Background: an optimization exercise with open tools, aiming at small area. Do not read the settings as production practice. RTL that was checked went through simulation tests only; none was proved equivalent to the original. The series may have gaps, and a smaller design here may also do less where the tests do not look. No functional check of the RTL was part of run 5.

--- flow/design.v: outline only ---
// module BombSquad: 3776 lines
module BombSquad(user_cred, submit_button, rotate_button, verify_button, clk, rst, timer_sevseg1, timer_sevseg2, timer_sevseg3, puzzle_sevseg1, puzzle_sevseg2, puzzle_sevseg3, puzzle_sevseg4, lcd_on, lcd_en, lcd_flag, led_g, led_r);
  // ...
==> flow/flow/run.sh <==
#!/bin/bash
# Layout flow: the standard flow (standard synthesis, floorplan, power
# grid, placement, CTS, routing) with two changes:
#  - the port buffers that global placement puts on every input and output
#    are the smallest buffer, sky130_fd_sc_hd__buf_1, instead of the cell
#    buffer_ports picks by default;
#  - clock tree synthesis runs with ORFS's usual arguments plus
#    -dont_use_dummy_load, so it adds no dummy load cells to the clock nets.
set -euo pipefail
export BUFFER_PORTS_ARGS="-buffer_cell sky130_fd_sc_hd__buf_1"
export CTS_ARGS="-sink_clustering_enable -repair_clock_nets -dont_use_dummy_load -buf_list sky130_fd_sc_hd__clkbuf_8"
bash standard.sh finish > standard_flow.log 2>&1
==> flow/standard.sh <==
#!/bin/bash
# synth_recipe.tcl (not shown) runs the flow's synth.tcl, then flattens the netlist and writes it again
# the make line also repeats each setting of config.mk as NAME=value (left out here)
make -C /OpenROAD-flow-scripts/flow DESIGN_CONFIG=/design/flow/config.mk WORK_HOME=/design/flow/orfs CLKGATE_MAP_FILE= SYNTH_SCRIPT=/design/flow/synth_recipe.tcl "${@:-finish}"
==> flow/config.mk <==
export PLATFORM = sky130hd
export DESIGN_NAME = BombSquad
export DESIGN_NICKNAME = BombSquad
export VERILOG_FILES = /design/flow/design.v
export SDC_FILE = /design/flow/constraint.sdc
export NUM_CORES = 4
export LEC_CHECK = 0
export ABC_AREA = 1
export CAP_MARGIN = 20
export CORE_MARGIN = 2
export CORE_UTILIZATION = 60
export CTS_BUF_LIST = sky130_fd_sc_hd__clkbuf_8
export SLEW_MARGIN = 20
==> flow/constraint.sdc <==
create_clock -name core_clock -period 10.0 [get_ports {clk}]
set_input_delay 2.0000 -clock core_clock [delete_from_list [all_inputs] [get_ports {clk}]]
set_output_delay 2.0000 -clock core_clock [all_outputs]
set_load 0.01 [all_outputs]
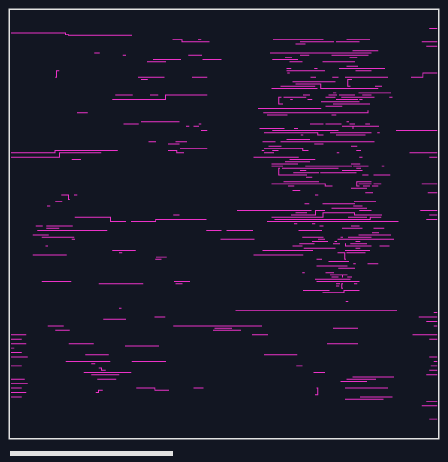
*M3 wires, run 1*
The bar under the picture is 50 um long.
main direction: horizontal
share of all routed wire: 7.4%

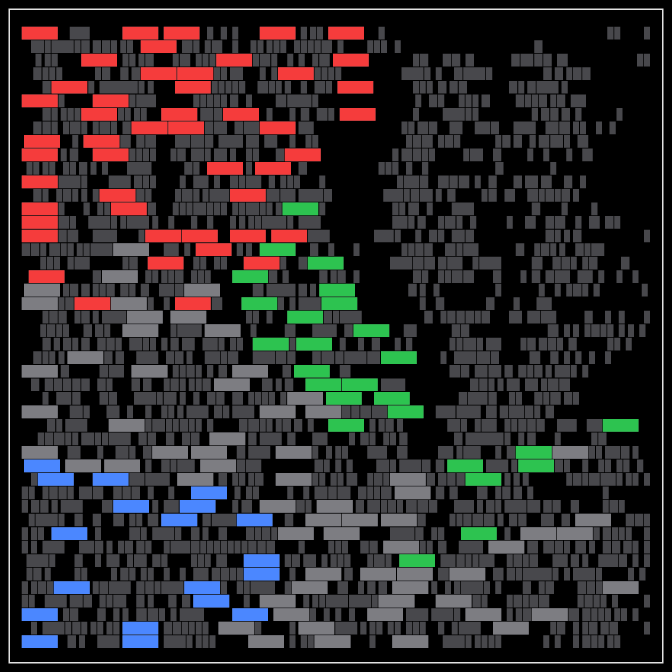
*Flops by top-level scope, run 1*
Other sequential cells in the stronger grey, the rest of the logic in the fainter grey.
| scope | colour | flops |
|---|---|---|
| SSD_Sequence1 | blue | 19 |
| LEDDriver1 | red | 48 |
| LCDController1 | green | 26 |
not coloured: 65

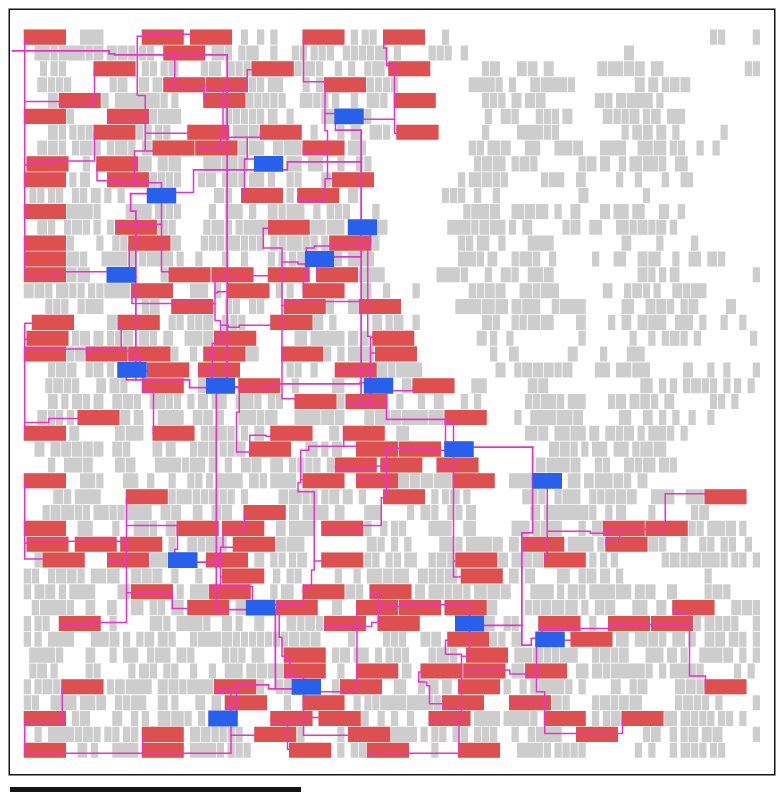
*Routed clock nets over the placement, run 1*
The bar under the picture is 50 um long.
[clock-net drivers] blue | count: 17
[clock wires] magenta | length: 1,810 um
[flip-flops] red | count: 158
flops lie: all over the die
routed clock nets: 18

==> flow_summary.yaml, run 1 <==
outcome:
  status: "finished clean"
layout:
  largest_class: "multi-input combinational cells"
  final_cell_mix: "nand2_1, inv_1, nor2_1, dfxtp_1, o21ai_0"
  buffer_area_share_pct: 3.48
  antenna_cells: 0
  fin_util_pct: 64.3
  final_common_cell: "nand2_1"
  buffers_excl_clock: 93
  fin_cells: 1683
  num-multi-input-gates: 984
clock_network:
  cts-resized-gates: 0
  cts_inserted_buffers: 17
  postCtsHoldBufs: 0
  htreeDepth: 4
  clockBufferDepth: 2
  cts.clk_slew.worst_paths_ns: 0.08
logic_synthesis:
  synth_adder_area_share_pct: 6.06
  synth_area_um2: 9700
  yosysMostFrequentCell: "nand2_1"
  ys_warn_count: 1
  syn-instance-count: 1419
  ys_seq_elements: 158
  yosysSeqAreaShare_pct: 32.6
  synth_top_family_by_area: "simple AND/OR/NAND/NOR gates"
  synth-edff-count: 0
  yosys.area_share.simple_pct: 25.9
  synth_cell_types: 59
die:
  die_w_um: 131
  nWellTaps: 216
  start_util_pct: 61.3
  core_area_um2: 15800
  die_area_um2: 17200
grt:
  grtUsageMet3_pct: 5.59
  grt.total_usage_pct: 31.1
  grt_use_met1_pct: 39.2
routing:
  vias: 9834
  top_layer_used: "met4"
  met2WireLength_um: 12500
  drc: 0
  wl_met3_um: 1990
critical_path:
  cpPeakStageDelay_ns: 0.94
  crit_path_start_kind: "flip-flop"
  worstSetupPathType: "flip-flop to primary output"
  cp_data_required_time_ns: 8.00
placed_design:
  place_congestion: 1.02
timing:
  clock_skew_ns: 0.0241
  tightest_slew_ns: 0.941
  whs_ns: 0.356
hold_path:
  min_path_type: "flip-flop to flip-flop"
==> run 2: changes to the inputs <==
==> flow/run.sh (new file) <==
#!/bin/bash
# synth_recipe.tcl (not shown) runs the flow's synth.tcl, then flattens the netlist and writes it again
# the make line also repeats each setting of config.mk as NAME=value (left out here)
make -C /OpenROAD-flow-scripts/flow DESIGN_CONFIG=/design/flow/config.mk WORK_HOME=/design/flow/orfs CLKGATE_MAP_FILE= SYNTH_SCRIPT=/design/flow/synth_recipe.tcl finish
removed: flow/flow/run.sh
removed: flow/standard.sh
==> flow_summary.yaml, run 2 <==
layout:
  fin_util_pct: 69.2
  antenna_cells: 0
  multi_input_area_um2: 5350
  fin_cells: 1702
  layout-drive-gt1-share_pct: 7.54
  clockBufferCount: 17
  final_cell_mix: "nand2_1, inv_1, nor2_1, dfxtp_1, o21ai_0"
  inv_count: 215
  final_common_cell: "nand2_1"
  buffer_area_share_pct: 8.75
  seq_share_pct: 28.9
  buffers_excl_clock: 97
  largest_class: "multi-input combinational cells"
  clkCellAreaFrac_pct: 3.71
  num-multi-input-gates: 984
  multi_input_area_share_pct: 48.8
die:
  pin_count: 100
  core_area_um2: 15800
  die_w_um: 131
  start_util_pct: 61.3
  die_area_um2: 17200
  rows: 46
  nWellTaps: 216
logic_synthesis:
  synth-edff-count: 0
  synth_top_family_by_area: "simple AND/OR/NAND/NOR gates"
  synth_area_leaders: "dfxtp_1, nand2_1, inv_1"
  synth_area_um2: 9700
  syn-instance-count: 1419
  yosys.area_share.simple_pct: 25.9
  synth_largest_area_cell: "dfxtp_1"
  yosysMostFrequentCell: "nand2_1"
  synth_cell_types: 59
  yosysSeqAreaShare_pct: 32.6
  ys_warn_count: 1
  synthXorXnorAreaFrac_pct: 0.452
  ys_seq_elements: 158
  avgSynthCellArea_um2: 6.83
  synth_adder_area_share_pct: 6.06
  synthMuxAreaShare_pct: 0
  synth_compound_area_share_pct: 22.4
critical_path:
  worstSetupPathType: "flip-flop to primary output"
  cp_top_family: "simple AND/OR/NAND/NOR gates"
  crit_cells: 15
  crit_path_start_kind: "flip-flop"
  r2r_slack_ns: 7.03
  cpPeakStageDelay_ns: 0.61
  cp_data_required_time_ns: 8.00
  worstPathCellList: "inv_2 > nand2_1 > inv_1 > nand2_1 > nand2_1 > inv_1 > o2111ai_1 > nand3_1 > nand3_1 > nand2_1 > nand3_1 > nand2_1 > nand3_1 > nand2_1 > clkdlybuf4s50_1"
  cp_slowest_cell: "dfxtp_1"
  end_kind: "primary output"
  crit_fanout: 11
placed_design:
  dpl_cell_area_um2: 10600
  dp.cells: 1670
  portBuffers: 92
  dp_hpwl_um: 21300
  place_congestion: 1.07
clock_network:
  cts_tree: "built"
  cts.clk_slew.worst_paths_ns: 0.09
  htreeDepth: 4
  cts_inserted_buffers: 17
  postCtsHoldBufs: 0
  post_cts_buffers: 0
  cts-resized-gates: 0
  cts-root-buf: "clkbuf_8"
  clockBufferDepth: 2
routing:
  wirelength_um: 29000
  first_pass_iters: 6
  routedWlPerCell_um: 17.0
  viasPerCell: 5.90
  wl_met1_um: 11600
  wl_met3_um: 2210
  vias: 10000
  drtIter0Drc: 1066
  met2WireLength_um: 13800
  drc: 0
  top_layer_used: "met4"
hold_path:
  whs_path_depth: 0
  min_path_type: "flip-flop to flip-flop"
timing:
  finalHoldViolations: 0
  grt_setup_unrepaired: "false"
  worst_slack_ns: 4.31
  whs_ns: 0.354
  tightest_slew_ns: 0.859
  slew_viol_final: 0
  tns_ns: 0
  fin_crit_sh_pct: 56.9
grt:
  antenna_found_initial: 0
  grt_remaining_overflow: 0
  grt_use_met1_pct: 39.4
  grt.total_usage_pct: 33.2
  use_met2_pct: 57.6
  grtUsageMet3_pct: 6.13
outcome:
  status: "finished clean"
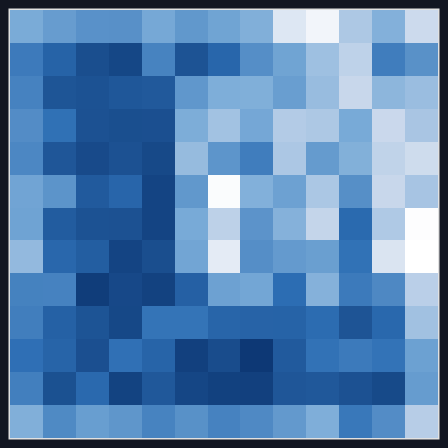
*Cell density map, run 2*
The die is cut into 13 by 13 equal tiles; white is low, dark blue is high, 0 to 100% covered.
tiles over 75% full: 36%
mean over tiles: 62%
nearly empty tiles: 1.2%
fullest tile: 97%

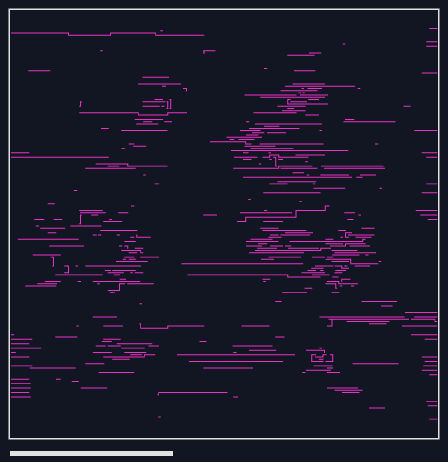
*M3 wires, run 2*
The bar under the picture is 50 um long.
share of all routed wire: 7.6%
main direction: horizontal

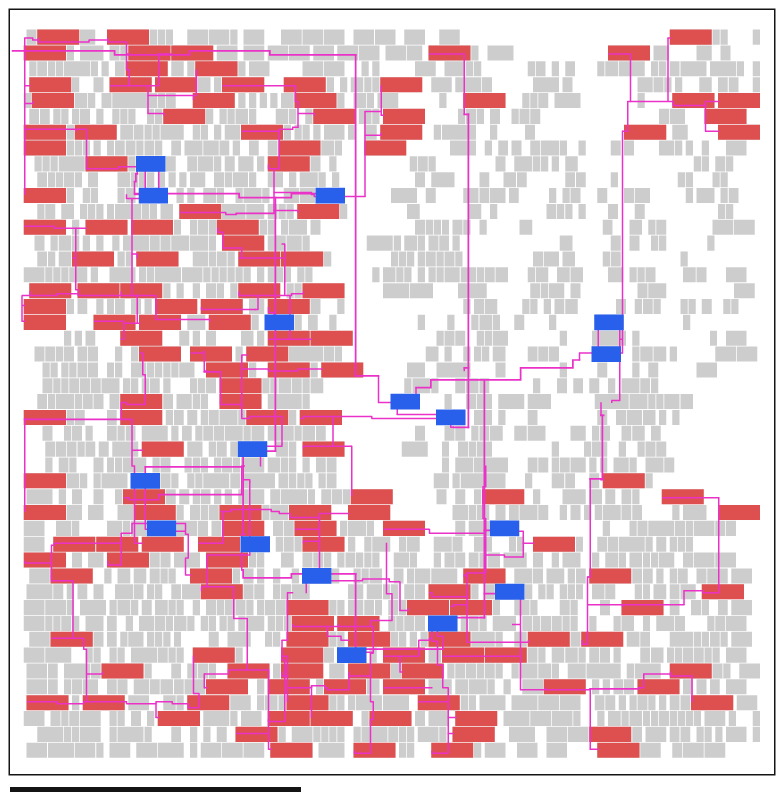
*Routed clock nets over the placement, run 2*
The bar under the picture is 50 um long.
Setup Skew: 0.0155 ns
Clock Latency Late Sink: 0.48 ns

--- run 3: outline of the changes from run 2 ---
flow/design.v: 3776 -> 3692 lines; modules unchanged: 0
  BombSquad: edited, 3776 -> 3692 lines
==> flow/flow/run.sh (new file) <==
#!/bin/bash
# Layout flow: the standard flow (standard synthesis, floorplan, power
# grid, placement, CTS, routing) with these changes:
#  - the port buffers that global placement puts on every input and output
#    are the smallest buffer, sky130_fd_sc_hd__buf_1, instead of the cell
#    buffer_ports picks by default;
#  - clock tree synthesis runs with ORFS's usual arguments plus
#    -dont_use_dummy_load, so it adds no dummy load cells to the clock nets;
#  - floorplan removes the buffers that synthesis's ABC mapping inserted
#    (REMOVE_ABC_BUFFERS), leaving buffering to the placement repair steps.
set -euo pipefail
export BUFFER_PORTS_ARGS="-buffer_cell sky130_fd_sc_hd__buf_1"
export REMOVE_ABC_BUFFERS=1
export CTS_ARGS="-sink_clustering_enable -repair_clock_nets -dont_use_dummy_load -buf_list sky130_fd_sc_hd__clkbuf_8 -sink_clustering_size 30 -sink_clustering_max_diameter 100"
bash standard.sh finish > standard_flow.log 2>&1
==> flow/standard.sh (new file) <==
#!/bin/bash
# synth_recipe.tcl (not shown) runs the flow's synth.tcl, then flattens the netlist and writes it again
# the make line also repeats each setting of config.mk as NAME=value (left out here)
make -C /OpenROAD-flow-scripts/flow DESIGN_CONFIG=/design/flow/config.mk WORK_HOME=/design/flow/orfs CLKGATE_MAP_FILE= SYNTH_SCRIPT=/design/flow/synth_recipe.tcl "${@:-finish}"
removed: flow/run.sh
==> flow_summary.yaml, run 3 <==
grt:
  grt.total_usage_pct: 30.8
  antenna_found_initial: 0
  use_met2_pct: 50.2
  grt_remaining_overflow: 0
layout:
  final_cell_mix: "nand2_1, inv_1, nor2_1, dfxtp_1, o21ai_0"
  buffer_area_share_pct: 3.79
  largest_class: "multi-input combinational cells"
  multi_input_area_um2: 5260
  antenna_cells: 0
  clkCellAreaFrac_pct: 2.31
  clockBufferCount: 17
  layout-drive-gt1-share_pct: 3.67
  buffers_excl_clock: 97
  seq_share_pct: 30.9
  multi_input_area_share_pct: 52.0
  fin_cells: 1686
timing:
  worst_slack_ns: 4.28
  clock_skew_ns: 0.0495
  whs_ns: 0.354
  tightest_slew_ns: 0.855
  finalHoldViolations: 0
  grt_setup_unrepaired: "false"
  tns_ns: 0
  fin_crit_sh_pct: 57.2
  slew_viol_final: 0
clock_network:
  clockBufferDepth: 2
  cts_tree: "built"
  cts-resized-gates: 0
  clock_latency_ns: 0.46
  postCtsHoldBufs: 0
  post_cts_buffers: 0
  cts-root-buf: "clkbuf_8"
logic_synthesis:
  avgSynthCellArea_um2: 6.78
  synth_top_family_by_area: "simple AND/OR/NAND/NOR gates"
  ys_seq_elements: 156
  synthMuxAreaShare_pct: 0
  synth-edff-count: 0
  synth_adder_area_share_pct: 7.33
  yosys.area_share.simple_pct: 25.9
  synth_compound_area_share_pct: 21.2
  synth_area_um2: 9560
  synth_largest_area_cell: "dfxtp_1"
routing:
  met2WireLength_um: 11900
  wl_met1_um: 11200
  viasPerCell: 5.78
  first_pass_iters: 6
  routedWlPerCell_um: 15.6
  top_layer_used: "met4"
  wl_met3_um: 1890
die:
  die_w_um: 130
  pin_count: 100
  die_area_um2: 17000
critical_path:
  worstSetupPathType: "flip-flop to primary output"
  cp_slowest_cell: "dfxtp_1"
  end_kind: "primary output"
  r2r_slack_ns: 7.07
  crit_fanout: 15
  cpPeakStageDelay_ns: 0.49
  cp_top_family: "buffers and inverters"
  crit_cells: 12
placed_design:
  dp_hpwl_um: 19700
  dp.cells: 1669
  dpl_cell_area_um2: 9880
  place_congestion: 1.10
hold_path:
  min_path_type: "flip-flop to flip-flop"
outcome:
  status: "finished clean"
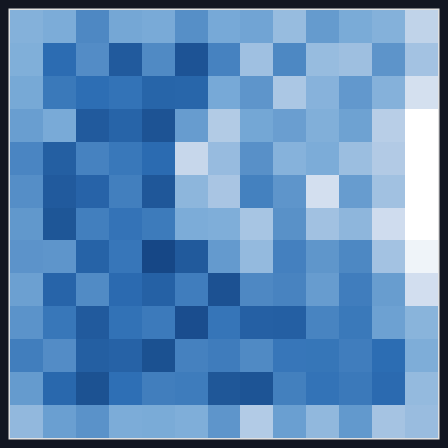
*Cell density map, run 3*
The die is cut into 13 by 13 equal tiles; white is low, dark blue is high, 0 to 100% covered.
Initial Utilization: 60.8%
Final Util: 64.3%
CORE AREA: 15,700 um2

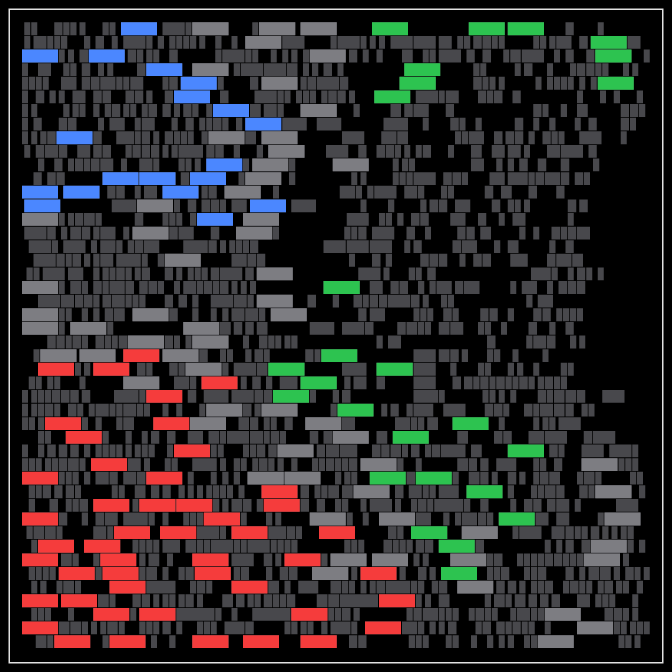
*Flops by top-level scope, run 3*
Other sequential cells in the stronger grey, the rest of the logic in the fainter grey.
| scope | colour | flops |
|---|---|---|
| LEDDriver1 | red | 48 |
| SSD_Sequence1 | blue | 19 |
| LCDController1 | green | 26 |

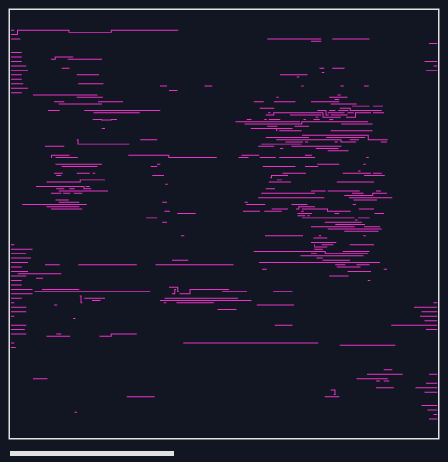
*M3 wires, run 3*
The bar under the picture is 50 um long.
drt total wl: 26,300 um
Vias: 9,744
M3 GR Usage: 5.90%

==> run 4: changes to the inputs <==
--- a/flow/flow/run.sh
+++ b/flow/flow/run.sh
@@ -12,4 +12,4 @@
 export BUFFER_PORTS_ARGS="-buffer_cell sky130_fd_sc_hd__buf_1"
 export REMOVE_ABC_BUFFERS=1
-export CTS_ARGS="-sink_clustering_enable -repair_clock_nets -dont_use_dummy_load -buf_list sky130_fd_sc_hd__clkbuf_8 -sink_clustering_size 30 -sink_clustering_max_diameter 100"
+export CTS_ARGS="-sink_clustering_enable -repair_clock_nets -dont_use_dummy_load -buf_list sky130_fd_sc_hd__clkbuf_8"
 bash standard.sh finish > standard_flow.log 2>&1
==> flow_summary.yaml, run 4 <==
timing:
  fin_crit_sh_pct: 57.2
  grt_setup_unrepaired: "false"
  finalSetupViolations: 0
  whs_ns: 0.354
  min_period_ns: 5.72
  slew_viol_final: 0
  clock_skew_ns: 0.0495
  worst_slack_ns: 4.28
  tightest_slew_ns: 0.855
  relSlewSlack_pct: 42.8
  finalHoldViolations: 0
  tns_ns: 0
critical_path:
  crit_cells: 12
  end_kind: "primary output"
  cp_top_family: "buffers and inverters"
  cpPeakStageDelay_ns: 0.49
  worstSetupPathType: "flip-flop to primary output"
  crit_buf_inv: 4
  worstPathCellList: "inv_1 > ha_1 > clkinv_1 > ha_1 > inv_1 > a21oi_1 > a21oi_1 > a2111oi_0 > nor3_1 > o2111ai_1 > nand2_1 > buf_1"
  cp_slowest_cell: "dfxtp_1"
  crit_fanout: 15
  reg2reg_depth: 19
  cp_data_required_time_ns: 8.00
  r2r_slack_ns: 7.07
layout:
  buffer_area_share_pct: 3.79
  fin_nets: 1541
  inv_count: 225
  antenna_cells: 0
  fin_util_pct: 64.3
  clockBufferCount: 17
  largest_class: "multi-input combinational cells"
  multi_input_area_um2: 5260
  layout-drive-gt1-share_pct: 3.67
  final_common_cell: "nand2_1"
  seq_share_pct: 30.9
  fin_cells: 1686
  buffers_excl_clock: 97
  multi_input_area_share_pct: 52.0
  clkCellAreaFrac_pct: 2.31
  final_cell_mix: "nand2_1, inv_1, nor2_1, dfxtp_1, o21ai_0"
  seq_cell_count: 156
logic_synthesis:
  yosysSeqAreaShare_pct: 32.7
  synthMuxAreaShare_pct: 0
  synth_area_um2: 9560
  synth_compound_area_share_pct: 21.2
  yosys.area_share.simple_pct: 25.9
  ys_seq_elements: 156
  synth_top_family_by_area: "simple AND/OR/NAND/NOR gates"
  synth_area_leaders: "dfxtp_1, nand2_1, inv_1"
  ys_warn_count: 1
  synth_adder_area_share_pct: 7.33
  synth-edff-count: 0
  avgSynthCellArea_um2: 6.78
  yosysMostFrequentCell: "nand2_1"
  synth_cell_types: 53
  synthTopCellsByCount: "nand2_1, inv_1, nor2_1"
  async_reset_ff_share_pct: 0
  synthFlopType: "dfxtp_1"
  synth_largest_area_cell: "dfxtp_1"
routing:
  drtIter0Drc: 1014
  wl_met1_um: 11200
  routedWlPerCell_um: 15.6
  met2WireLength_um: 11900
  viasPerCell: 5.78
  first_pass_iters: 6
  wl_met3_um: 1890
  wirelength_um: 26300
  vias: 9744
  ant_nets: 0
  top_layer_used: "met4"
clock_network:
  post_cts_buffers: 0
  cts-root-buf: "clkbuf_8"
  cts_tree: "built"
  postCtsHoldBufs: 0
  clock-sinks: 156
  cts-resized-gates: 0
  clockBufferDepth: 2
  clock_latency_ns: 0.46
grt:
  grt_max_degree: 37
  grt_remaining_overflow: 0
  busiest_layer: "met2"
  grtUsageMet3_pct: 5.90
  use_met2_pct: 50.2
  antenna_found_initial: 0
  grt_use_met1_pct: 39.0
  grt.total_usage_pct: 30.8
die:
  die_w_um: 130
  start_util_pct: 60.8
  die_area_um2: 17000
  die_h_um: 130
  core_area_um2: 15700
  pin_count: 100
placed_design:
  dpl_cell_area_um2: 9880
  dp_hpwl_um: 19700
  place_congestion: 1.10
  dp.cells: 1669
hold_path:
  min_path_type: "flip-flop to flip-flop"
outcome:
  status: "finished clean"
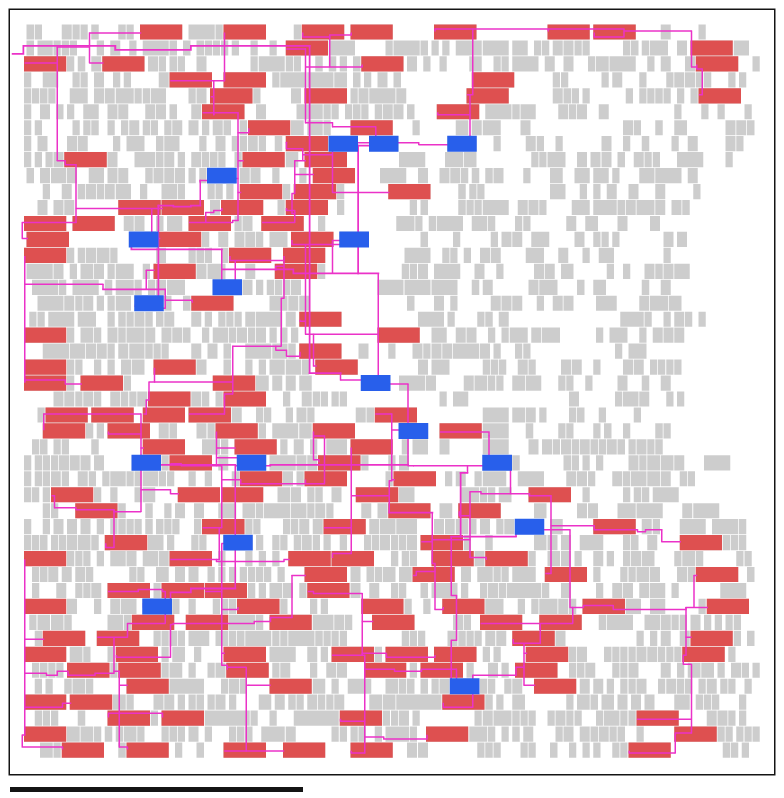
*Routed clock nets over the placement, run 4*
The bar under the picture is 50 um long.
[clock wires] magenta | length: 1,900 um
[clock-net drivers] blue | count: 17
[flip-flops] red | count: 156
flops lie: all over the die
routed clock nets: 18

--- run 5: outline of the changes from run 4 ---
flow/design.v: 3692 -> 3658 lines; modules unchanged: 0
  BombSquad: edited, 3692 -> 3658 lines
--- a/flow/flow/run.sh
+++ b/flow/flow/run.sh
@@ -12,4 +12,4 @@
 export BUFFER_PORTS_ARGS="-buffer_cell sky130_fd_sc_hd__buf_1"
 export REMOVE_ABC_BUFFERS=1
-export CTS_ARGS="-sink_clustering_enable -repair_clock_nets -dont_use_dummy_load -buf_list sky130_fd_sc_hd__clkbuf_8"
+export CTS_ARGS="-sink_clustering_enable -repair_clock_nets -dont_use_dummy_load -buf_list sky130_fd_sc_hd__clkbuf_8 -sink_clustering_size 64 -sink_clustering_max_diameter 300"
 bash standard.sh finish > standard_flow.log 2>&1
==> flow_summary.yaml, run 5 <==
outcome:
  status: "finished clean"
critical_path:
  cpPeakStageDelay_ns: 0.67
  worstSetupPathType: "flip-flop to primary output"
  cp_data_required_time_ns: 8.00
  worstPathCellList: "inv_1 > ha_1 > inv_1 > ha_1 > inv_1 > a21oi_1 > a21oi_1 > a2111oi_0 > nor3_1 > nand4_1 > nand2_1 > buf_1"
  reg2reg_depth: 19
  crit_fanout: 15
  cp_top_family: "buffers and inverters"
  crit_cells: 12
layout:
  multi_input_area_um2: 5170
  final_common_cell: "nand2_1"
  final_cell_mix: "nand2_1, inv_1, nor2_1, dfxtp_1, o21ai_0"
  antenna_cells: 0
  fin_nets: 1524
  seq_share_pct: 31.3
  seq_cell_count: 156
  clockBufferCount: 17
  buffers_excl_clock: 95
  inv_count: 217
  clkCellAreaFrac_pct: 2.35
routing:
  wl_met1_um: 11700
  first_pass_iters: 8
  drtIter0Drc: 1012
  routedWlPerCell_um: 16.0
  wirelength_um: 26800
  ant_nets: 0
  met2WireLength_um: 12200
  wl_met3_um: 1990
die:
  die_w_um: 130
  core_area_um2: 15300
  start_util_pct: 61.7
  die_area_um2: 16800
  die_h_um: 130
grt:
  grtUsageMet3_pct: 6.40
  antenna_found_initial: 0
  grt_max_degree: 35
  grt_remaining_overflow: 0
  grt_use_met1_pct: 41.5
logic_synthesis:
  synthMuxAreaShare_pct: 0
  synth_largest_area_cell: "dfxtp_1"
  synthFlopType: "dfxtp_1"
  ys_warn_count: 1
  synth_adder_area_share_pct: 6.22
  synth_top_family_by_area: "simple AND/OR/NAND/NOR gates"
  synth_cell_types: 55
  synth_area_um2: 9450
  yosysSeqAreaShare_pct: 33.0
  avgSynthCellArea_um2: 6.71
  ys_seq_elements: 156
  synth_area_leaders: "dfxtp_1, nand2_1, inv_1"
  synth-edff-count: 0
  synth_compound_area_share_pct: 20.8
  synthTopCellsByCount: "nand2_1, inv_1, nor2_1"
timing:
  tightest_slew_ns: 1.01
  slew_viol_final: 0
  grt_setup_unrepaired: "false"
  tns_ns: 0
  clock_skew_ns: 0.0325
  min_period_ns: 5.76
  relSlewSlack_pct: 32.3
  finalHoldViolations: 0
  worst_slack_ns: 4.24
  fin_crit_sh_pct: 57.6
clock_network:
  postCtsHoldBufs: 0
  clock_latency_ns: 0.47
  clock-sinks: 156
  cts-resized-gates: 0
  post_cts_buffers: 0
placed_design:
  place_congestion: 1.12
  dpl_cell_area_um2: 9740
  dp_hpwl_um: 20000
  dp.cells: 1656
hold_path:
  min_path_type: "flip-flop to flip-flop"
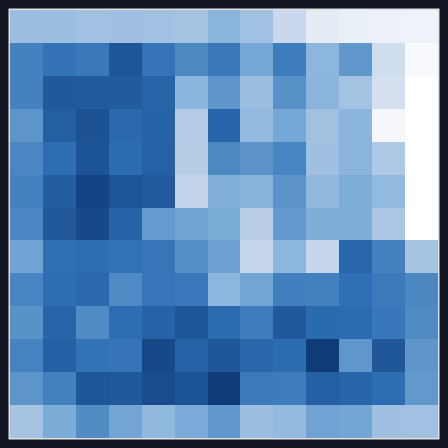
*Cell density map, run 5*
The die is cut into 13 by 13 equal tiles; white is low, dark blue is high, 0 to 100% covered.
tiles over 75% full: 28%
fullest tile: 95%
nearly empty tiles: 3.0%
emptiest ninth of the die: north-east
mean over tiles: 58%

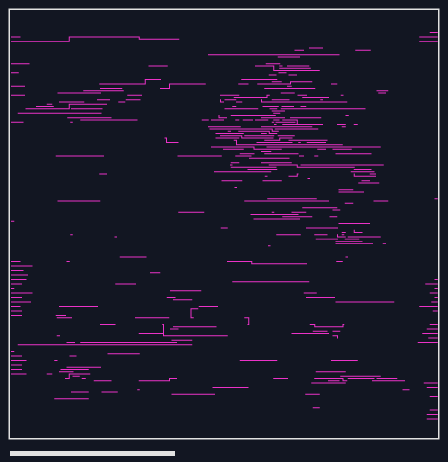
*M3 wires, run 5*
The bar under the picture is 50 um long.
longest straight run: 52.4 um
wire length on this layer: 1,990 um

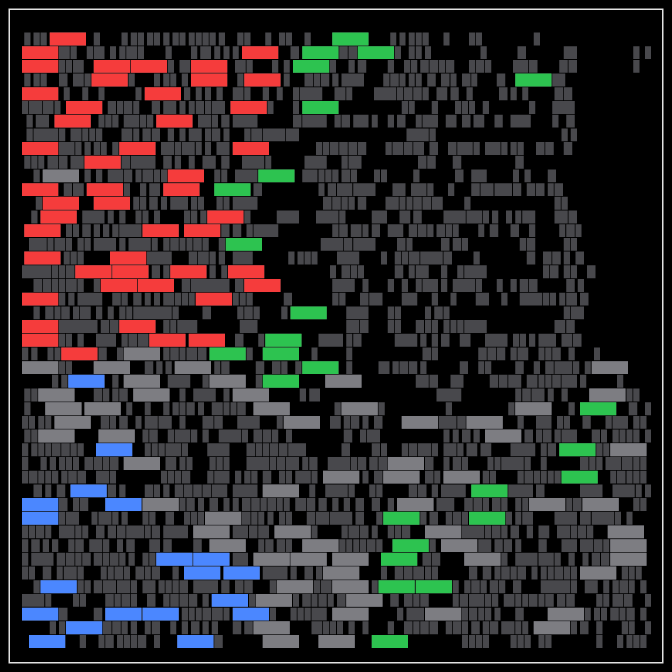
*Flops by top-level scope, run 5*
Other sequential cells in the stronger grey, the rest of the logic in the fainter grey.
| scope | colour | flops |
|---|---|---|
| SSD_Sequence1 | blue | 19 |
| LCDController1 | green | 26 |
| LEDDriver1 | red | 48 |

--- run 6: outline of the changes from run 5 ---
flow/design.v: 3658 -> 3626 lines; modules unchanged: 0
  BombSquad: edited, 3658 -> 3626 lines
--- a/flow/flow/run.sh
+++ b/flow/flow/run.sh
@@ -12,4 +12,4 @@
 export BUFFER_PORTS_ARGS="-buffer_cell sky130_fd_sc_hd__buf_1"
 export REMOVE_ABC_BUFFERS=1
-export CTS_ARGS="-sink_clustering_enable -repair_clock_nets -dont_use_dummy_load -buf_list sky130_fd_sc_hd__clkbuf_8 -sink_clustering_size 64 -sink_clustering_max_diameter 300"
+export CTS_ARGS="-repair_clock_nets -dont_use_dummy_load -buf_list sky130_fd_sc_hd__clkbuf_8"
 bash standard.sh finish > standard_flow.log 2>&1
==> flow_summary.yaml, run 6 <==
outcome:
  status: "finished clean"
clock_network:
  cts-resized-gates: 0
  clock_latency_ns: 0.46
  cts_tree: "built"
  postCtsHoldBufs: 0
  clock-sinks: 156
  post_cts_buffers: 0
timing:
  tns_ns: 0
  clock_skew_ns: 0.0386
  relSlewSlack_pct: 45.1
  tightest_slew_ns: 0.820
  fin_crit_sh_pct: 56.4
  slew_viol_final: 0
  worst_slack_ns: 4.36
  finalHoldViolations: 0
  min_period_ns: 5.64
  grt_setup_unrepaired: "false"
logic_synthesis:
  syn-instance-count: 1416
  ys_warn_count: 1
  synth_top_family_by_area: "simple AND/OR/NAND/NOR gates"
  synthFlopType: "dfxtp_1"
  ys_seq_elements: 156
  yosysSeqAreaShare_pct: 33.1
  synthTopCellsByCount: "nand2_1, inv_1, nor2_1"
  synth_adder_area_share_pct: 5.17
  synth_area_leaders: "dfxtp_1, nand2_1, inv_1"
  synth_area_um2: 9440
  avgSynthCellArea_um2: 6.66
  synthMuxAreaShare_pct: 0
  synth_cell_types: 54
  synth_compound_area_share_pct: 20.7
  synth-edff-count: 0
  synth_largest_area_cell: "dfxtp_1"
layout:
  multi_input_area_um2: 5170
  clkCellAreaFrac_pct: 2.35
  largest_class: "multi-input combinational cells"
  final_cell_mix: "nand2_1, inv_1, nor2_1, dfxtp_1, o21ai_0"
  finalInstanceArea_um2: 9970
  buffers_excl_clock: 97
  clockBufferCount: 17
  seq_cell_count: 156
  antenna_cells: 0
  seq_share_pct: 31.3
  fin_nets: 1528
  regArea_um2: 3120
  final_common_cell: "nand2_1"
  buffer_area_share_pct: 3.84
  inv_count: 212
die:
  die_w_um: 129
  die_h_um: 129
routing:
  drc: 0
  ant_nets: 0
  vias: 9718
  wirelength_um: 26300
  drtIter0Drc: 917
  routedWlPerCell_um: 15.6
  wl_met3_um: 1960
  met2WireLength_um: 12200
  wl_met1_um: 11200
  first_pass_iters: 6
grt:
  grt_use_met1_pct: 40.6
  busiest_layer: "met2"
  grtUsageMet3_pct: 6.03
  grt_max_degree: 34
  antenna_found_initial: 0
  grt_remaining_overflow: 0
critical_path:
  worstSetupPathType: "flip-flop to primary output"
  crit_fanout: 14
  reg2reg_depth: 17
  crit_cells: 10
  critPathArrivalTime_ns: 3.64
  cpPeakStageDelay_ns: 0.64
  end_kind: "primary output"
  cp_data_required_time_ns: 8.00
  worstPathCellList: "ha_1 > inv_1 > nor2_1 > inv_1 > a21oi_1 > o21ai_0 > o211ai_1 > nand4_1 > a21oi_1 > buf_1"
  cp_top_family: "compound AO/OA/AOI/OAI gates"
  cp_slowest_cell: "nor2_1"
placed_design:
  dp.cells: 1668
  dpl_cell_area_um2: 9740
  dp_hpwl_um: 19900
  place_congestion: 1.02
hold_path:
  min_path_type: "flip-flop to flip-flop"
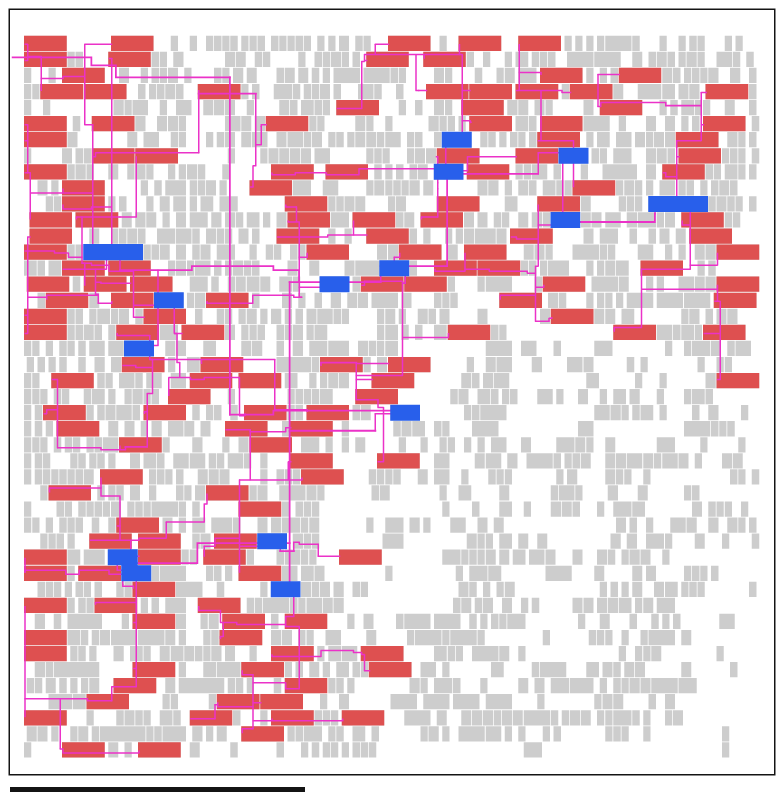
*Routed clock nets over the placement, run 6*
The bar under the picture is 50 um long.
[flip-flops] red | count: 156
[clock-net drivers] blue | count: 17
[clock wires] magenta | length: 1,780 um
routed clock nets: 18

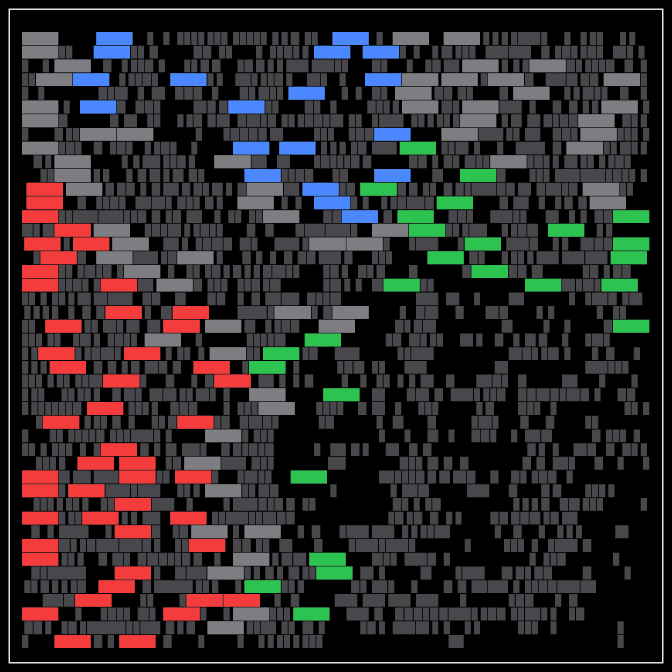
*Flops by top-level scope, run 6*
Other sequential cells in the stronger grey, the rest of the logic in the fainter grey.
full die area: 16,700 um2
Layout Cells excl Fill: 1,685
Final Util: 65.4%

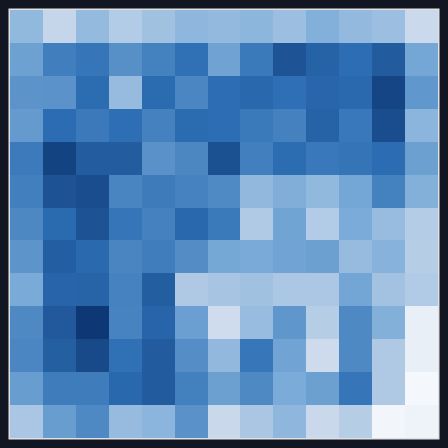
*Cell density map, run 6*
The die is cut into 13 by 13 equal tiles; white is low, dark blue is high, 0 to 100% covered.
CORE AREA: 15,300 um2
Initial Utilization: 61.8%

==> run 7: changes to the inputs <==
--- a/flow/flow/run.sh
+++ b/flow/flow/run.sh
@@ -12,4 +12,4 @@
 export BUFFER_PORTS_ARGS="-buffer_cell sky130_fd_sc_hd__buf_1"
 export REMOVE_ABC_BUFFERS=1
-export CTS_ARGS="-repair_clock_nets -dont_use_dummy_load -buf_list sky130_fd_sc_hd__clkbuf_8"
+export CTS_ARGS="-sink_clustering_enable -repair_clock_nets -dont_use_dummy_load -buf_list sky130_fd_sc_hd__clkbuf_8"
 bash standard.sh finish > standard_flow.log 2>&1
==> flow_summary.yaml, run 7 <==
die:
  start_util_pct: 61.8
  core_area_um2: 15300
  die_h_um: 129
  die_area_um2: 16700
  die_w_um: 129
routing:
  drtIter0Drc: 917
  first_pass_iters: 6
  met2WireLength_um: 12200
  drc: 0
  wl_met1_um: 11200
  wirelength_um: 26300
timing:
  grt_setup_unrepaired: "false"
  fin_crit_sh_pct: 56.4
  finalHoldViolations: 0
  slew_viol_final: 0
clock_network:
  clock-sinks: 156
  clock_latency_ns: 0.46
  post_cts_buffers: 0
grt:
  antenna_found_initial: 0
  grt_max_degree: 34
  grtUsageMet3_pct: 6.03
  busiest_layer: "met2"
layout:
  final_cell_mix: "nand2_1, inv_1, nor2_1, dfxtp_1, o21ai_0"
  fin_nets: 1528
  seq_share_pct: 31.3
  multi_input_area_um2: 5170
  buffer_area_share_pct: 3.84
  final_common_cell: "nand2_1"
critical_path:
  end_kind: "primary output"
  crit_fanout: 14
  cp_slowest_cell: "nor2_1"
  cp_top_family: "compound AO/OA/AOI/OAI gates"
  worstPathCellList: "ha_1 > inv_1 > nor2_1 > inv_1 > a21oi_1 > o21ai_0 > o211ai_1 > nand4_1 > a21oi_1 > buf_1"
placed_design:
  dp.cells: 1668
  dpl_cell_area_um2: 9740
logic_synthesis:
  synth_area_um2: 9440
  synthFlopType: "dfxtp_1"
  synth_compound_area_share_pct: 20.7
  synth-edff-count: 0
  synth_adder_area_share_pct: 5.17
  syn-instance-count: 1416
  synthTopCellsByCount: "nand2_1, inv_1, nor2_1"
outcome:
  status: "finished clean"
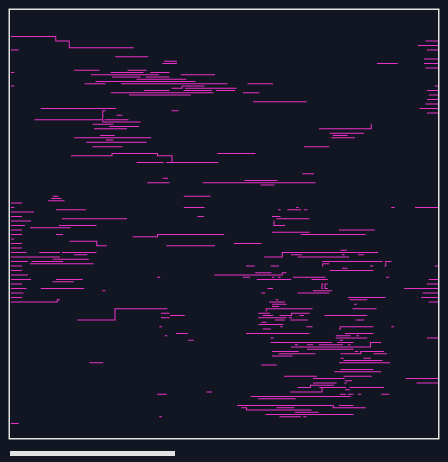
*M3 wires, run 7*
The bar under the picture is 50 um long.
main direction: horizontal
share of all routed wire: 7.5%

==> run 8: changes to the inputs <==
==> flow/flow/run.sh (replaced) <==
#!/bin/bash
# Layout flow: the standard flow (standard synthesis, floorplan, power
# grid, placement, CTS, routing) with these changes:
#  - after the standard synthesis, its combinational cells are re-mapped for
#    area by flow/remap.sh (Yosys + ABC); every flip-flop is kept exactly as
#    the standard synthesis made it (name, cell type, connections);
#  - the port buffers that global placement puts on every input and output
#    are the smallest buffer, sky130_fd_sc_hd__buf_1, instead of the cell
#    buffer_ports picks by default;
#  - floorplan removes buffers left from synthesis (REMOVE_ABC_BUFFERS),
#    leaving buffering to the placement repair steps;
#  - clock tree synthesis runs with ORFS's usual arguments plus
#    -dont_use_dummy_load, so it adds no dummy load cells to the clock nets.
# Each tool's output goes to a log file of its own in this folder.
set -euo pipefail
WORK=$(pwd)
ORFS_WORK=$(grep -o "WORK_HOME=[^ ]*" standard.sh | head -1 | cut -d= -f2- | tr -d "'")
R=$ORFS_WORK/results/$FLOW_PLATFORM/BombSquad/base
LIB=$FLOW_HOME/platforms/$FLOW_PLATFORM/lib/sky130_fd_sc_hd__tt_025C_1v80.lib
YOSYS=$FLOW_HOME/../tools/install/yosys/bin/yosys
[ -x "$YOSYS" ] || YOSYS=yosys
export BUFFER_PORTS_ARGS="-buffer_cell sky130_fd_sc_hd__buf_1"
export REMOVE_ABC_BUFFERS=1
export CTS_ARGS="-sink_clustering_enable -repair_clock_nets -dont_use_dummy_load -buf_list {sky130_fd_sc_hd__clkbuf_4 sky130_fd_sc_hd__clkbuf_8}"
# 1. standard synthesis only
bash standard.sh "$R/1_2_yosys.v" > standard_synth.log 2>&1
# 2. area re-mapping of the combinational logic
cp "$R/1_2_yosys.v" "$R/1_2_yosys_standard.v"
bash flow/remap.sh "$R/1_2_yosys_standard.v" "$R/1_2_yosys_remapped.v" "$LIB" flow/amap.abc "$YOSYS" > remap.log 2>&1
cp "$R/1_2_yosys_remapped.v" "$R/1_2_yosys.v"
touch "$R/1_2_yosys.v" "$R/1_2_yosys.sdc"
# 3. the rest of the standard flow
bash standard.sh finish > standard_flow.log 2>&1
==> flow/flow/amap.abc (new file) <==
strash
dch -f
amap
topo
==> flow/flow/remap.sh (new file) <==
#!/bin/bash
# remap.sh IN.v OUT.v LIB ABCSCRIPT YOSYS
# Re-maps the combinational cells of the standard synthesis's netlist for
# area (ABC script amap.abc), keeping every flip-flop instance exactly as the
# standard synthesis made it: same instance name, cell type, connections and
# Q net name. The combinational cells are flattened into logic, mapped again
# to the platform's cells (minus DONT_USE_CELLS), constants get tie cells and
# pass-through nets buffers, as in ORFS's synthesis.
set -euo pipefail
IN=$1; OUT=$2; LIB=$3; SCR=$4; YOSYS=$5
FLOPS=$(grep -oE "sky130_fd_sc_hd__(s?e?df[a-z]+_[0-9]+)" "$IN" | sort -u | tr '\n' ' ')
DU=""
for c in probe_p_8 probec_p_8 lpflow_bleeder_1 lpflow_clkbufkapwr_1 lpflow_clkbufkapwr_16 lpflow_clkbufkapwr_2 lpflow_clkbufkapwr_4 lpflow_clkbufkapwr_8 lpflow_clkinvkapwr_1 lpflow_clkinvkapwr_16 lpflow_clkinvkapwr_2 lpflow_clkinvkapwr_4 lpflow_clkinvkapwr_8 lpflow_decapkapwr_12 lpflow_decapkapwr_3 lpflow_decapkapwr_4 lpflow_decapkapwr_6 lpflow_decapkapwr_8 lpflow_inputiso0n_1 lpflow_inputiso0p_1 lpflow_inputiso1n_1 lpflow_inputiso1p_1 lpflow_inputisolatch_1 lpflow_isobufsrc_1 lpflow_isobufsrc_16 lpflow_isobufsrc_2 lpflow_isobufsrc_4 lpflow_isobufsrc_8 lpflow_isobufsrckapwr_16 lpflow_lsbuf_lh_hl_isowell_tap_1 lpflow_lsbuf_lh_hl_isowell_tap_2 lpflow_lsbuf_lh_hl_isowell_tap_4 lpflow_lsbuf_lh_isowell_4 lpflow_lsbuf_lh_isowell_tap_1 lpflow_lsbuf_lh_isowell_tap_2 lpflow_lsbuf_lh_isowell_tap_4; do DU="$DU -dont_use sky130_fd_sc_hd__$c"; done
KEEP=""; for f in $FLOPS; do KEEP="$KEEP setattr -mod -set keep_hierarchy 1 $f; setattr -set keep 1 t:$f %x:+[Q,Q_N] t:$f %d;"; done
BB=""; for f in $FLOPS; do BB="$BB blackbox $f;"; done
"$YOSYS" -p "read_liberty -ignore_miss_func $LIB; read_verilog $IN; hierarchy -top BombSquad; $KEEP flatten; $BB opt -purge; abc -liberty $LIB $DU -script $SCR; opt_clean -purge; hilomap -singleton -hicell sky130_fd_sc_hd__conb_1 HI -locell sky130_fd_sc_hd__conb_1 LO; splitnets; insbuf -buf sky130_fd_sc_hd__buf_1 A X; opt_clean -purge; rename -hide w:_*; select BombSquad; write_verilog -noattr -noexpr -nohex -nodec -selected $OUT; tee -o $OUT.stat stat -liberty $LIB"
==> flow_summary.yaml, run 8 <==
die:
  pin_count: 100
  core_area_um2: 13800
  die_area_um2: 14900
  die_w_um: 122
  rows: 43
  start_util_pct: 60.8
critical_path:
  cp_slowest_cell: "nor3_1"
  cp_top_family: "simple AND/OR/NAND/NOR gates"
  worstPathCellList: "clkinv_1 > nor2_1 > clkinv_1 > nor2_1 > clkinv_1 > nor3_1 > nor2_1 > a21oi_1 > nor3_1 > a21oi_1 > nor2_1 > nor4_1 > a221oi_1 > o21ai_0 > buf_1"
  crit_fanout: 13
  end_kind: "primary output"
layout:
  num-multi-input-gates: 900
  multi_input_area_um2: 4560
  regArea_um2: 3120
  final_cell_mix: "nor2_1, clkinv_1, dfxtp_1, nand2_1, buf_1"
  buffer_area_share_pct: 4.27
  buffers_excl_clock: 98
  fin_nets: 1352
  final_common_cell: "nor2_1"
timing:
  grt_setup_unrepaired: "false"
  fin_crit_sh_pct: 64.4
clock_network:
  postCtsHoldBufs: 0
  clock-sinks: 156
  cts.clk_slew.worst_paths_ns: 0.06
  cts_tree: "built"
  post_cts_buffers: 0
routing:
  drc: 0
  first_pass_iters: 7
  met2WireLength_um: 11500
  drtIter0Drc: 1065
  wl_met1_um: 10300
  wirelength_um: 25100
placed_design:
  dp.cells: 1500
  dpl_cell_area_um2: 8910
outcome:
  status: "finished clean"
grt:
  grtUsageMet3_pct: 7.72
  antenna_found_initial: 0
  grt_first_pass_wirelength_um: 41500
  grt_max_degree: 30
  busiest_layer: "met2"
logic_synthesis:
  synth_area_um2: 8380
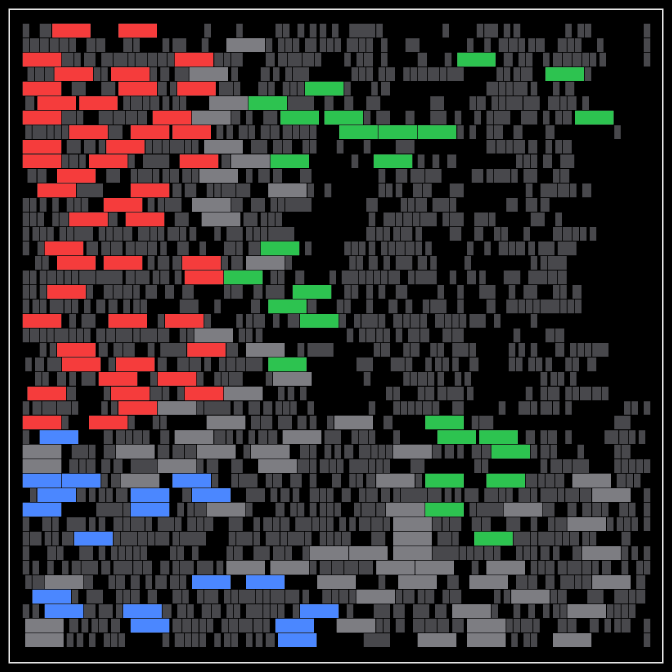
*Flops by top-level scope, run 8*
Other sequential cells in the stronger grey, the rest of the logic in the fainter grey.
| scope | colour | flops |
|---|---|---|
| LCDController1 | green | 26 |
| LEDDriver1 | red | 48 |
| SSD_Sequence1 | blue | 19 |

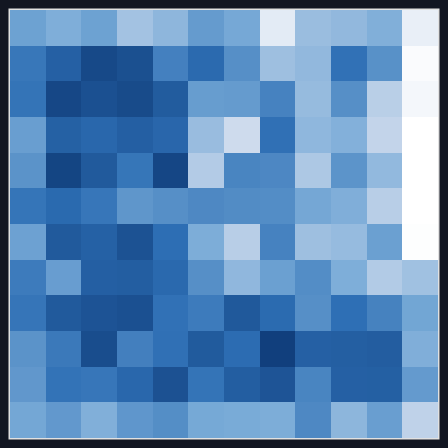
*Cell density map, run 8*
The die is cut into 12 by 12 equal tiles; white is low, dark blue is high, 0 to 100% covered.
fullest tile: 94%
nearly empty tiles: 2.8%
tiles over 75% full: 28%
mean over tiles: 60%

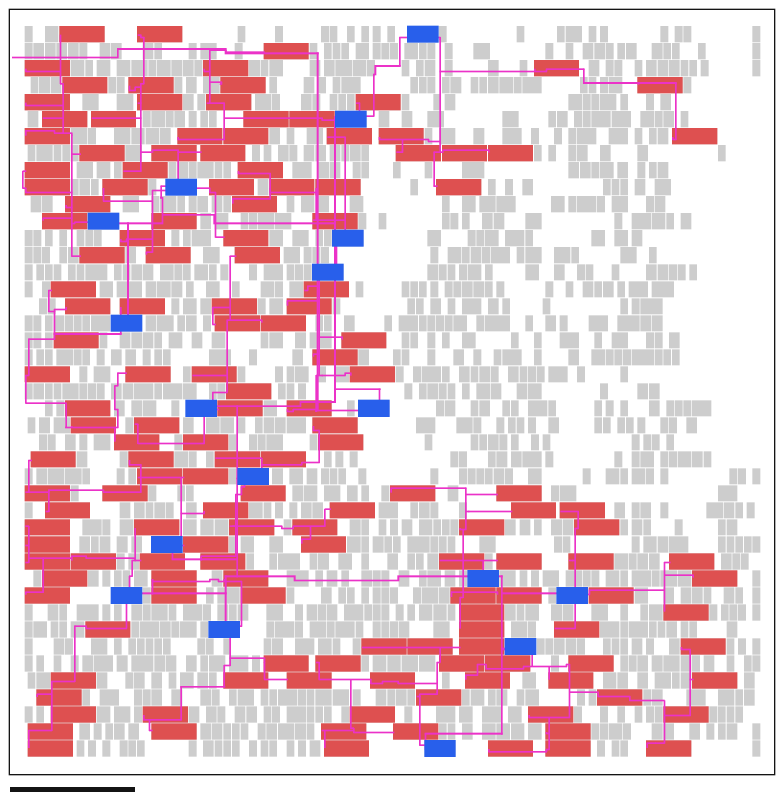
*Routed clock nets over the placement, run 8*
The bar under the picture is 20 um long.
Setup Skew: 0.0274 ns
Clock Latency Late Sink: 0.46 ns

==> run 9: changes to the inputs <==
--- a/flow/flow/run.sh
+++ b/flow/flow/run.sh
@@ -22,5 +22,5 @@
 export BUFFER_PORTS_ARGS="-buffer_cell sky130_fd_sc_hd__buf_1"
 export REMOVE_ABC_BUFFERS=1
-export CTS_ARGS="-sink_clustering_enable -repair_clock_nets -dont_use_dummy_load -buf_list {sky130_fd_sc_hd__clkbuf_4 sky130_fd_sc_hd__clkbuf_8}"
+export CTS_ARGS="-sink_clustering_enable -repair_clock_nets -dont_use_dummy_load -buf_list sky130_fd_sc_hd__clkbuf_8"
 # 1. standard synthesis only
 bash standard.sh "$R/1_2_yosys.v" > standard_synth.log 2>&1
==> flow_summary.yaml, run 9 <==
outcome:
  status: "finished clean"
logic_synthesis:
  synth_area_um2: 8380
critical_path:
  cp_slowest_cell: "nor3_1"
  crit_fanout: 13
  worstPathCellList: "clkinv_1 > nor2_1 > clkinv_1 > nor2_1 > clkinv_1 > nor3_1 > nor2_1 > a21oi_1 > nor3_1 > a21oi_1 > nor2_1 > nor4_1 > a221oi_1 > o21ai_0 > buf_1"
  cp_top_family: "simple AND/OR/NAND/NOR gates"
placed_design:
  dp.cells: 1500
  dpl_cell_area_um2: 8910
  portBuffers: 92
layout:
  buffers_excl_clock: 98
  fin_nets: 1352
  final_common_cell: "nor2_1"
  multi_input_area_um2: 4560
  num-multi-input-gates: 900
  buffer_area_share_pct: 4.27
  final_cell_mix: "nor2_1, clkinv_1, dfxtp_1, nand2_1, buf_1"
  regArea_um2: 3120
  fillers: 1234
die:
  core_area_um2: 13800
  rows: 43
  die_w_um: 122
  pin_count: 100
  die_area_um2: 14900
  start_util_pct: 60.8
routing:
  wl_met1_um: 10300
  met2WireLength_um: 11500
  top_layer_used: "met4"
  first_pass_iters: 7
  drtIter0Drc: 1065
  drc: 0
clock_network:
  postCtsHoldBufs: 0
  clock-sinks: 156
  clock_latency_ns: 0.46
  clockBufferDepth: 2
  post_cts_buffers: 0
  cts_tree: "built"
  cts.clk_slew.worst_paths_ns: 0.06
grt:
  grtUsageMet3_pct: 7.72
  busiest_layer: "met2"
  grt_first_pass_wirelength_um: 41500
  antenna_found_initial: 0
  grt_pass1_vias: 8671
timing:
  clock_skew_ns: 0.0274
  grt_setup_unrepaired: "false"
  fin_crit_sh_pct: 64.4
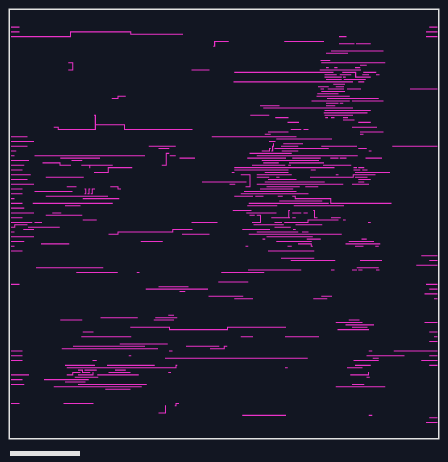
*M3 wires, run 9*
The bar under the picture is 20 um long.
Vias: 9,447
drt total wl: 25,100 um

## Run 10: large edit since run 9, in outline
flow/design.v: 3626 -> 3520 lines; modules unchanged: 0
  BombSquad: edited, 3626 -> 3520 lines
==> flow_summary.yaml, run 10 <==
routing:
  met2WireLength_um: 13300
  vias: 9581
  viasPerCell: 6.52
  first_pass_iters: 9
  top_layer_used: "met4"
  wl_met1_um: 10700
  routedWlPerCell_um: 19.2
  wirelength_um: 28200
  drtIter0Drc: 1042
  ant_nets: 0
  drc: 0
logic_synthesis:
  synth_area_um2: 8280
  ys_warn_count: 1
  avgSynthCellArea_um2: 6.93
hold_path:
  min_path_type: "flip-flop to flip-flop"
layout:
  fillers: 1107
  fin_nets: 1308
  seq_cell_count: 156
  clockBufferCount: 17
  antenna_cells: 0
  fin_cells: 1469
  largest_class: "multi-input combinational cells"
  buffer_area_share_pct: 4.55
  inv_count: 157
  regArea_um2: 3120
  multi_input_area_um2: 4500
  clkCellAreaFrac_pct: 2.58
  finalInstanceArea_um2: 9080
  buffers_excl_clock: 101
  final_common_cell: "nor2_1"
  final_cell_mix: "nor2_1, clkinv_1, dfxtp_1, nand2_1, buf_1"
  num-multi-input-gates: 862
  seq_share_pct: 34.4
  layout-drive-gt1-share_pct: 2.09
  fin_util_pct: 68.0
clock_network:
  clock-sinks: 156
  clockBufferDepth: 2
  clock_latency_ns: 0.48
  cts-resized-gates: 0
  htreeDepth: 4
  cts_tree: "built"
  cts.clk_slew.worst_paths_ns: 0.08
  post_cts_buffers: 0
  postCtsHoldBufs: 0
  cts_inserted_buffers: 17
die:
  core_area_um2: 13300
  die_area_um2: 14800
  rows: 42
  start_util_pct: 62.1
  die_w_um: 122
  die_h_um: 122
  pin_count: 100
critical_path:
  cp_slowest_cell: "nor2_1"
  r2r_slack_ns: 5.29
  cp_data_required_time_ns: 8.00
  crit_buf_inv: 5
  cp_top_family: "simple AND/OR/NAND/NOR gates"
  cpPeakStageDelay_ns: 0.57
  crit_fanout: 10
  worstSetupPathType: "flip-flop to primary output"
  crit_cells: 15
  end_kind: "primary output"
  reg2reg_depth: 26
  worstPathCellList: "clkinv_1 > nor2_1 > clkinv_1 > nor2_1 > clkinv_1 > nor2_1 > nor3_1 > a21oi_1 > clkinv_1 > nand2_1 > o21ai_0 > o211a_1 > o41ai_1 > o211a_1 > buf_1"
outcome:
  status: "finished clean"
grt:
  busiest_layer: "met2"
  grt_pass1_vias: 8834
  grt_remaining_overflow: 0
  grt_max_degree: 41
  use_met2_pct: 65.8
  antenna_found_initial: 0
  grtUsageMet3_pct: 8.74
  grt_first_pass_wirelength_um: 44700
placed_design:
  dp.cells: 1452
  dpl_cell_area_um2: 8840
  portBuffers: 92
  place_ws_ns: 4.01
  place_congestion: 1.09
timing:
  slew_viol_final: 0
  worst_slack_ns: 3.31
  finalSetupViolations: 0
  fmax_mhz: 150
  min_period_ns: 6.69
  tns_ns: 0
  whs_ns: 0.347
  fin_crit_sh_pct: 66.9
  clock_skew_ns: 0.0237
  tightest_slew_ns: 1.14
  relSlewSlack_pct: 23.2
  grt_setup_unrepaired: "false"
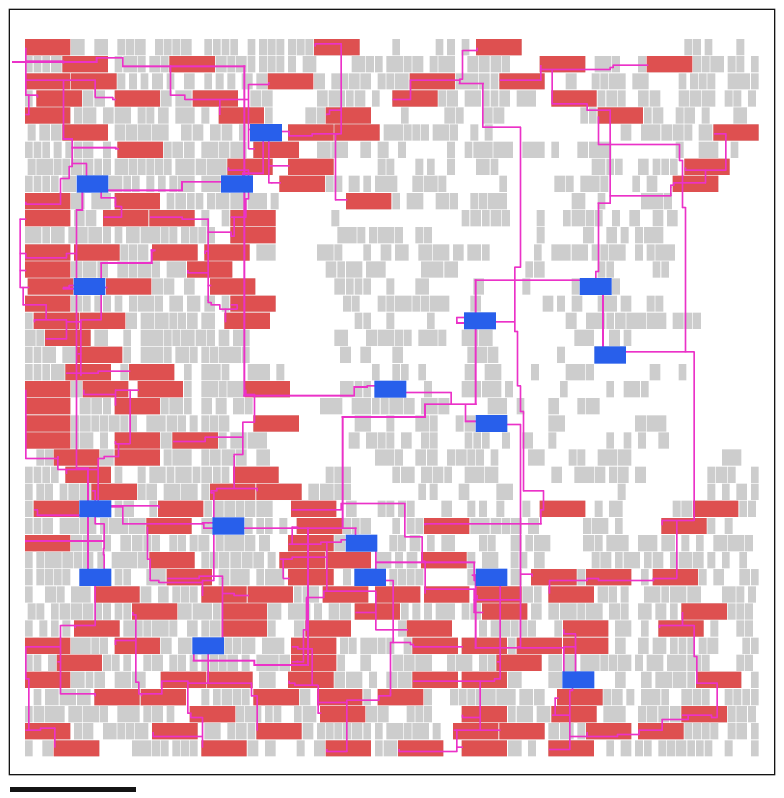
*Routed clock nets over the placement, run 10*
The bar under the picture is 20 um long.
[clock-net drivers] blue | count: 17
[flip-flops] red | count: 156
[clock wires] magenta | length: 1,970 um
routed clock nets: 18

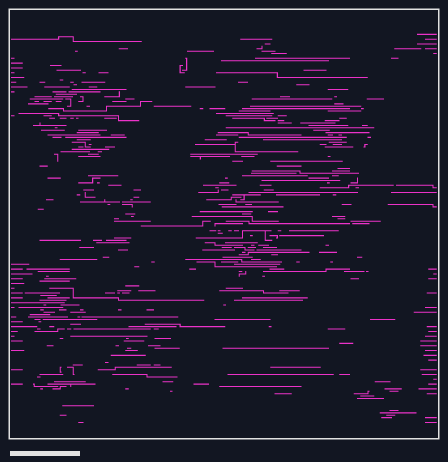
*M3 wires, run 10*
The bar under the picture is 20 um long.
longest straight run: 41.9 um
share of all routed wire: 9.6%
main direction: horizontal

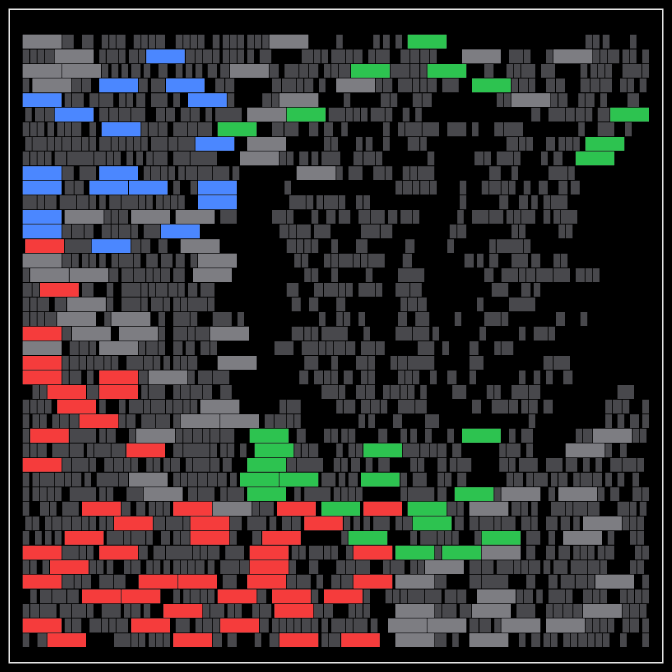
*Flops by top-level scope, run 10*
Other sequential cells in the stronger grey, the rest of the logic in the fainter grey.
| scope | colour | flops |
|---|---|---|
| SSD_Sequence1 | blue | 19 |
| LCDController1 | green | 26 |
| LEDDriver1 | red | 48 |
not coloured: 63

## Run 11: large edit since run 10, in outline
flow/design.v: 3520 -> 3505 lines; modules unchanged: 0
  BombSquad: edited, 3520 -> 3505 lines
==> flow_summary.yaml, run 11 <==
outcome:
  status: "finished clean"
layout:
  seq_share_pct: 34.2
  buffer_area_share_pct: 4.50
  layout-drive-gt1-share_pct: 2.02
  final_common_cell: "nor2_1"
  clkCellAreaFrac_pct: 2.60
  fin_cells: 1461
  buffers_excl_clock: 100
  finalInstanceArea_um2: 9010
  antenna_cells: 0
  clockBufferCount: 17
  multi_input_area_um2: 4430
  inv_count: 170
  regArea_um2: 3080
critical_path:
  end_kind: "primary output"
  cp_slowest_cell: "dfxtp_1"
  crit_buf_inv: 4
  cp_data_required_time_ns: 8.00
  cpPeakStageDelay_ns: 0.93
  crit_fanout: 23
  crit_cells: 10
  worstSetupPathType: "flip-flop to primary output"
placed_design:
  portBuffers: 92
  place_ws_ns: 4.18
  dp.cells: 1444
  place_congestion: 1.10
timing:
  clock_skew_ns: 0.0221
  whs_ns: 0.343
  worst_slack_ns: 3.39
  finalSetupViolations: 0
  fin_crit_sh_pct: 66.1
grt:
  grt_max_degree: 34
  grt_first_pass_wirelength_um: 41900
  grt_remaining_overflow: 0
  grt_pass1_vias: 8427
  antenna_found_initial: 0
  busiest_layer: "met2"
die:
  pin_count: 100
  die_area_um2: 14700
  die_w_um: 121
  die_h_um: 121
  rows: 42
routing:
  wl_met1_um: 10800
  routedWlPerCell_um: 18.2
  met2WireLength_um: 11600
  viasPerCell: 6.40
  drtIter0Drc: 1335
  ant_nets: 0
  drc: 0
  first_pass_iters: 9
clock_network:
  cts.clk_slew.worst_paths_ns: 0.06
  clock-sinks: 154
  cts-resized-gates: 0
  postCtsHoldBufs: 0
  cts_inserted_buffers: 17
logic_synthesis:
  avgSynthCellArea_um2: 6.91
hold_path:
  min_path_type: "flip-flop to flip-flop"
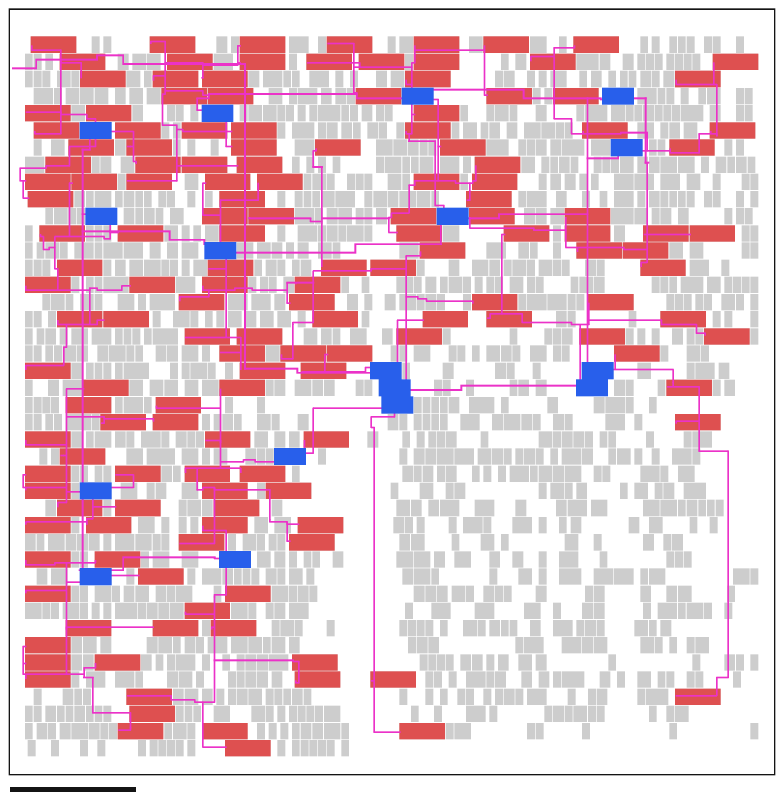
*Routed clock nets over the placement, run 11*
The bar under the picture is 20 um long.
[flip-flops] red | count: 154
[clock wires] magenta | length: 1,870 um
[clock-net drivers] blue | count: 17
routed clock nets: 18
flops lie: all over the die

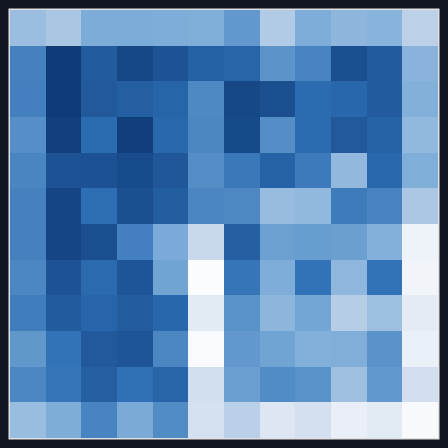
*Cell density map, run 11*
The die is cut into 12 by 12 equal tiles; white is low, dark blue is high, 0 to 100% covered.
Final Util: 67.8%
CORE AREA: 13,300 um2
Initial Utilization: 61.9%

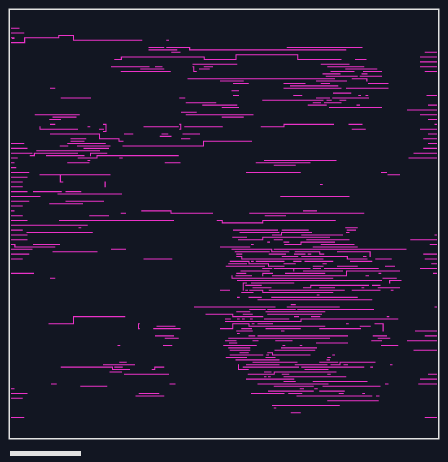
*M3 wires, run 11*
The bar under the picture is 20 um long.
Vias: 9,353
M3 GR Usage: 7.61%

[re-timing with driven ports]
The flow's constraints put no driver on any port. The routed layouts listed below were extracted and timed again, unchanged, in two steps.
Step 1 (the two cells are an assumption about what drives the block):
set clk [get_ports {clk}]
set_driving_cell -lib_cell sky130_fd_sc_hd__clkbuf_16 $clk
set_driving_cell -lib_cell sky130_fd_sc_hd__buf_2 [delete_from_list [all_inputs] $clk]
Step 2, shift: input delay + t, output delay - t, t = (earliest + latest rising clock arrival at the registers) / 2. This alone moves slack from input paths to output paths.
a / b / c = no drivers / after step 1 / after step 2; a / b = the first two.
run	t (ns)	slack for setup (ns)	worst setup path at the end
run 1	0.486	4.401 / 4.361 / 4.847	register to output
run 2	0.511	4.312 / 4.271 / 4.782	register to output
run 3	0.471	4.282 / 4.243 / 4.714	register to output
run 4	0.471	4.282 / 4.243 / 4.714	register to output
run 5	0.496	4.244 / 4.204 / 4.700	register to output
run 6	0.475	4.360 / 4.319 / 4.794	register to output
run 7	0.475	4.360 / 4.319 / 4.794	register to output
run 8	0.483	3.555 / 3.516 / 3.999	register to output
run 9	0.483	3.555 / 3.516 / 3.999	register to output
run 10	0.508	3.313 / 3.273 / 3.781	register to output
run 11	0.492	3.388 / 3.351 / 3.844	register to output
After both steps every run listed still meets setup and hold.
